What follows belongs to an exercise in optimizing a design on an open flow for small area, a short achievable clock period and few clock cycles; a production flow would make more cautious choices.
Only simulation tests tie the RTL to the original design; equivalence was not proved.
Power is estimated from default activity; no workload was simulated.

`run.sh`:
```
#!/bin/bash
# synth_recipe.tcl (not shown) runs the flow's synth.tcl, then flattens the netlist and writes it again
# the make line also repeats each setting of config.mk as NAME=value (left out here)
make -C /OpenROAD-flow-scripts/flow DESIGN_CONFIG=/design/flow/config.mk WORK_HOME=/design/flow/orfs CLKGATE_MAP_FILE= SYNTH_SCRIPT=/design/flow/synth_recipe.tcl finish
```
`config.mk`:
```
export PLATFORM = sky130hd
export DESIGN_NAME = top
export DESIGN_NICKNAME = top
export VERILOG_FILES = /design/flow/design.v
export SDC_FILE = /design/flow/constraint.sdc
export NUM_CORES = 8
export LEC_CHECK = 0
export CAP_MARGIN = 30
export CORE_MARGIN = 2
export CORE_UTILIZATION = 40
export SLEW_MARGIN = 30
```
`constraint.sdc`:
```
create_clock -name core_clock -period 155.0 [get_ports {clk}]
set_input_delay 31.0000 -clock core_clock [delete_from_list [all_inputs] [get_ports {clk}]]
set_output_delay 31.0000 -clock core_clock [all_outputs]
set_load 0.01 [all_outputs]
```
`design.v`:
```
module riscv #(
    parameter RV32M = 1,
    parameter RV32E = 0,
    parameter RV32B = 0,
    parameter RV32C = 0
)(
    input                   clk,
    input                   resetb,
    input                   stall,
    output reg              exception,
    output                  timer_en,
    input                   timer_irq,
    input                   sw_irq,
    input                   interrupt,
    output                  imem_ready,
    input                   imem_valid,
    output          [31: 0] imem_addr,
    input                   imem_rresp,
    input           [31: 0] imem_rdata,
    output                  dmem_wready,
    input                   dmem_wvalid,
    output          [31: 0] dmem_waddr,
    output          [31: 0] dmem_wdata,
    output          [ 3: 0] dmem_wstrb,
    output                  dmem_rready,
    input                   dmem_rvalid,
    output          [31: 0] dmem_raddr,
    input                   dmem_rresp,
    input           [31: 0] dmem_rdata
);
localparam  [31: 0] RESETVEC   = 32'h0000_0000;
localparam  [31: 0] NOP        = 32'h0000_0013;      
localparam  [ 6: 0] OP_AUIPC   = 7'b0010111,         
                    OP_LUI     = 7'b0110111,         
                    OP_JAL     = 7'b1101111,         
                    OP_JALR    = 7'b1100111,         
                    OP_BRANCH  = 7'b1100011,         
                    OP_LOAD    = 7'b0000011,         
                    OP_STORE   = 7'b0100011,         
                    OP_ARITHI  = 7'b0010011,         
                    OP_ARITHR  = 7'b0110011,         
                    OP_FENCE   = 7'b0001111,
                    OP_SYSTEM  = 7'b1110011;
localparam  [ 2: 0] OP_BEQ     = 3'b000,
                    OP_BNE     = 3'b001,
                    OP_BLT     = 3'b100,
                    OP_BGE     = 3'b101,
                    OP_BLTU    = 3'b110,
                    OP_BGEU    = 3'b111;
localparam  [ 2: 0] OP_LB      = 3'b000,
                    OP_LH      = 3'b001,
                    OP_LW      = 3'b010,
                    OP_LBU     = 3'b100,
                    OP_LHU     = 3'b101;
localparam  [ 2: 0] OP_SB      = 3'b000,
                    OP_SH      = 3'b001,
                    OP_SW      = 3'b010;
localparam  [ 2: 0] OP_ADD     = 3'b000,     
                    OP_SLL     = 3'b001,
                    OP_SLT     = 3'b010,
                    OP_SLTU    = 3'b011,
                    OP_XOR     = 3'b100,
                    OP_SR      = 3'b101,     
                    OP_OR      = 3'b110,
                    OP_AND     = 3'b111;
localparam  [ 2: 0] OP_MUL     = 3'b000,
                    OP_MULH    = 3'b001,
                    OP_MULSU   = 3'b010,
                    OP_MULU    = 3'b011,
                    OP_DIV     = 3'b100,
                    OP_DIVU    = 3'b101,
                    OP_REM     = 3'b110,
                    OP_REMU    = 3'b111;
localparam  [ 2: 0] OP_ECALL   = 3'b000,     
                    OP_CSRRW   = 3'b001,
                    OP_CSRRS   = 3'b010,
                    OP_CSRRC   = 3'b011,
                    OP_CSRRWI  = 3'b101,
                    OP_CSRRSI  = 3'b110,
                    OP_CSRRCI  = 3'b111;
localparam  [11: 0] CSR_MVENDORID   = 12'hF11,     
                    CSR_MARCHID     = 12'hF12,     
                    CSR_MIMPID      = 12'hF13,     
                    CSR_MHARTID     = 12'hF14,     
                    CSR_MSTATUS     = 12'h300,     
                    CSR_MISA        = 12'h301,     
                    CSR_MEDELEG     = 12'h302,     
                    CSR_MIDELEG     = 12'h303,     
                    CSR_MIE         = 12'h304,     
                    CSR_MTVEC       = 12'h305,     
                    CSR_MCOUNTEREN  = 12'h306,     
                    CSR_MSTATUSH    = 12'h310,     
                    CSR_MSCRATCH    = 12'h340,     
                    CSR_MEPC        = 12'h341,     
                    CSR_MCAUSE      = 12'h342,     
                    CSR_MTVAL       = 12'h343,     
                    CSR_MIP         = 12'h344,     
                    CSR_SSTATUS     = 12'h100,     
                    CSR_SIE         = 12'h104,     
                    CSR_STVEC       = 12'h105,     
                    CSR_SSCRATCH    = 12'h140,     
                    CSR_SEPC        = 12'h141,     
                    CSR_SCAUSE      = 12'h142,     
                    CSR_STVAL       = 12'h143,     
                    CSR_SIP         = 12'h144,     
                    CSR_SATP        = 12'h180,     
                    CSR_RDCYCLE     = 12'hc00,     
                    CSR_RDCYCLEH    = 12'hc80,     
                    CSR_RDTIME      = 12'hc01,     
                    CSR_RDTIMEH     = 12'hc81,     
                    CSR_RDINSTRET   = 12'hc02,     
                    CSR_RDINSTRETH  = 12'hc82;     
localparam  [31: 0] SYS_OPEN        = 32'h0031,
                    SYS_LSEEK       = 32'h0032,
                    SYS_CLOSE       = 32'h0039,
                    SYS_READ        = 32'h003f,
                    SYS_WRITE       = 32'h0040,
                    SYS_FSTAT       = 32'h0050,
                    SYS_EXIT        = 32'h005d,
                    SYS_SBRK        = 32'h00d6,
                    SYS_DUMP        = 32'h0088,
                    SYS_DUMP_BIN    = 32'h0099;
localparam  [31: 0] TRAP_INST_ALIGN = 32'h0,         
                    TRAP_INST_FAIL  = 32'h1,         
                    TRAP_INST_ILL   = 32'h2,         
                    TRAP_BREAK      = 32'h3,         
                    TRAP_LD_ALIGN   = 32'h4,         
                    TRAP_LD_FAIL    = 32'h5,         
                    TRAP_ST_ALIGN   = 32'h6,         
                    TRAP_ST_FAIL    = 32'h7,         
                    TRAP_ECALL      = 32'hb,         
                    INT_USI         = 1<<31|32'h0,   
                    INT_SSI         = 1<<31|32'h1,   
                    INT_MSI         = 1<<31|32'h3,   
                    INT_UTIME       = 1<<31|32'h4,   
                    INT_STIME       = 1<<31|32'h5,   
                    INT_MTIME       = 1<<31|32'h7,   
                    INT_UEI         = 1<<31|32'h8,   
                    INT_SEI         = 1<<31|32'h9,   
                    INT_MEI         = 1<<31|32'hb;   
localparam  [ 4: 0] UIE             = 5'd0,      
                    SIE             = 5'd1,      
                    MIE             = 5'd3,      
                    UPIE            = 5'd4,      
                    SPIE            = 5'd5,      
                    MPIE            = 5'd7,      
                    SPP             = 5'd8,      
                    MPP             = 5'd11,     
                    FS              = 5'd13,     
                    XS              = 5'd15,     
                    MPRV            = 5'd17,     
                    SUM             = 5'd18,
                    MXR             = 5'd19,
                    TVM             = 5'd20,
                    TW              = 5'd21,
                    TSR             = 5'd22;
localparam  [ 4: 0] USIE            = 5'd0,      
                    SSIE            = 5'd1,      
                    MSIE            = 5'd3,      
                    UTIE            = 5'd4,      
                    STIE            = 5'd5,      
                    MTIE            = 5'd7,      
                    UEIE            = 5'd8,      
                    SEIE            = 5'd9,      
                    MEIE            = 5'd11;     
localparam  [ 4: 0] USIP            = 5'd0,      
                    SSIP            = 5'd1,      
                    MSIP            = 5'd3,      
                    UTIP            = 5'd4,      
                    STIP            = 5'd5,      
                    MTIP            = 5'd7,      
                    UEIP            = 5'd8,      
                    SEIP            = 5'd9,      
                    MEIP            = 5'd11;     
localparam  [ 4: 0] REG_ZERO =  0, REG_RA =  1, REG_SP  =  2, REG_GP  =  3,
                    REG_TP   =  4, REG_T0 =  5, REG_T1  =  6, REG_T2  =  7,
                    REG_S0   =  8, REG_S1 =  9, REG_A0  = 10, REG_A1  = 11,
                    REG_A2   = 12, REG_A3 = 13, REG_A4  = 14, REG_A5  = 15,
                    REG_A6   = 16, REG_A7 = 17, REG_S2  = 18, REG_S3  = 19,
                    REG_S4   = 20, REG_S5 = 21, REG_S6  = 22, REG_S7  = 23,
                    REG_S8   = 24, REG_S9 = 25, REG_S10 = 26, REG_S11 = 27,
                    REG_T3   = 28, REG_T4 = 29, REG_T5  = 30, REG_T6  = 31;
localparam  [31: 0] MVENDORID = 32'h0,
                    MARCHID   = 32'h0,
                    MIMPID    = 32'h0,
                    MHARTID   = 32'h0,
                    MISA      = {               2'h1,  
                                               17'h0,  
                                 RV32M ? 1'h1 : 1'h0,  
                                                3'h0,  
                                                1'h1,  
                                                3'h0,  
                                 RV32E ? 1'h1 : 1'h0,  
                                                1'h0,  
                                                1'h0,  
                                 RV32B ? 1'h1 : 1'h0,  
                                                1'b0}; 
localparam  [ 3: 0] CLINT_BASE    = 4'h9;
localparam  [ 3: 0] MMIO_BASE     = 4'hA;
localparam  [31: 0] MTIME_BASE    = 32'h9000_0000,
                    MTIMECMP_BASE = 32'h9000_0008,
                    MSIP_BASE     = 32'h9000_0010,
                    MMIO_PUTC     = 32'hA000_001C,
                    MMIO_GETC     = 32'hA000_0020,
                    MMIO_EXIT     = 32'hA000_002C,
                    MMIO_TOHOST   = 32'hA000_0030,
                    MMIO_FROMHOST = 32'hA000_0034;
    reg                     stall_r;
    wire            [31: 0] inst;
    reg                     flush;
    reg             [ 1: 0] pipefill;
    wire                    if_stall;
    wire                    ex_stall;
    wire                    wb_stall;
    reg             [31: 0] fetch_pc;
    reg             [31: 0] if_pc;
    reg             [31: 0] ex_pc;
    reg             [31: 0] wb_pc;
    wire            [31: 0] if_insn;
    reg             [31: 0] regs [(RV32E == 1 ? 15 : 31): 1];
    wire            [31: 0] reg_rdata1, reg_rdata2;
    wire            [31: 0] alu_op1;
    wire            [31: 0] alu_op2;
    reg             [31: 0] ex_insn;
    reg             [31: 0] ex_imm;
    reg                     ex_imm_sel;
    reg             [ 4: 0] ex_src1_sel;
    reg             [ 4: 0] ex_src2_sel;
    reg             [ 4: 0] ex_dst_sel;
    reg             [ 2: 0] ex_alu_op;
    reg                     ex_subtype;
    reg                     ex_memwr;
    reg                     ex_mem2reg;
    wire            [31: 0] ex_memaddr;
    wire            [31: 1] ex_ret_pc;
    reg                     ex_alu;
    reg                     ex_csr;
    reg                     ex_csr_wr;
    reg                     ex_lui;
    reg                     ex_auipc;
    reg                     ex_jal;
    reg                     ex_jalr;
    reg                     ex_branch;
    reg                     ex_system;
    reg                     ex_system_op;
    wire                    ex_systemcall;
    wire                    ex_flush;
    reg             [31: 0] ex_csr_read;
    wire                    ex_trap;
    wire                    ex_trap_nop;
    wire            [31: 0] ex_trap_pc;
    wire            [31: 0] ex_csr_data;
    reg             [31: 0] ex_mcause;
    reg                     ex_illegal;
    reg                     ex_ill_branch;
    wire                    ex_ld_align_excp;
    wire                    ex_st_align_excp;
    wire                    ex_inst_ill_excp;
    wire                    ex_inst_align_excp;
    wire                    ex_timer_irq;
    wire                    ex_sw_irq;
    wire                    ex_interrupt;
    reg                     ex_mul;
    reg                     wb_alu2reg;
    reg             [31: 0] wb_result;
    reg             [ 2: 0] wb_alu_op;
    reg                     wb_memwr;
    reg                     wb_mem2reg;
    reg             [ 4: 0] wb_dst_sel;
    reg                     wb_branch;
    reg                     wb_branch_nxt;
    reg                     wb_trap_nop;
    reg                     wb_nop;
    reg                     wb_nop_more;
    reg             [31: 0] wb_waddr;
    reg             [ 1: 0] wb_raddr;
    reg             [ 3: 0] wb_wstrb;
    reg             [31: 0] wb_wdata;
    reg             [31: 0] wb_rdata;
    wire                    wb_flush;
    reg                     ex_ill_csr;
    reg             [63: 0] csr_cycle;
    reg             [63: 0] csr_instret;
    reg             [31: 0] csr_mscratch;
    reg             [31: 0] csr_mstatus;
    reg             [31: 0] csr_mstatush;
    reg             [31: 0] csr_misa;
    reg             [31: 0] csr_mie;
    reg             [31: 0] csr_mip;
    reg             [31: 0] csr_mtvec;
    reg             [31: 0] csr_mepc;
    reg             [31: 0] csr_mcause;
    reg             [31: 0] csr_mtval;
    integer                 i;
assign if_insn              = imem_rdata;
assign inst                 = flush ? NOP : if_insn;
assign if_stall             = stall_r || !imem_valid;
assign dmem_waddr           = wb_waddr;
assign dmem_raddr           = ex_memaddr;
assign dmem_rready          = ex_mem2reg;
assign dmem_wready          = wb_memwr;
assign dmem_wdata           = wb_wdata;
assign dmem_wstrb           = wb_wstrb;
always @(posedge clk or negedge resetb) begin
    if (!resetb)
        exception           <= 1'b0;
    else if (ex_inst_ill_excp || ex_inst_align_excp ||
             ex_ld_align_excp || ex_st_align_excp)
        exception           <= 1'b1;
end
always @(posedge clk or negedge resetb) begin
    if (!resetb) begin
        stall_r             <= 1'b1;
        flush               <= 1'b1;
    end else begin
        stall_r             <= stall;
        flush               <= stall_r;
    end
end
always @(posedge clk or negedge resetb) begin
    if (!resetb) begin
        if_pc               <= RESETVEC;
    end else if (!wb_stall) begin
        if_pc               <= fetch_pc;
    end
end
    reg             [31: 0] imm;
always @* begin
    case(inst[6:0])
        OP_AUIPC : imm      = {inst[31:12], 12'd0};  
        OP_LUI   : imm      = {inst[31:12], 12'd0};  
        OP_JAL   : imm      = {{12{inst[31]}}, inst[19:12], inst[20], inst[30:21], 1'b0};  
        OP_JALR  : imm      = {{20{inst[31]}}, inst[31:20]};  
        OP_BRANCH: imm      = {{20{inst[31]}}, inst[7], inst[30:25], inst[11:8], 1'b0};  
        OP_LOAD  : imm      = {{20{inst[31]}}, inst[31:20]};  
        OP_STORE : imm      = {{20{inst[31]}}, inst[31:25], inst[11:7]};  
        OP_ARITHI: imm      = (inst[14:12] == OP_SLL || inst[14:12] == OP_SR) ?
                              {27'h0, inst[24:20]} : {{20{inst[31]}}, inst[31:20]};  
        OP_ARITHR: imm      = 'd0;  
        OP_FENCE : imm      = 'd0;
        OP_SYSTEM: imm      = {20'h0, inst[31:20]};
        default  : imm      = 'd0;
    endcase
end
always @(posedge clk or negedge resetb) begin
    if (!resetb) begin
        ex_imm              <= 32'h0;
        ex_imm_sel          <= 1'b0;
        ex_src1_sel         <= 5'h0;
        ex_src2_sel         <= 5'h0;
        ex_dst_sel          <= 5'h0;
        ex_alu_op           <= 3'h0;
        ex_subtype          <= 1'b0;
        ex_memwr            <= 1'b0;
        ex_alu              <= 1'b0;
        ex_csr              <= 1'b0;
        ex_csr_wr           <= 1'b0;
        ex_lui              <= 1'b0;
        ex_auipc            <= 1'b0;
        ex_jal              <= 1'b0;
        ex_jalr             <= 1'b0;
        ex_branch           <= 1'b0;
        ex_system           <= 1'b0;
        ex_system_op        <= 1'b0;
        ex_pc               <= RESETVEC;
        ex_illegal          <= 1'b0;
        ex_mul              <= 1'b0;
    end else if (!if_stall) begin
        ex_imm              <= imm;
        ex_imm_sel          <= (inst[6:0] == OP_JALR  ) ||
                               (inst[6:0] == OP_LOAD  ) ||
                               (inst[6:0] == OP_ARITHI);
        ex_src1_sel         <= inst[19:15];
        ex_src2_sel         <= inst[24:20];
        ex_dst_sel          <= inst[11:7];
        ex_alu_op           <= inst[14:12];
        ex_subtype          <= inst[30] &&
                               !(inst[6:0] == OP_ARITHI && inst[14:12] == OP_ADD);
        ex_memwr            <= inst[6:0] == OP_STORE;
        ex_alu              <= (inst[6:0] == OP_ARITHI) ||
                               ((inst[6:0] == OP_ARITHR) &&
                                (inst[31:25] == 'h00 || inst[31:25] == 'h20));
        ex_csr              <= (inst[6:0] == OP_SYSTEM) &&
                               (inst[14:12] != OP_ECALL);
        ex_csr_wr           <= (inst[6:0] == OP_SYSTEM) &&
                               (inst[14:12] != OP_ECALL) &&
                               !(inst[14:12] != OP_CSRRW && inst[14:12] != OP_CSRRWI &&
                                 inst[19:15] == 5'h0);
        ex_lui              <= inst[6:0] == OP_LUI;
        ex_auipc            <= inst[6:0] == OP_AUIPC;
        ex_jal              <= inst[6:0] == OP_JAL;
        ex_jalr             <= inst[6:0] == OP_JALR;
        ex_branch           <= inst[6:0] == OP_BRANCH;
        ex_system           <= (inst[6:0] == OP_SYSTEM) &&
                               (inst[14:12] == 3'b000);
        ex_system_op        <= inst[6:0] == OP_SYSTEM;
        ex_pc               <= if_pc;
        ex_illegal          <= !((inst[6:0] == OP_AUIPC )||
                                 (inst[6:0] == OP_LUI   )||
                                 (inst[6:0] == OP_JAL   )||
                                 (inst[6:0] == OP_JALR  )||
                                 (inst[6:0] == OP_BRANCH)||
                                 ((inst[6:0] == OP_LOAD ) &&
                                  ((inst[14:12] == OP_LB) ||
                                   (inst[14:12] == OP_LH) ||
                                   (inst[14:12] == OP_LW) ||
                                   (inst[14:12] == OP_LBU) ||
                                   (inst[14:12] == OP_LHU))) ||
                                 ((inst[6:0] == OP_STORE) &&
                                  ((inst[14:12] == OP_SB) ||
                                   (inst[14:12] == OP_SH) ||
                                   (inst[14:12] == OP_SW))) ||
                                 (inst[6:0] == OP_ARITHI)||
                                 ((inst[6:0] == OP_ARITHR) &&
                                  (inst[31:25] == 'h00 || inst[31:25] == 'h20)) ||
                                 ((inst[6:0] == OP_ARITHR) && (inst[31:25] == 'h01) &&
                                  (RV32M == 1)) ||
                                 (inst[6:0] == OP_FENCE )||
                                 (inst[6:0] == OP_SYSTEM));
        ex_mul              <= (inst[6:0] == OP_ARITHR) && (inst[31:25] == 'h1) &&
                               (RV32M == 1);
    end
end
always @(posedge clk or negedge resetb) begin
    if (!resetb)
        ex_mem2reg          <= 1'b0;
    else if (inst[6:0] == OP_LOAD)
        ex_mem2reg          <= 1'b1;
    else if (ex_mem2reg && dmem_rvalid)
        ex_mem2reg          <= 1'b0;
end
always @(posedge clk or negedge resetb) begin
    if (!resetb) begin
        ex_insn             <= NOP;
    end else if (!if_stall) begin
        ex_insn             <= inst;
    end
end
    wire            [32: 0] result_subs;
    wire            [32: 0] result_subu;
    reg             [31: 0] ex_result;
    reg             [31: 0] next_pc;
    reg                     branch_taken;
    wire            [31: 0] result_jal;
    wire            [31: 0] result_jalr;
assign ex_ld_align_excp     = ex_mem2reg && !ex_flush && (
                                (ex_alu_op == OP_LH && ex_memaddr[0]) ||
                                (ex_alu_op == OP_LW && |ex_memaddr[1:0]) ||
                                (ex_alu_op == OP_LHU && ex_memaddr[0])
                              );
assign ex_st_align_excp     = ex_memwr && !ex_flush && (
                                (ex_alu_op == OP_SH && ex_memaddr[0]) ||
                                (ex_alu_op == OP_SW && |ex_memaddr[1:0])
                              );
assign ex_inst_ill_excp     = !ex_flush && (ex_ill_branch || ex_ill_csr || ex_illegal);
assign ex_inst_align_excp   = !ex_flush && |next_pc[1:0];
assign ex_timer_irq         = timer_irq && csr_mstatus[MIE] && csr_mie[MTIE] &&
                              !ex_system_op && !ex_flush;
assign ex_sw_irq            = sw_irq && csr_mstatus[MIE] && csr_mie[MSIE] &&
                              !ex_system_op && !ex_flush;
assign ex_interrupt         = interrupt && csr_mstatus[MIE] && csr_mie[MEIE] &&
                              !ex_system_op && !ex_flush;
assign ex_stall             = stall_r || if_stall ||
                              (ex_mem2reg && !dmem_rvalid);
assign alu_op1[31: 0]       = reg_rdata1;
assign alu_op2[31: 0]       = (ex_imm_sel) ? ex_imm : reg_rdata2;
assign result_subs[32: 0]   = {alu_op1[31], alu_op1} - {alu_op2[31], alu_op2};
assign result_subu[32: 0]   = {1'b0, alu_op1} - {1'b0, alu_op2};
assign ex_memaddr           = alu_op1 + ex_imm;
assign ex_flush             = wb_branch || wb_branch_nxt;
assign ex_systemcall        = ex_system && !ex_flush;
assign result_jal           = ex_pc + ex_imm;
assign result_jalr          = alu_op1 + ex_imm;
always @* begin
    branch_taken  = !ex_flush;
    next_pc       = fetch_pc + (4);
    ex_ill_branch = 1'b0;
    case(1'b1)
        ex_jal   : next_pc = {result_jal[31: 1], 1'b0};  
        ex_jalr  : next_pc = {result_jalr[31: 1], 1'b0};  
        ex_branch: begin
            case(ex_alu_op)
                OP_BEQ : begin
                            next_pc = (result_subs[32: 0] == 'd0) ?
                                      ex_pc + ex_imm : fetch_pc + (4);
                            if (result_subs[32: 0] != 'd0) branch_taken = 1'b0;
                         end
                OP_BNE : begin
                            next_pc = (result_subs[32: 0] != 'd0) ?
                                      ex_pc + ex_imm : fetch_pc + (4);
                            if (result_subs[32: 0] == 'd0) branch_taken = 1'b0;
                         end
                OP_BLT : begin
                            next_pc = result_subs[32] ?
                                      ex_pc + ex_imm : fetch_pc + (4);
                            if (!result_subs[32]) branch_taken = 1'b0;
                         end
                OP_BGE : begin
                            next_pc = !result_subs[32] ?
                                      ex_pc + ex_imm : fetch_pc + (4);
                            if (result_subs[32]) branch_taken = 1'b0;
                         end
                OP_BLTU: begin
                            next_pc = result_subu[32] ?
                                      ex_pc + ex_imm : fetch_pc + (4);
                            if (!result_subu[32]) branch_taken = 1'b0;
                         end
                OP_BGEU: begin
                            next_pc = !result_subu[32] ?
                                      ex_pc + ex_imm : fetch_pc + (4);
                            if (result_subu[32]) branch_taken = 1'b0;
                         end
                default: begin
                         next_pc    = fetch_pc;
                         ex_ill_branch = 1'b1;
                         end
            endcase
        end
        default  : begin
                   next_pc          = fetch_pc + (4);
                   branch_taken     = 1'b0;
                   end
    endcase
end
    wire            [63: 0] result_mul;
    wire            [63: 0] result_mulsu;
    wire            [63: 0] result_mulu;
    wire            [31: 0] result_div;
    wire            [31: 0] result_divu;
    wire            [31: 0] result_rem;
    wire            [31: 0] result_remu;
generate
if (RV32M == 1)
begin: have_rv32m
    assign result_mul[63: 0]    = $signed  ({{32{alu_op1[31]}}, alu_op1[31: 0]}) *
                                  $signed  ({{32{alu_op2[31]}}, alu_op2[31: 0]});
    assign result_mulu[63: 0]   = $unsigned({{32{1'b0}},        alu_op1[31: 0]}) *
                                  $unsigned({{32{1'b0}},        alu_op2[31: 0]});
    assign result_mulsu[63: 0]  = $signed  ({{32{alu_op1[31]}}, alu_op1[31: 0]}) *
                                  $unsigned({{32{1'b0}},        alu_op2[31: 0]});
    assign result_div[31: 0]    = (alu_op2 == 32'h00000000) ? 32'hffffffff :
                                  ((alu_op1 == 32'h80000000) && (alu_op2 == 32'hffffffff)) ?
                                  32'h80000000 :
                                  $signed  ($signed  (alu_op1) / $signed  (alu_op2));
    assign result_divu[31: 0]   = (alu_op2 == 32'h00000000) ? 32'hffffffff :
                                  $unsigned($unsigned(alu_op1) / $unsigned(alu_op2));
    assign result_rem[31: 0]    = (alu_op2 == 32'h00000000) ? alu_op1 :
                                  ((alu_op1 == 32'h80000000) && (alu_op2 == 32'hffffffff)) ?
                                  32'h00000000 :
                                  $signed  ($signed  (alu_op1) % $signed  (alu_op2));
    assign result_remu[31: 0]   = (alu_op2 == 32'h00000000) ? alu_op1 :
                                  $unsigned($unsigned(alu_op1) % $unsigned(alu_op2));
end
else
begin: no_rv32m
    assign result_mul[63: 0]    = 0;
    assign result_mulu[63: 0]   = 0;
    assign result_mulsu[63: 0]  = 0;
    assign result_div[31: 0]    = 0;
    assign result_divu[31: 0]   = 0;
    assign result_rem[31: 0]    = 0;
    assign result_remu[31: 0]   = 0;
end
endgenerate
always @* begin
    case(1'b1)
        ex_memwr:   ex_result           = alu_op2;
        ex_jal:     ex_result           = ex_pc + (4);
        ex_jalr:    ex_result           = ex_pc + (4);
        ex_lui:     ex_result           = ex_imm;
        ex_auipc:   ex_result           = ex_pc + ex_imm;
        ex_csr:     ex_result           = ex_csr_read;
        ex_mul:
            case(ex_alu_op)
                OP_MUL   : ex_result    = result_mul  [31: 0];
                OP_MULH  : ex_result    = result_mul  [63:32];
                OP_MULSU : ex_result    = result_mulsu[63:32];
                OP_MULU  : ex_result    = result_mulu [63:32];
                OP_DIV   : ex_result    = result_div  [31: 0];
                OP_DIVU  : ex_result    = result_divu [31: 0];
                OP_REM   : ex_result    = result_rem  [31: 0];
                default  : ex_result    = result_remu [31: 0];
            endcase
        ex_alu:
            case(ex_alu_op)
                OP_ADD : if (ex_subtype == 1'b0)
                            ex_result   = alu_op1 + alu_op2;
                         else
                            ex_result   = alu_op1 - alu_op2;
                OP_SLL : ex_result      = alu_op1 << alu_op2[4:0];
                OP_SLT : ex_result      = result_subs[32] ? 'd1 : 'd0;
                OP_SLTU: ex_result      = result_subu[32] ? 'd1 : 'd0;
                OP_XOR : ex_result      = alu_op1 ^ alu_op2;
                OP_SR  : if (ex_subtype == 1'b0)  
                            ex_result   = alu_op1 >>> alu_op2[4:0];
                         else
                            ex_result   = $signed(alu_op1) >>> alu_op2[4:0];
                OP_OR  : ex_result      = alu_op1 | alu_op2;
                default: ex_result      = alu_op1 & alu_op2;
            endcase
        default: begin
            ex_result                   = 32'h0;
        end
    endcase
end
always @(posedge clk or negedge resetb) begin
    if (!resetb) begin
        fetch_pc            <= RESETVEC;
    end else if (!ex_stall) begin
        fetch_pc            <= (ex_flush) ? (fetch_pc + (4)) :
                               (ex_trap)  ? (ex_trap_pc)   :
                               {next_pc[31:1], 1'b0};
    end
end
always @(posedge clk or negedge resetb) begin
    if (!resetb) begin
        wb_result           <= 32'h0;
        wb_alu2reg          <= 1'b0;
        wb_dst_sel          <= 5'h0;
        wb_branch           <= 1'b0;
        wb_branch_nxt       <= 1'b0;
        wb_mem2reg          <= 1'b0;
        wb_raddr            <= 2'h0;
        wb_alu_op           <= 3'h0;
    end else if (!ex_stall) begin
        wb_result           <= ex_result;
        wb_alu2reg          <= ex_alu || ex_lui || ex_auipc || ex_jal || ex_jalr ||
                               ex_csr ||
                               ex_mul ||
                               (ex_mem2reg && !ex_ld_align_excp);
        wb_dst_sel          <= ex_dst_sel;
        wb_branch           <= branch_taken || ex_trap;
        wb_branch_nxt       <= wb_branch;
        wb_mem2reg          <= ex_mem2reg;
        wb_raddr            <= dmem_raddr[1:0];
        wb_alu_op           <= ex_alu_op;
    end
end
always @(posedge clk or negedge resetb) begin
    if (!resetb)
        wb_memwr            <= 1'b0;
    else if (ex_memwr && !ex_flush && !ex_st_align_excp && !ex_illegal)
        wb_memwr            <= 1'b1;
    else if (wb_memwr && dmem_wvalid)
        wb_memwr            <= 1'b0;
end
always @(posedge clk or negedge resetb) begin
    if (!resetb) begin
        wb_waddr            <= 32'h0;
        wb_wstrb            <= 4'h0;
        wb_wdata            <= 32'h0;
    end else if (!ex_stall && ex_memwr) begin
        wb_waddr            <= ex_memaddr;
        case(ex_alu_op)
            OP_SB: begin
                wb_wdata    <= {4{alu_op2[7:0]}};
                case(ex_memaddr[1:0])
                    2'b00:  wb_wstrb <= 4'b0001;
                    2'b01:  wb_wstrb <= 4'b0010;
                    2'b10:  wb_wstrb <= 4'b0100;
                    default:wb_wstrb <= 4'b1000;
                endcase
            end
            OP_SH: begin
                wb_wdata    <= {2{alu_op2[15:0]}};
                wb_wstrb    <= ex_memaddr[1] ? 4'b1100 : 4'b0011;
            end
            OP_SW: begin
                wb_wdata    <= alu_op2;
                wb_wstrb    <= 4'hf;
            end
            default: begin
                wb_wdata    <= 32'h0;
                wb_wstrb    <= 4'hf;
            end
        endcase
    end
end
assign imem_addr            = fetch_pc;
assign imem_ready           = !stall_r && !wb_stall;
assign wb_stall             = stall_r ||
                              (wb_memwr && !dmem_wvalid) ||
                              (wb_mem2reg && !dmem_rresp);
assign wb_flush             = wb_nop || wb_nop_more;
always @(posedge clk or negedge resetb) begin
    if (!resetb) begin
        wb_nop              <= 1'b0;
        wb_nop_more         <= 1'b0;
        wb_trap_nop         <= 1'b0;
    end else if (!ex_stall && !(wb_memwr && !dmem_wvalid)) begin
        wb_nop              <= wb_branch;
        wb_nop_more         <= wb_nop;
        wb_trap_nop         <= ex_trap_nop;
    end
end
always @* begin
    case(wb_alu_op)
        OP_LB  : begin
                    case(wb_raddr[1:0])
                        2'b00: wb_rdata[31: 0] = {{24{dmem_rdata[7]}},
                                                  dmem_rdata[ 7: 0]};
                        2'b01: wb_rdata[31: 0] = {{24{dmem_rdata[15]}},
                                                  dmem_rdata[15: 8]};
                        2'b10: wb_rdata[31: 0] = {{24{dmem_rdata[23]}},
                                                  dmem_rdata[23:16]};
                        2'b11: wb_rdata[31: 0] = {{24{dmem_rdata[31]}},
                                                  dmem_rdata[31:24]};
                    endcase
                 end
        OP_LH  : begin
                     wb_rdata = (wb_raddr[1]) ?
                               {{16{dmem_rdata[31]}}, dmem_rdata[31:16]} :
                               {{16{dmem_rdata[15]}}, dmem_rdata[15: 0]};
                 end
        OP_LW  : begin
                    wb_rdata = dmem_rdata;
                 end
        OP_LBU : begin
                    case(wb_raddr[1:0])
                        2'b00: wb_rdata[31: 0] = {24'h0, dmem_rdata[7:0]};
                        2'b01: wb_rdata[31: 0] = {24'h0, dmem_rdata[15:8]};
                        2'b10: wb_rdata[31: 0] = {24'h0, dmem_rdata[23:16]};
                        2'b11: wb_rdata[31: 0] = {24'h0, dmem_rdata[31:24]};
                    endcase
                 end
        OP_LHU : begin
                    wb_rdata = (wb_raddr[1]) ?
                               {16'h0, dmem_rdata[31:16]} :
                               {16'h0, dmem_rdata[15: 0]};
                 end
        default: begin
                    wb_rdata = 32'h0;
                 end
    endcase
end
assign ex_trap_nop  = (ex_inst_ill_excp || ex_inst_align_excp ||
                       ex_ld_align_excp || ex_st_align_excp) && !ex_flush;
assign ex_trap      = (ex_inst_ill_excp || ex_inst_align_excp ||
                       ex_ld_align_excp || ex_st_align_excp ||
                       ex_timer_irq || ex_sw_irq || ex_interrupt ||
                       ex_systemcall) && !ex_flush;
assign ex_trap_pc   = (ex_systemcall && ex_imm[1:0] == 2'b10) ?  
                      csr_mepc :
                      csr_mtvec[0] ?
                      {csr_mtvec[31:2], 2'b00} + {26'h0, ex_mcause[3:0], 2'b00} :
                      {csr_mtvec[31:2], 2'b00};
assign ex_csr_data  = ex_alu_op[2] ? {27'h0, ex_src1_sel[4:0]} : reg_rdata1;
always @* begin
    ex_mcause     = 32'h0;
    case(1'b1)
        ex_inst_ill_excp   : ex_mcause = TRAP_INST_ILL;
        ex_inst_align_excp : ex_mcause = TRAP_INST_ALIGN;
        ex_ld_align_excp   : ex_mcause = TRAP_LD_ALIGN;
        ex_st_align_excp   : ex_mcause = TRAP_ST_ALIGN;
        ex_timer_irq       : ex_mcause = INT_MTIME;
        ex_sw_irq          : ex_mcause = INT_MSI;
        ex_interrupt       : ex_mcause = INT_MEI;
        ex_systemcall      : begin
            case (ex_imm[1:0])
                2'b00: ex_mcause   = TRAP_ECALL;
                2'b01: ex_mcause   = TRAP_BREAK;
                2'b10: ex_mcause   = csr_mcause;  
                default: begin
                    ex_mcause = TRAP_INST_ILL;
                end
            endcase
        end
    endcase
end
assign ex_ret_pc = (ex_jal || ex_jalr || (ex_branch && branch_taken)) ?
                   next_pc[31: 1] : ex_pc[31: 1] + 31'd2;
always @(posedge clk or negedge resetb) begin
    if (!resetb) begin
        csr_mcause                  <= 32'h0;
        csr_mepc                    <= 32'h0;
        csr_mtval                   <= 32'h0;
        csr_mstatus                 <= 32'h0;
        csr_mstatush                <= 32'h0;
        csr_mip                     <= 32'h0;
    end else if (!ex_stall && !ex_flush) begin
        case(1'b1)
            ex_inst_ill_excp : begin
                csr_mcause          <= TRAP_INST_ILL;
                csr_mepc            <= {ex_pc[31: 1], 1'b0};
                csr_mtval           <= ex_insn;
                csr_mstatus[MPIE]   <= csr_mstatus[MIE];
                csr_mstatus[MIE]    <= 1'b0;
                csr_mip             <= csr_mip;
            end
            ex_csr_wr : begin
                case (ex_imm[11: 0])
                    CSR_MEPC   : begin
                        csr_mepc    <= !ex_alu_op[1] ? ex_csr_data :  
                                       !ex_alu_op[0] ? (csr_mepc | ex_csr_data) :  
                                       (csr_mepc & ~ex_csr_data);  
                    end
                    CSR_MCAUSE : begin
                        csr_mcause  <= !ex_alu_op[1] ? ex_csr_data :  
                                       !ex_alu_op[0] ? (csr_mcause | ex_csr_data) :  
                                       (csr_mcause & ~ex_csr_data);  
                    end
                    CSR_MTVAL  : begin
                        csr_mtval   <= !ex_alu_op[1] ? ex_csr_data :  
                                       !ex_alu_op[0] ? (csr_mtval | ex_csr_data) :  
                                       (csr_mtval & ~ex_csr_data);  
                    end
                    CSR_MSTATUS: begin
                        csr_mstatus <= !ex_alu_op[1] ? ex_csr_data :  
                                       !ex_alu_op[0] ? (csr_mstatus | ex_csr_data) :  
                                       (csr_mstatus & ~ex_csr_data);  
                    end
                    CSR_MSTATUSH: begin
                        csr_mstatush <= !ex_alu_op[1] ? ex_csr_data :  
                                        !ex_alu_op[0] ? (csr_mstatush | ex_csr_data) :  
                                        (csr_mstatush & ~ex_csr_data);  
                    end
                    CSR_MIP    : begin
                        csr_mip     <= !ex_alu_op[1] ? ex_csr_data :  
                                       !ex_alu_op[0] ? (csr_mip | ex_csr_data) :  
                                       (csr_mip & ~ex_csr_data);  
                    end
                    default    : ;
                endcase
            end
            ex_inst_align_excp : begin
                csr_mcause          <= TRAP_INST_ALIGN;
                csr_mepc            <= {ex_pc[31: 1], 1'b0};
                csr_mtval           <= next_pc[31: 0];
                csr_mstatus[MPIE]   <= csr_mstatus[MIE];
                csr_mstatus[MIE]    <= 1'b0;
                csr_mip             <= csr_mip;
            end
            ex_ld_align_excp : begin
                csr_mcause          <= TRAP_LD_ALIGN;
                csr_mepc            <= {ex_pc[31: 1], 1'b0};
                csr_mtval           <= ex_memaddr;
                csr_mstatus[MPIE]   <= csr_mstatus[MIE];
                csr_mstatus[MIE]    <= 1'b0;
                csr_mip             <= csr_mip;
            end
            ex_st_align_excp : begin
                csr_mcause          <= TRAP_ST_ALIGN;
                csr_mepc            <= {ex_pc[31: 1], 1'b0};
                csr_mtval           <= ex_memaddr;
                csr_mstatus[MPIE]   <= csr_mstatus[MIE];
                csr_mstatus[MIE]    <= 1'b0;
                csr_mip             <= csr_mip;
            end
            ex_timer_irq : begin
                csr_mcause          <= INT_MTIME;
                csr_mepc            <= {ex_ret_pc[31: 1], 1'b0};
                csr_mtval           <= 32'd0;  
                csr_mstatus[MPIE]   <= csr_mstatus[MIE];
                csr_mstatus[MIE]    <= 1'b0;
                csr_mip[MTIP]       <= 1'b1;
            end
            ex_sw_irq : begin
                csr_mcause          <= INT_MSI;
                csr_mepc            <= {ex_ret_pc[31: 1], 1'b0};
                csr_mtval           <= 32'd0;  
                csr_mstatus[MPIE]   <= csr_mstatus[MIE];
                csr_mstatus[MIE]    <= 1'b0;
                csr_mip[MSIP]       <= 1'b1;
            end
            ex_interrupt : begin
                csr_mcause          <= INT_MEI;
                csr_mepc            <= {ex_ret_pc[31: 1], 1'b0};
                csr_mtval           <= 32'd0;  
                csr_mstatus[MPIE]   <= csr_mstatus[MIE];
                csr_mstatus[MIE]    <= 1'b0;
                csr_mip[MEIP]       <= 1'b1;
            end
            ex_systemcall : begin
                case (ex_imm[1:0])
                    2'b00: begin  
                        csr_mcause          <= TRAP_ECALL;
                        csr_mepc            <= {ex_pc[31: 1], 1'b0};
                        csr_mtval           <= 32'd0;  
                        csr_mstatus[MPIE]   <= csr_mstatus[MIE];
                        csr_mstatus[MIE]    <= 1'b0;
                        csr_mip             <= csr_mip;
                    end
                    2'b01: begin  
                        csr_mcause          <= TRAP_BREAK;
                        csr_mepc            <= {ex_pc[31: 1], 1'b0};
                        csr_mtval           <= {ex_pc[31: 1], 1'b0};
                        csr_mstatus[MPIE]   <= csr_mstatus[MIE];
                        csr_mstatus[MIE]    <= 1'b0;
                        csr_mip             <= csr_mip;
                    end
                    2'b10: begin  
                        csr_mcause          <= csr_mcause;   
                        csr_mepc            <= {ex_pc[31: 1], 1'b0};  
                        csr_mtval           <= 32'd0;  
                        csr_mstatus[MIE]    <= csr_mstatus[MPIE];
                        csr_mip             <= csr_mip;
                    end
                    default: begin
                        csr_mcause          <= TRAP_INST_ILL;
                        csr_mepc            <= {ex_pc[31: 1], 1'b0};
                        csr_mtval           <= ex_insn;
                        csr_mstatus         <= csr_mstatus;
                        csr_mip             <= csr_mip;
                    end
                endcase
            end
        endcase
    end
end
always @* begin
    ex_ill_csr  = 1'b0;
    ex_csr_read = 32'h0;
    if (ex_csr && !ex_flush) begin
        case (ex_imm[11:0])
            CSR_MVENDORID  : ex_csr_read = MVENDORID;
            CSR_MARCHID    : ex_csr_read = MARCHID;
            CSR_MIMPID     : ex_csr_read = MIMPID;
            CSR_MHARTID    : ex_csr_read = MHARTID;
            CSR_MSCRATCH   : ex_csr_read = csr_mscratch;
            CSR_MSTATUS    : ex_csr_read = csr_mstatus;
            CSR_MSTATUSH   : ex_csr_read = csr_mstatush;
            CSR_MISA       : ex_csr_read = csr_misa;
            CSR_MIE        : ex_csr_read = csr_mie;
            CSR_MIP        : ex_csr_read = csr_mip;
            CSR_MTVEC      : ex_csr_read = csr_mtvec;
            CSR_MEPC       : ex_csr_read = csr_mepc;
            CSR_MCAUSE     : ex_csr_read = csr_mcause[31:0];
            CSR_MTVAL      : ex_csr_read = csr_mtval;
            CSR_RDCYCLE    : ex_csr_read = csr_cycle[31:0];
            CSR_RDCYCLEH   : ex_csr_read = csr_cycle[63:32];
            CSR_RDINSTRET  : ex_csr_read = csr_instret[31:0];
            CSR_RDINSTRETH : ex_csr_read = csr_instret[63:32];
            default: begin
                ex_ill_csr = 1'b1;
            end
        endcase
    end
end
always @(posedge clk or negedge resetb) begin
    if (!resetb) begin
        csr_misa            <= MISA;
        csr_mie             <= 32'h0;
        csr_mtvec           <= 32'h0;
    end else if (!ex_stall && ex_csr_wr && !ex_flush) begin
        case (ex_imm[11:0])
            CSR_MVENDORID  : ;  
            CSR_MARCHID    : ;  
            CSR_MIMPID     : ;  
            CSR_MHARTID    : ;  
            CSR_MSTATUS    : ;  
            CSR_MSTATUSH   : ;  
            CSR_MSCRATCH   : begin
                csr_mscratch<= !ex_alu_op[1] ? ex_csr_data :  
                               !ex_alu_op[0] ? (csr_mscratch | ex_csr_data) :  
                               (csr_mscratch & ~ex_csr_data);  
            end
            CSR_MISA       : begin
                csr_misa    <= !ex_alu_op[1] ? ex_csr_data :  
                               !ex_alu_op[0] ? (csr_misa | ex_csr_data) :  
                               (csr_misa & ~ex_csr_data);  
            end
            CSR_MIE        : begin
                csr_mie     <= !ex_alu_op[1] ? ex_csr_data :  
                               !ex_alu_op[0] ? (csr_mie | ex_csr_data) :  
                               (csr_mie & ~ex_csr_data);  
            end
            CSR_MTVEC      : begin
                csr_mtvec   <= !ex_alu_op[1] ? ex_csr_data :  
                               !ex_alu_op[0] ? (csr_mtvec | ex_csr_data) :  
                               (csr_mtvec & ~ex_csr_data);  
            end
            CSR_MEPC       : ;  
            CSR_MCAUSE     : ;  
            CSR_MTVAL      : ;  
            CSR_RDCYCLE    : ;  
            CSR_RDCYCLEH   : ;  
            CSR_RDINSTRET  : ;  
            CSR_RDINSTRETH : ;  
            default: ;
        endcase
    end
end
assign timer_en             = (pipefill == 2'b10);
always @(posedge clk or negedge resetb) begin
    if (!resetb) begin
        csr_cycle           <= 64'h0;
        csr_instret         <= 64'h0;
        pipefill            <= 2'b00;
    end else if (!stall_r) begin
        if (pipefill != 2'b10)
            pipefill        <= pipefill + 1'b1;
        else begin
            csr_cycle       <= csr_cycle + 1'b1;
            if (!ex_stall && !ex_flush) begin
                csr_instret <= csr_instret + 1'b1;
            end
        end
    end
end
assign reg_rdata1[31: 0]    = (ex_src1_sel == 5'h0) ? 32'h0 :
                              (!wb_flush && wb_alu2reg &&
                               (wb_dst_sel == ex_src1_sel)) ?  
                                (wb_mem2reg ? wb_rdata : wb_result) :
                                regs[ex_src1_sel];
assign reg_rdata2[31: 0]    = (ex_src2_sel == 5'h0) ? 32'h0 :
                              (!wb_flush && wb_alu2reg &&
                               (wb_dst_sel == ex_src2_sel)) ?  
                                (wb_mem2reg ? wb_rdata : wb_result) :
                                regs[ex_src2_sel];
always @(posedge clk or negedge resetb) begin
    if (!resetb) begin
        for(i = 1; i < (RV32E==1 ? 16 : 32); i = i + 1) regs[i] <= 32'h0;
    end else if (wb_alu2reg && !stall_r && !(wb_stall || wb_flush) && !wb_trap_nop) begin
        regs[wb_dst_sel]    <= wb_mem2reg ? wb_rdata : wb_result;
    end
end
endmodule
module clint #(
    parameter RV32M = 1,
    parameter RV32E = 0,
    parameter RV32B = 0,
    parameter RV32C = 0
)(
    input                   clk,
    input                   resetb,
    input                   timer_en,
    input                   wready,
    output                  wvalid,
    input           [31: 0] waddr,
    input           [31: 0] wdata,
    input           [ 3: 0] wstrb,
    input                   rready,
    output                  rvalid,
    input           [31: 0] raddr,
    output reg              rresp,
    output reg      [31: 0] rdata,
    output reg              timer_irq,
    output reg              sw_irq,
    output reg              ex_irq
);
localparam  [31: 0] RESETVEC   = 32'h0000_0000;
localparam  [31: 0] NOP        = 32'h0000_0013;      
localparam  [ 6: 0] OP_AUIPC   = 7'b0010111,         
                    OP_LUI     = 7'b0110111,         
                    OP_JAL     = 7'b1101111,         
                    OP_JALR    = 7'b1100111,         
                    OP_BRANCH  = 7'b1100011,         
                    OP_LOAD    = 7'b0000011,         
                    OP_STORE   = 7'b0100011,         
                    OP_ARITHI  = 7'b0010011,         
                    OP_ARITHR  = 7'b0110011,         
                    OP_FENCE   = 7'b0001111,
                    OP_SYSTEM  = 7'b1110011;
localparam  [ 2: 0] OP_BEQ     = 3'b000,
                    OP_BNE     = 3'b001,
                    OP_BLT     = 3'b100,
                    OP_BGE     = 3'b101,
                    OP_BLTU    = 3'b110,
                    OP_BGEU    = 3'b111;
localparam  [ 2: 0] OP_LB      = 3'b000,
                    OP_LH      = 3'b001,
                    OP_LW      = 3'b010,
                    OP_LBU     = 3'b100,
                    OP_LHU     = 3'b101;
localparam  [ 2: 0] OP_SB      = 3'b000,
                    OP_SH      = 3'b001,
                    OP_SW      = 3'b010;
localparam  [ 2: 0] OP_ADD     = 3'b000,     
                    OP_SLL     = 3'b001,
                    OP_SLT     = 3'b010,
                    OP_SLTU    = 3'b011,
                    OP_XOR     = 3'b100,
                    OP_SR      = 3'b101,     
                    OP_OR      = 3'b110,
                    OP_AND     = 3'b111;
localparam  [ 2: 0] OP_MUL     = 3'b000,
                    OP_MULH    = 3'b001,
                    OP_MULSU   = 3'b010,
                    OP_MULU    = 3'b011,
                    OP_DIV     = 3'b100,
                    OP_DIVU    = 3'b101,
                    OP_REM     = 3'b110,
                    OP_REMU    = 3'b111;
localparam  [ 2: 0] OP_ECALL   = 3'b000,     
                    OP_CSRRW   = 3'b001,
                    OP_CSRRS   = 3'b010,
                    OP_CSRRC   = 3'b011,
                    OP_CSRRWI  = 3'b101,
                    OP_CSRRSI  = 3'b110,
                    OP_CSRRCI  = 3'b111;
localparam  [11: 0] CSR_MVENDORID   = 12'hF11,     
                    CSR_MARCHID     = 12'hF12,     
                    CSR_MIMPID      = 12'hF13,     
                    CSR_MHARTID     = 12'hF14,     
                    CSR_MSTATUS     = 12'h300,     
                    CSR_MISA        = 12'h301,     
                    CSR_MEDELEG     = 12'h302,     
                    CSR_MIDELEG     = 12'h303,     
                    CSR_MIE         = 12'h304,     
                    CSR_MTVEC       = 12'h305,     
                    CSR_MCOUNTEREN  = 12'h306,     
                    CSR_MSTATUSH    = 12'h310,     
                    CSR_MSCRATCH    = 12'h340,     
                    CSR_MEPC        = 12'h341,     
                    CSR_MCAUSE      = 12'h342,     
                    CSR_MTVAL       = 12'h343,     
                    CSR_MIP         = 12'h344,     
                    CSR_SSTATUS     = 12'h100,     
                    CSR_SIE         = 12'h104,     
                    CSR_STVEC       = 12'h105,     
                    CSR_SSCRATCH    = 12'h140,     
                    CSR_SEPC        = 12'h141,     
                    CSR_SCAUSE      = 12'h142,     
                    CSR_STVAL       = 12'h143,     
                    CSR_SIP         = 12'h144,     
                    CSR_SATP        = 12'h180,     
                    CSR_RDCYCLE     = 12'hc00,     
                    CSR_RDCYCLEH    = 12'hc80,     
                    CSR_RDTIME      = 12'hc01,     
                    CSR_RDTIMEH     = 12'hc81,     
                    CSR_RDINSTRET   = 12'hc02,     
                    CSR_RDINSTRETH  = 12'hc82;     
localparam  [31: 0] SYS_OPEN        = 32'h0031,
                    SYS_LSEEK       = 32'h0032,
                    SYS_CLOSE       = 32'h0039,
                    SYS_READ        = 32'h003f,
                    SYS_WRITE       = 32'h0040,
                    SYS_FSTAT       = 32'h0050,
                    SYS_EXIT        = 32'h005d,
                    SYS_SBRK        = 32'h00d6,
                    SYS_DUMP        = 32'h0088,
                    SYS_DUMP_BIN    = 32'h0099;
localparam  [31: 0] TRAP_INST_ALIGN = 32'h0,         
                    TRAP_INST_FAIL  = 32'h1,         
                    TRAP_INST_ILL   = 32'h2,         
                    TRAP_BREAK      = 32'h3,         
                    TRAP_LD_ALIGN   = 32'h4,         
                    TRAP_LD_FAIL    = 32'h5,         
                    TRAP_ST_ALIGN   = 32'h6,         
                    TRAP_ST_FAIL    = 32'h7,         
                    TRAP_ECALL      = 32'hb,         
                    INT_USI         = 1<<31|32'h0,   
                    INT_SSI         = 1<<31|32'h1,   
                    INT_MSI         = 1<<31|32'h3,   
                    INT_UTIME       = 1<<31|32'h4,   
                    INT_STIME       = 1<<31|32'h5,   
                    INT_MTIME       = 1<<31|32'h7,   
                    INT_UEI         = 1<<31|32'h8,   
                    INT_SEI         = 1<<31|32'h9,   
                    INT_MEI         = 1<<31|32'hb;   
localparam  [ 4: 0] UIE             = 5'd0,      
                    SIE             = 5'd1,      
                    MIE             = 5'd3,      
                    UPIE            = 5'd4,      
                    SPIE            = 5'd5,      
                    MPIE            = 5'd7,      
                    SPP             = 5'd8,      
                    MPP             = 5'd11,     
                    FS              = 5'd13,     
                    XS              = 5'd15,     
                    MPRV            = 5'd17,     
                    SUM             = 5'd18,
                    MXR             = 5'd19,
                    TVM             = 5'd20,
                    TW              = 5'd21,
                    TSR             = 5'd22;
localparam  [ 4: 0] USIE            = 5'd0,      
                    SSIE            = 5'd1,      
                    MSIE            = 5'd3,      
                    UTIE            = 5'd4,      
                    STIE            = 5'd5,      
                    MTIE            = 5'd7,      
                    UEIE            = 5'd8,      
                    SEIE            = 5'd9,      
                    MEIE            = 5'd11;     
localparam  [ 4: 0] USIP            = 5'd0,      
                    SSIP            = 5'd1,      
                    MSIP            = 5'd3,      
                    UTIP            = 5'd4,      
                    STIP            = 5'd5,      
                    MTIP            = 5'd7,      
                    UEIP            = 5'd8,      
                    SEIP            = 5'd9,      
                    MEIP            = 5'd11;     
localparam  [ 4: 0] REG_ZERO =  0, REG_RA =  1, REG_SP  =  2, REG_GP  =  3,
                    REG_TP   =  4, REG_T0 =  5, REG_T1  =  6, REG_T2  =  7,
                    REG_S0   =  8, REG_S1 =  9, REG_A0  = 10, REG_A1  = 11,
                    REG_A2   = 12, REG_A3 = 13, REG_A4  = 14, REG_A5  = 15,
                    REG_A6   = 16, REG_A7 = 17, REG_S2  = 18, REG_S3  = 19,
                    REG_S4   = 20, REG_S5 = 21, REG_S6  = 22, REG_S7  = 23,
                    REG_S8   = 24, REG_S9 = 25, REG_S10 = 26, REG_S11 = 27,
                    REG_T3   = 28, REG_T4 = 29, REG_T5  = 30, REG_T6  = 31;
localparam  [31: 0] MVENDORID = 32'h0,
                    MARCHID   = 32'h0,
                    MIMPID    = 32'h0,
                    MHARTID   = 32'h0,
                    MISA      = {               2'h1,  
                                               17'h0,  
                                 RV32M ? 1'h1 : 1'h0,  
                                                3'h0,  
                                                1'h1,  
                                                3'h0,  
                                 RV32E ? 1'h1 : 1'h0,  
                                                1'h0,  
                                                1'h0,  
                                 RV32B ? 1'h1 : 1'h0,  
                                                1'b0}; 
localparam  [ 3: 0] CLINT_BASE    = 4'h9;
localparam  [ 3: 0] MMIO_BASE     = 4'hA;
localparam  [31: 0] MTIME_BASE    = 32'h9000_0000,
                    MTIMECMP_BASE = 32'h9000_0008,
                    MSIP_BASE     = 32'h9000_0010,
                    MMIO_PUTC     = 32'hA000_001C,
                    MMIO_GETC     = 32'hA000_0020,
                    MMIO_EXIT     = 32'hA000_002C,
                    MMIO_TOHOST   = 32'hA000_0030,
                    MMIO_FROMHOST = 32'hA000_0034;
    reg             [63: 0] mtime;
    reg             [63: 0] mtimecmp;
    wire            [63: 0] mtime_nxt;
assign rvalid = 1'b1;
assign wvalid = 1'b1;
assign mtime_nxt = mtime + 1;
always @(posedge clk or negedge resetb)
begin
    if (!resetb)
        timer_irq           <= 1'b0;
    else if (mtime_nxt >= mtimecmp)
        timer_irq           <= 1'b1;
    else
        timer_irq           <= 1'b0;
end
always @(posedge clk or negedge resetb)
begin
    if (!resetb)
        mtime[63: 0]        <= 64'd0;
    else if (wready && waddr == MTIME_BASE)
        mtime[31: 0]        <= wdata[31: 0];
    else if (wready && waddr == (MTIME_BASE+4))
        mtime[63:32]        <= wdata[31: 0];
    else if (timer_en)
        mtime[63: 0]        <= mtime_nxt[63: 0];
end
always @(posedge clk or negedge resetb)
begin
    if (!resetb)
        mtimecmp[63: 0] <= 64'd0;
    else if (wready && waddr == MTIMECMP_BASE)
        mtimecmp[31: 0] <= wdata[31: 0];
    else if (wready && waddr == MTIMECMP_BASE+4)
        mtimecmp[63:32] <= wdata[31: 0];
end
always @(posedge clk or negedge resetb)
begin
    if (!resetb) begin
        sw_irq          <= 1'b0;
        ex_irq          <= 1'b0;
    end else if (wready && waddr == MSIP_BASE) begin
        sw_irq          <= wdata[0];         
        ex_irq          <= wdata[16];        
    end
end
always @(posedge clk or negedge resetb)
begin
    if (!resetb)
        rresp               <= 1'b0;
    else if (rready)
        rresp               <= 1'b1;
    else
        rresp               <= 1'b0;
end
always @(posedge clk)
begin
    if (rready) begin
        case(raddr)
            MTIME_BASE      : rdata[31: 0] <= mtime[31: 0];
            MTIME_BASE+4    : rdata[31: 0] <= mtime[63:32];
            MTIMECMP_BASE   : rdata[31: 0] <= mtimecmp[31: 0];
            MTIMECMP_BASE+4 : rdata[31: 0] <= mtimecmp[63:32];
            MSIP_BASE       : rdata[31: 0] <= {15'h0, ex_irq, 15'h0, sw_irq};
        endcase
    end
end
endmodule
module top #(
    parameter RV32M = 1,
    parameter RV32E = 0,
    parameter RV32B = 0,
    parameter RV32C = 0
)(
    input                   clk,
    input                   resetb,
    input                   stall,
    output                  exception,
    input                   interrupt,
    output                  imem_ready,
    input                   imem_valid,
    output          [31: 0] imem_addr,
    input                   imem_rresp,
    input           [31: 0] imem_rdata,
    output                  dmem_wready,
    input                   dmem_wvalid,
    output          [31: 0] dmem_waddr,
    output          [31: 0] dmem_wdata,
    output          [ 3: 0] dmem_wstrb,
    output                  dmem_rready,
    input                   dmem_rvalid,
    output          [31: 0] dmem_raddr,
    input                   dmem_rresp,
    input           [31: 0] dmem_rdata,
    output                  ex_irq
);
localparam  [31: 0] RESETVEC   = 32'h0000_0000;
localparam  [31: 0] NOP        = 32'h0000_0013;      
localparam  [ 6: 0] OP_AUIPC   = 7'b0010111,         
                    OP_LUI     = 7'b0110111,         
                    OP_JAL     = 7'b1101111,         
                    OP_JALR    = 7'b1100111,         
                    OP_BRANCH  = 7'b1100011,         
                    OP_LOAD    = 7'b0000011,         
                    OP_STORE   = 7'b0100011,         
                    OP_ARITHI  = 7'b0010011,         
                    OP_ARITHR  = 7'b0110011,         
                    OP_FENCE   = 7'b0001111,
                    OP_SYSTEM  = 7'b1110011;
localparam  [ 2: 0] OP_BEQ     = 3'b000,
                    OP_BNE     = 3'b001,
                    OP_BLT     = 3'b100,
                    OP_BGE     = 3'b101,
                    OP_BLTU    = 3'b110,
                    OP_BGEU    = 3'b111;
localparam  [ 2: 0] OP_LB      = 3'b000,
                    OP_LH      = 3'b001,
                    OP_LW      = 3'b010,
                    OP_LBU     = 3'b100,
                    OP_LHU     = 3'b101;
localparam  [ 2: 0] OP_SB      = 3'b000,
                    OP_SH      = 3'b001,
                    OP_SW      = 3'b010;
localparam  [ 2: 0] OP_ADD     = 3'b000,     
                    OP_SLL     = 3'b001,
                    OP_SLT     = 3'b010,
                    OP_SLTU    = 3'b011,
                    OP_XOR     = 3'b100,
                    OP_SR      = 3'b101,     
                    OP_OR      = 3'b110,
                    OP_AND     = 3'b111;
localparam  [ 2: 0] OP_MUL     = 3'b000,
                    OP_MULH    = 3'b001,
                    OP_MULSU   = 3'b010,
                    OP_MULU    = 3'b011,
                    OP_DIV     = 3'b100,
                    OP_DIVU    = 3'b101,
                    OP_REM     = 3'b110,
                    OP_REMU    = 3'b111;
localparam  [ 2: 0] OP_ECALL   = 3'b000,     
                    OP_CSRRW   = 3'b001,
                    OP_CSRRS   = 3'b010,
                    OP_CSRRC   = 3'b011,
                    OP_CSRRWI  = 3'b101,
                    OP_CSRRSI  = 3'b110,
                    OP_CSRRCI  = 3'b111;
localparam  [11: 0] CSR_MVENDORID   = 12'hF11,     
                    CSR_MARCHID     = 12'hF12,     
                    CSR_MIMPID      = 12'hF13,     
                    CSR_MHARTID     = 12'hF14,     
                    CSR_MSTATUS     = 12'h300,     
                    CSR_MISA        = 12'h301,     
                    CSR_MEDELEG     = 12'h302,     
                    CSR_MIDELEG     = 12'h303,     
                    CSR_MIE         = 12'h304,     
                    CSR_MTVEC       = 12'h305,     
                    CSR_MCOUNTEREN  = 12'h306,     
                    CSR_MSTATUSH    = 12'h310,     
                    CSR_MSCRATCH    = 12'h340,     
                    CSR_MEPC        = 12'h341,     
                    CSR_MCAUSE      = 12'h342,     
                    CSR_MTVAL       = 12'h343,     
                    CSR_MIP         = 12'h344,     
                    CSR_SSTATUS     = 12'h100,     
                    CSR_SIE         = 12'h104,     
                    CSR_STVEC       = 12'h105,     
                    CSR_SSCRATCH    = 12'h140,     
                    CSR_SEPC        = 12'h141,     
                    CSR_SCAUSE      = 12'h142,     
                    CSR_STVAL       = 12'h143,     
                    CSR_SIP         = 12'h144,     
                    CSR_SATP        = 12'h180,     
                    CSR_RDCYCLE     = 12'hc00,     
                    CSR_RDCYCLEH    = 12'hc80,     
                    CSR_RDTIME      = 12'hc01,     
                    CSR_RDTIMEH     = 12'hc81,     
                    CSR_RDINSTRET   = 12'hc02,     
                    CSR_RDINSTRETH  = 12'hc82;     
localparam  [31: 0] SYS_OPEN        = 32'h0031,
                    SYS_LSEEK       = 32'h0032,
                    SYS_CLOSE       = 32'h0039,
                    SYS_READ        = 32'h003f,
                    SYS_WRITE       = 32'h0040,
                    SYS_FSTAT       = 32'h0050,
                    SYS_EXIT        = 32'h005d,
                    SYS_SBRK        = 32'h00d6,
                    SYS_DUMP        = 32'h0088,
                    SYS_DUMP_BIN    = 32'h0099;
localparam  [31: 0] TRAP_INST_ALIGN = 32'h0,         
                    TRAP_INST_FAIL  = 32'h1,         
                    TRAP_INST_ILL   = 32'h2,         
                    TRAP_BREAK      = 32'h3,         
                    TRAP_LD_ALIGN   = 32'h4,         
                    TRAP_LD_FAIL    = 32'h5,         
                    TRAP_ST_ALIGN   = 32'h6,         
                    TRAP_ST_FAIL    = 32'h7,         
                    TRAP_ECALL      = 32'hb,         
                    INT_USI         = 1<<31|32'h0,   
                    INT_SSI         = 1<<31|32'h1,   
                    INT_MSI         = 1<<31|32'h3,   
                    INT_UTIME       = 1<<31|32'h4,   
                    INT_STIME       = 1<<31|32'h5,   
                    INT_MTIME       = 1<<31|32'h7,   
                    INT_UEI         = 1<<31|32'h8,   
                    INT_SEI         = 1<<31|32'h9,   
                    INT_MEI         = 1<<31|32'hb;   
localparam  [ 4: 0] UIE             = 5'd0,      
                    SIE             = 5'd1,      
                    MIE             = 5'd3,      
                    UPIE            = 5'd4,      
                    SPIE            = 5'd5,      
                    MPIE            = 5'd7,      
                    SPP             = 5'd8,      
                    MPP             = 5'd11,     
                    FS              = 5'd13,     
                    XS              = 5'd15,     
                    MPRV            = 5'd17,     
                    SUM             = 5'd18,
                    MXR             = 5'd19,
                    TVM             = 5'd20,
                    TW              = 5'd21,
                    TSR             = 5'd22;
localparam  [ 4: 0] USIE            = 5'd0,      
                    SSIE            = 5'd1,      
                    MSIE            = 5'd3,      
                    UTIE            = 5'd4,      
                    STIE            = 5'd5,      
                    MTIE            = 5'd7,      
                    UEIE            = 5'd8,      
                    SEIE            = 5'd9,      
                    MEIE            = 5'd11;     
localparam  [ 4: 0] USIP            = 5'd0,      
                    SSIP            = 5'd1,      
                    MSIP            = 5'd3,      
                    UTIP            = 5'd4,      
                    STIP            = 5'd5,      
                    MTIP            = 5'd7,      
                    UEIP            = 5'd8,      
                    SEIP            = 5'd9,      
                    MEIP            = 5'd11;     
localparam  [ 4: 0] REG_ZERO =  0, REG_RA =  1, REG_SP  =  2, REG_GP  =  3,
                    REG_TP   =  4, REG_T0 =  5, REG_T1  =  6, REG_T2  =  7,
                    REG_S0   =  8, REG_S1 =  9, REG_A0  = 10, REG_A1  = 11,
                    REG_A2   = 12, REG_A3 = 13, REG_A4  = 14, REG_A5  = 15,
                    REG_A6   = 16, REG_A7 = 17, REG_S2  = 18, REG_S3  = 19,
                    REG_S4   = 20, REG_S5 = 21, REG_S6  = 22, REG_S7  = 23,
                    REG_S8   = 24, REG_S9 = 25, REG_S10 = 26, REG_S11 = 27,
                    REG_T3   = 28, REG_T4 = 29, REG_T5  = 30, REG_T6  = 31;
localparam  [31: 0] MVENDORID = 32'h0,
                    MARCHID   = 32'h0,
                    MIMPID    = 32'h0,
                    MHARTID   = 32'h0,
                    MISA      = {               2'h1,  
                                               17'h0,  
                                 RV32M ? 1'h1 : 1'h0,  
                                                3'h0,  
                                                1'h1,  
                                                3'h0,  
                                 RV32E ? 1'h1 : 1'h0,  
                                                1'h0,  
                                                1'h0,  
                                 RV32B ? 1'h1 : 1'h0,  
                                                1'b0}; 
localparam  [ 3: 0] CLINT_BASE    = 4'h9;
localparam  [ 3: 0] MMIO_BASE     = 4'hA;
localparam  [31: 0] MTIME_BASE    = 32'h9000_0000,
                    MTIMECMP_BASE = 32'h9000_0008,
                    MSIP_BASE     = 32'h9000_0010,
                    MMIO_PUTC     = 32'hA000_001C,
                    MMIO_GETC     = 32'hA000_0020,
                    MMIO_EXIT     = 32'hA000_002C,
                    MMIO_TOHOST   = 32'hA000_0030,
                    MMIO_FROMHOST = 32'hA000_0034;
    wire                    timer_irq;
    wire                    timer_en;
    wire                    twready;
    wire                    twvalid;
    wire            [31: 0] twaddr;
    wire            [31: 0] twdata;
    wire            [ 3: 0] twstrb;
    wire                    trready;
    wire                    trvalid;
    wire            [31: 0] traddr;
    wire                    trresp;
    wire            [31: 0] trdata;
    wire                    dwready;
    wire                    dwvalid;
    wire            [31: 0] dwaddr;
    wire            [31: 0] dwdata;
    wire            [ 3: 0] dwstrb;
    wire                    drready;
    wire                    drvalid;
    wire            [31: 0] draddr;
    wire                    drresp;
    wire            [31: 0] drdata;
    reg                     data_sel;
    wire                    sw_irq;
    assign dmem_wready      = dwready && (dwaddr[31:28] != CLINT_BASE);
    assign dwvalid          = (dwaddr[31:28] == CLINT_BASE) ? twvalid : dmem_wvalid;
    assign dmem_waddr       = dwaddr;
    assign dmem_wdata       = dwdata;
    assign dmem_wstrb       = dwstrb;
    assign dmem_rready      = drready && (draddr[31:28] != CLINT_BASE);
    assign drvalid          = (draddr[31:28] == CLINT_BASE) ? trvalid : dmem_rvalid;
    assign dmem_raddr       = draddr;
    assign drresp           = 1'b1;  
    assign drdata           = data_sel ? trdata : dmem_rdata;  
always @(posedge clk or negedge resetb)
begin
    if (!resetb)
        data_sel            <= 1'b0;
    else
        data_sel            <= (draddr[31:28] == CLINT_BASE) ? 1'b1 : 1'b0;
end
    riscv #(
        .RV32M (RV32M),
        .RV32E (RV32E),
        .RV32B (RV32B),
        .RV32C (RV32C)
    ) riscv (
        .clk                (clk),
        .resetb             (resetb),
        .stall              (stall),
        .exception          (exception),
        .timer_en           (timer_en),
        .timer_irq          (timer_irq),
        .sw_irq             (sw_irq),
        .interrupt          (interrupt),
        .imem_ready         (imem_ready),
        .imem_valid         (imem_valid),
        .imem_addr          (imem_addr),
        .imem_rresp         (imem_rresp),
        .imem_rdata         (imem_rdata),
        .dmem_wready        (dwready),
        .dmem_wvalid        (dwvalid),
        .dmem_waddr         (dwaddr),
        .dmem_wdata         (dwdata),
        .dmem_wstrb         (dwstrb),
        .dmem_rready        (drready),
        .dmem_rvalid        (drvalid),
        .dmem_raddr         (draddr),
        .dmem_rresp         (drresp),
        .dmem_rdata         (drdata)
    );
    assign twready          = dwready && (dwaddr[31:28] == CLINT_BASE);
    assign twaddr           = dwaddr;
    assign twdata           = dwdata;
    assign twstrb           = dwstrb;
    assign trready          = drready && (draddr[31:28] == CLINT_BASE);
    assign traddr           = draddr;
    clint #(
        .RV32M (RV32M),
        .RV32E (RV32E),
        .RV32B (RV32B),
        .RV32C (RV32C)
    ) clint (
        .clk                (clk),
        .resetb             (resetb),
        .timer_en           (timer_en),
        .wready             (twready),
        .wvalid             (twvalid),
        .waddr              (twaddr),
        .wdata              (twdata),
        .wstrb              (twstrb),
        .rready             (trready),
        .rvalid             (trvalid),
        .raddr              (traddr),
        .rresp              (trresp),
        .rdata              (trdata),
        .timer_irq          (timer_irq),
        .sw_irq             (sw_irq),
        .ex_irq             (ex_irq)
    );
endmodule
```
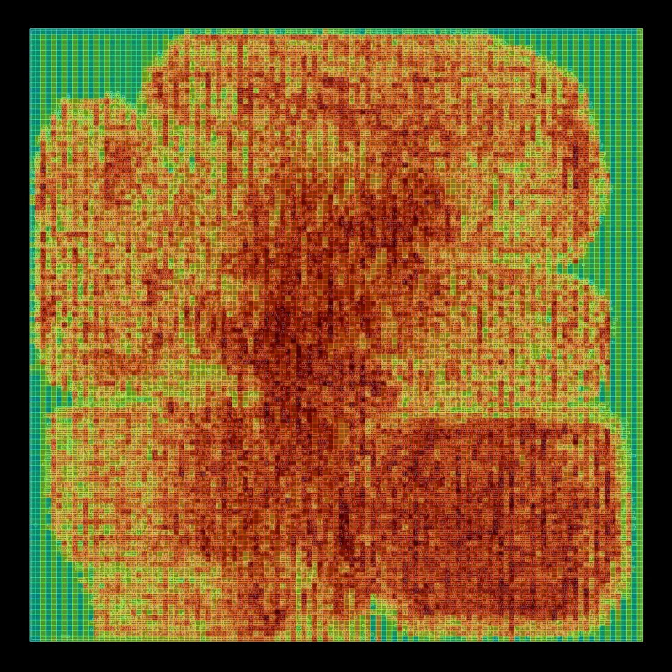
Figure 1: routing congestion.
M3 GR Usage: 17.75%
routed length per instance: 36.12 µm
M1 GR Usage: 56.22%
GR peak layer: met2

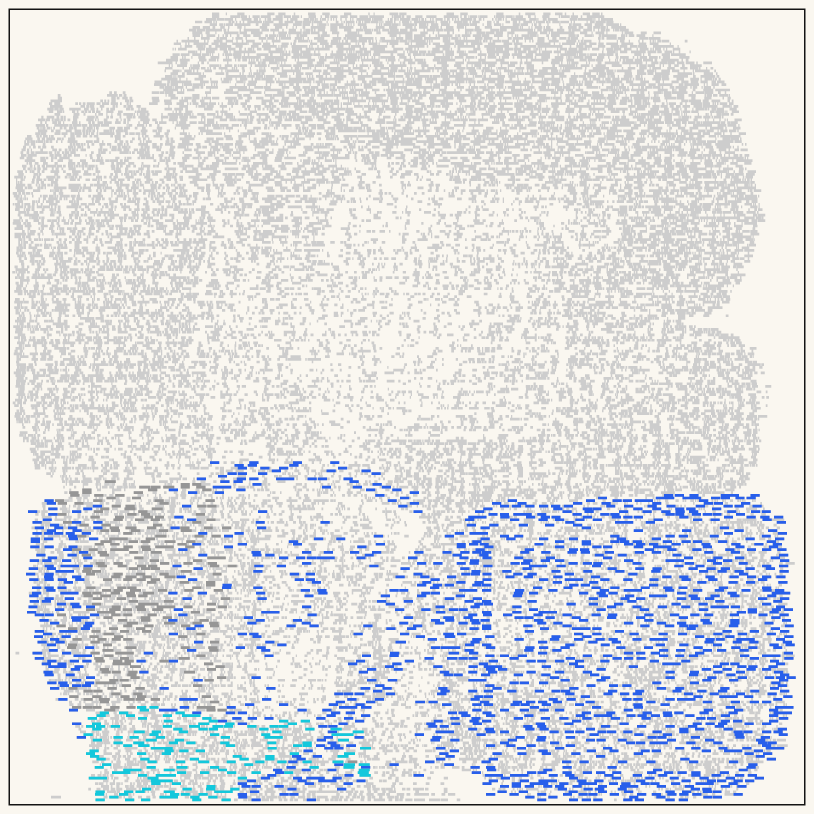
Figure 2: hierarchy map of the flops.
Drawn at 1 px/µm. Other sequential cells in the stronger gray, the rest of the logic in the fainter gray.
[blue] riscv | flops: 1456
[cyan] clint | flops: 163 | where: bottom left

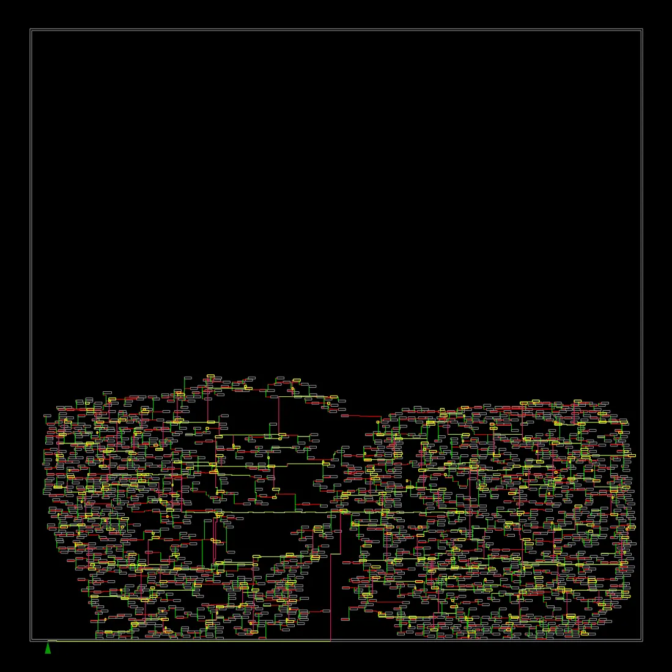
Figure 3: the clock network.
Clock buffer cells: 243
Seq Cell Count: 1903
Power Clock: 0.000498 W

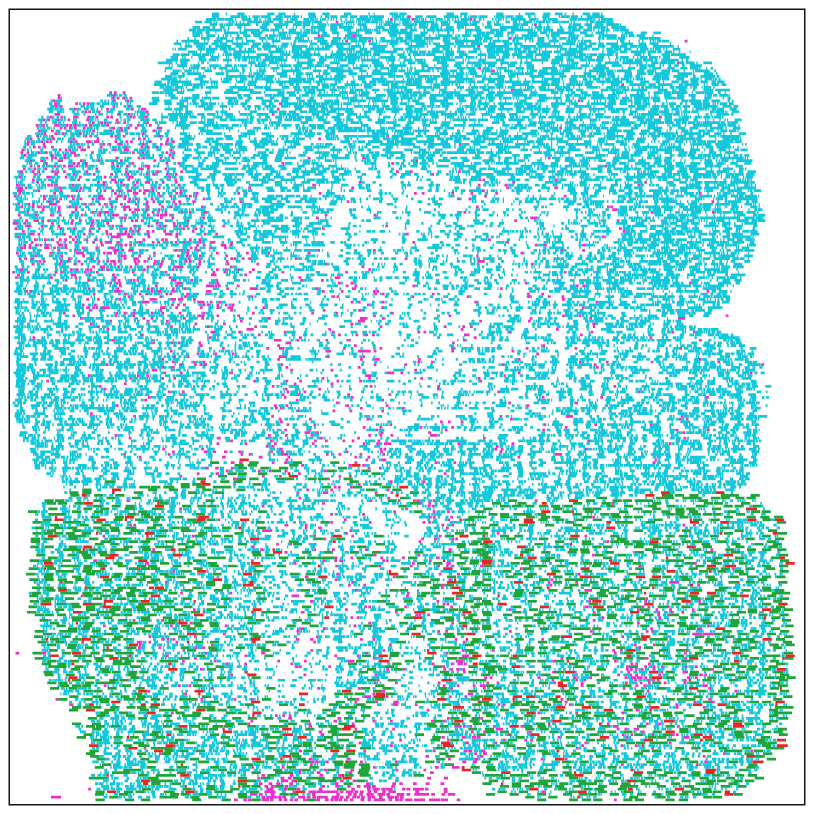
Figure 4: placement by cell class.
Drawn at 1 px/µm.
[cyan] combinational and other logic | cells: 26690 | share of their area: 74%
[green] sequential cells | cells: 1903 | share of their area: 18%
[magenta] remaining buffers and delay cells | cells: 2026 | share of their area: 6.1%
[red] clock drivers and dummy loads | cells: 329 | share of their area: 2.3%

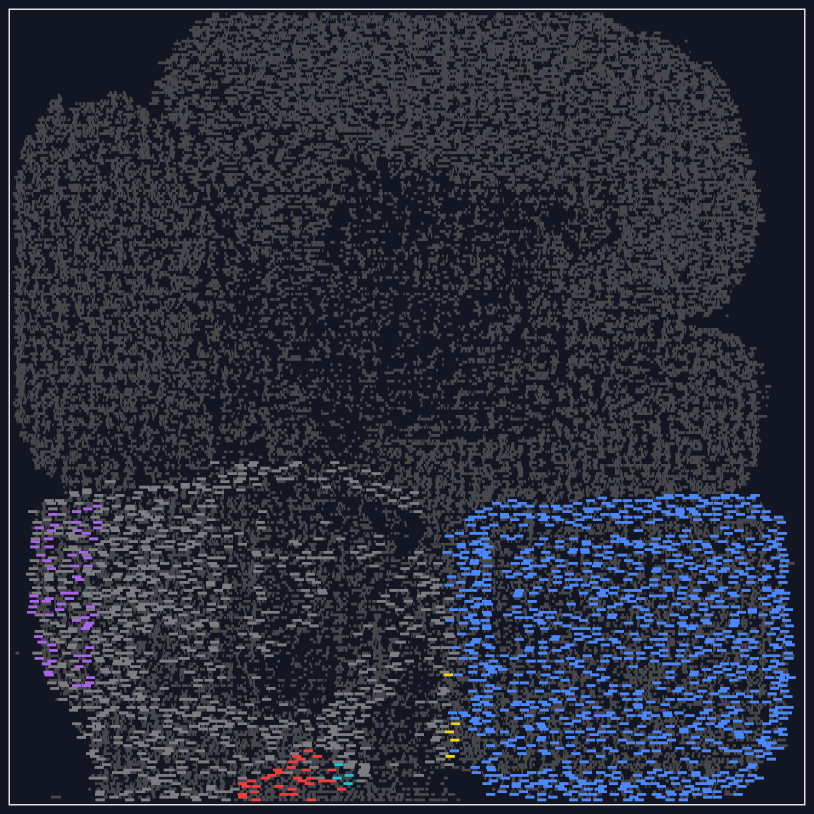
Figure 5: register map, names as in the netlist.
Drawn at 1 px/µm. Other sequential cells in the stronger gray, the rest of the logic in the fainter gray.
[red] riscv.wb_waddr | flops: 32
[purple] riscv.csr_instret | flops: 64 | where: bottom left
[yellow] riscv.wb_dst_sel | flops: 5 | where: bottom middle
[cyan] riscv.wb_wstrb | flops: 4 | where: bottom middle
[blue] riscv.regs | flops: 992 | where: bottom right
not colored: 806

-- per-layer routing --
layer	up-vias	routed length, µm	global-route usage (%)
li1	106289	-	-
met1	127523	546000	56.22
met2	19204	557100	59.50
met3	4779	200100	17.75
met4	88	121500	30.33
met5	-	1329	1.112
-- power groups by stage --
stage / registers [W] / logic, W / clock network (W)
3_5_place_dp: 0.000612 / 0.262 / 0
3_3_place_gp: 0.000611 / 0.260 / 0
2_1_floorplan: 0.000578 / 0.213 / 0
-- per-stage QoR --
step                cells  instance area, µm²  hold WS, ns  setup WS (ns)  power, W
global placement    38913              271500       0.4546          6.709    0.2609
floorplan           30319              249600       0.3860          22.79    0.2136
detailed placement  38922              272000       0.4589          6.913    0.2624
global route        39295              278800       0.4861         0.1219    0.2799
finish              39484              279300       0.4713          5.955    0.2637
CTS                 39251              278200       0.4759          7.339    0.2639
-- timing repair --
item / 4_1_cts / 5_1_grt
endpoints found under the setup margin: 0 / 31
resized for setup: 0 / 7
setup buffers: 0 / 4
-- cells by family (layout without fill, tap and decap cells) --
logic type	Yosys count	after routing	share of synthesized area (%)
mux	686	686	3.004
fa+ha+maj	4263	4263	28.23
simple gates	9665	9665	17.84
buf+inv	4796	5425	7.286
other cells	0	214	0
flops	1903	1903	19.21
compound gates	7740	7740	19.99
xor+xnor	1266	1266	4.445
-- worst min-delay path by stage --
stage                     slack [ns]         endpoint  cells after the start       startpoint
after detailed placement        0.46  riscv.exception                      1  riscv.exception
after global placement          0.45  riscv.exception                      1  riscv.exception
after floorplan                 0.39      riscv.flush                      0    riscv.stall_r
-- layout by cell type, fill, tap and decap left out, drive strengths merged, types with 467 or more instances in the layout --
master  synthesis  layout
a22oi         587     587
o21ai        2440    2440
fa           2284    2284
xor2          467     467
and3          552     552
xnor2         799     799
buf           302    1817
dfrtp        1831    1831
ha           1974    1974
nor3          649     649
a21oi        1541    1541
nor2         2388    2388
nand2        3633    3633
inv          3051    3058
nand3         711     711
-- area by class of cell --
class	count	share of cell area (%)
Inverter	3070	4.141
Timing Repair Buffer	2026	5.863
Multi-Input combinational cell	23620	66.67
Sequential cell	1903	17.19
Antenna cell	214	0.1917
Clock inverter	86	0.3718
Clock buffer	243	1.844
Tap cell	8322	3.728
==> impl_metrics.tcl <==
set metrics [dict create \
    outcome "finished clean" \
    power.internal_w 0.1091 \
    synth-async-reset-ratio_pct 96.64 \
    cts_tree "built" \
    finClkSkew_ns 0.1037 \
    clock.fmax_mhz 6.709 \
    power_leader "combinational cells" \
    rr_endpoint "riscv.wb_result[31]" \
    cp-end-kind "flop" \
    io_pins 210 \
    ff_latch_area_um2 48000 \
    insertion_delay_ns 0.96 \
    clk_pin_slew_ns 0.07 \
    syn_nets 34650 \
    die_h_um 794.0 \
    crit_family "compound AO/OA/AOI/OAI gates" \
    grt_max_degree 157 \
    reg2reg_depth 481 \
    pwr-share-comb_pct 99.6 \
    worstPathMaxFanout 33 \
    ys_ff_latch 1903 \
    timing.rr.start "riscv.ex_insn[23]" \
    viasPerCell 6.531 \
    p_switching_w 0.1546 \
    fin_util_pct 44.86 \
    powerSeq_w 0.000610 \
    io_buffer_count 207 \
    place_hpwl_mm 1081 \
    ys_top_cells_by_count "nand2_1, inv_1, o21ai_0" \
    die_area_um2 630400 \
    yosys_warnings 4 \
    power.leakage_nw 132.4 \
    drive_above_1_share_pct 10.92 \
    required_ns 155.66 \
    antenna_found_initial 213 \
    crit_type "input pin to flop" \
    cts_max_level 4 \
    hp-start "riscv.exception" \
    tightestPinTransition_ns 1.313 \
    multi_input_area_um2 186200 \
    synthMostInstantiatedCell "nand2_1" \
    rows 290 \
    ir_drop_v 0.004033 \
    rsz0062_at_grt "no" \
    hold_path_class "flop to flop" \
    nets 35137 \
    worstPathArrival_ns 149.71 \
    ys_types 119 \
    grt_first_pass_wirelength_mm 1954 \
    slew_violations 0 \
    clockBufferDepth 4 \
    final_antenna_net_count 0 \
    slowest_delay_ns 0.71 \
    cts-root-buf "clkbuf_16" \
    synthTopCellsByArea "dfrtp_1, fa_1, ha_1" \
    drtIter0Drc 39889 \
    setup_tns_ns 0 \
    clock_sinks 1903 \
    worst_path_most_repeated_cell "o21a_1" \
    pwr-share-seq_pct 0.2 \
    syn_inst 30319 \
    cp-endpoint "riscv.wb_result[31]" \
    gp_congestion 1.154 \
    timing.final.crit_share_pct 96.16 \
    maxSlewHeadroom_pct 12.48 \
    synth_top_cell_area_share_pct 18.35 \
    worstSetupStartpointType "input pin" \
    ys_seq_area_share_pct 19.21 \
    yosys.area.top_type "dfrtp_1" \
    gr-usage-all-layers_pct 43.81 \
    synth_area_per_cell_um2 8.234 \
    synth_ff_type "dfrtp_1" \
    startpoint "dmem_rdata[25]" \
    cp_num_cells 482 \
    route.detailed.drc 0 \
    worstHoldEndpoint "riscv.exception" \
    area_growth_pct 11.88 \
    drtPass1Iterations 12 \
    netSwitchingFraction_pct 58.62 \
    nFillCells 61881 \
    coreArea_um2 622600 \
    finalCriticalPeriod_ns 149.05 \
    clkPwrFrac_pct 0.2 \
    hold_viol_final 0 \
    setup_viol 0 \
    r2r_setup_slack_ns 33.20 \
    die_w_um 794.0 \
    synth_area_um2 249600 \
    initial_utilization_pct 40.09 \
    drv_cap 0 \
    power_per_cell_area_nw_per_um2 944.1 \
    hold_path_depth 1 \
    vias 257883 \
    drt_wl_total_mm 1426 \
    synth_edf_count 64 \
    slowest_stage "nand4_2" \
    cts_buffers 185 \
    pg_comb_w 0.263 \
    grt_overflow 0 \
    grt_pass1_vias 242912 \
    crit_buf_inv 51 \
    ctsHoldBuffers 0 \
]
Testbench counts, summed over its fixed seeds: cycles 604,370.

separate check: timing with driven ports:
The results above use ideal ports. As a check the final layout listed here was re-extracted and re-timed, cells and wires unchanged. Step 1 sets driving cells, clkbuf_16 on the clock port and buf_2 on the other inputs (assumed; they add their load-dependent delay and slew). Step 2 times the ports against the registers' clock, not the clock port: input delays grow and output delays shrink by t, the midpoint of the rising clock arrivals with the driver on. Slacks: ideal / step 1 / step 2; pairs: ideal / step 1.
t (ns): 1.003
setup WS [ns]: 5.955 / 6.026 / 5.023
clock arrival spread, ns: 0.103 / 0.104
cell pins on the clock port's net: 1
After both steps this run still meets setup and hold. The setup slack of this run moves by +0.071 ns with the drivers and by -0.932 ns with both steps.
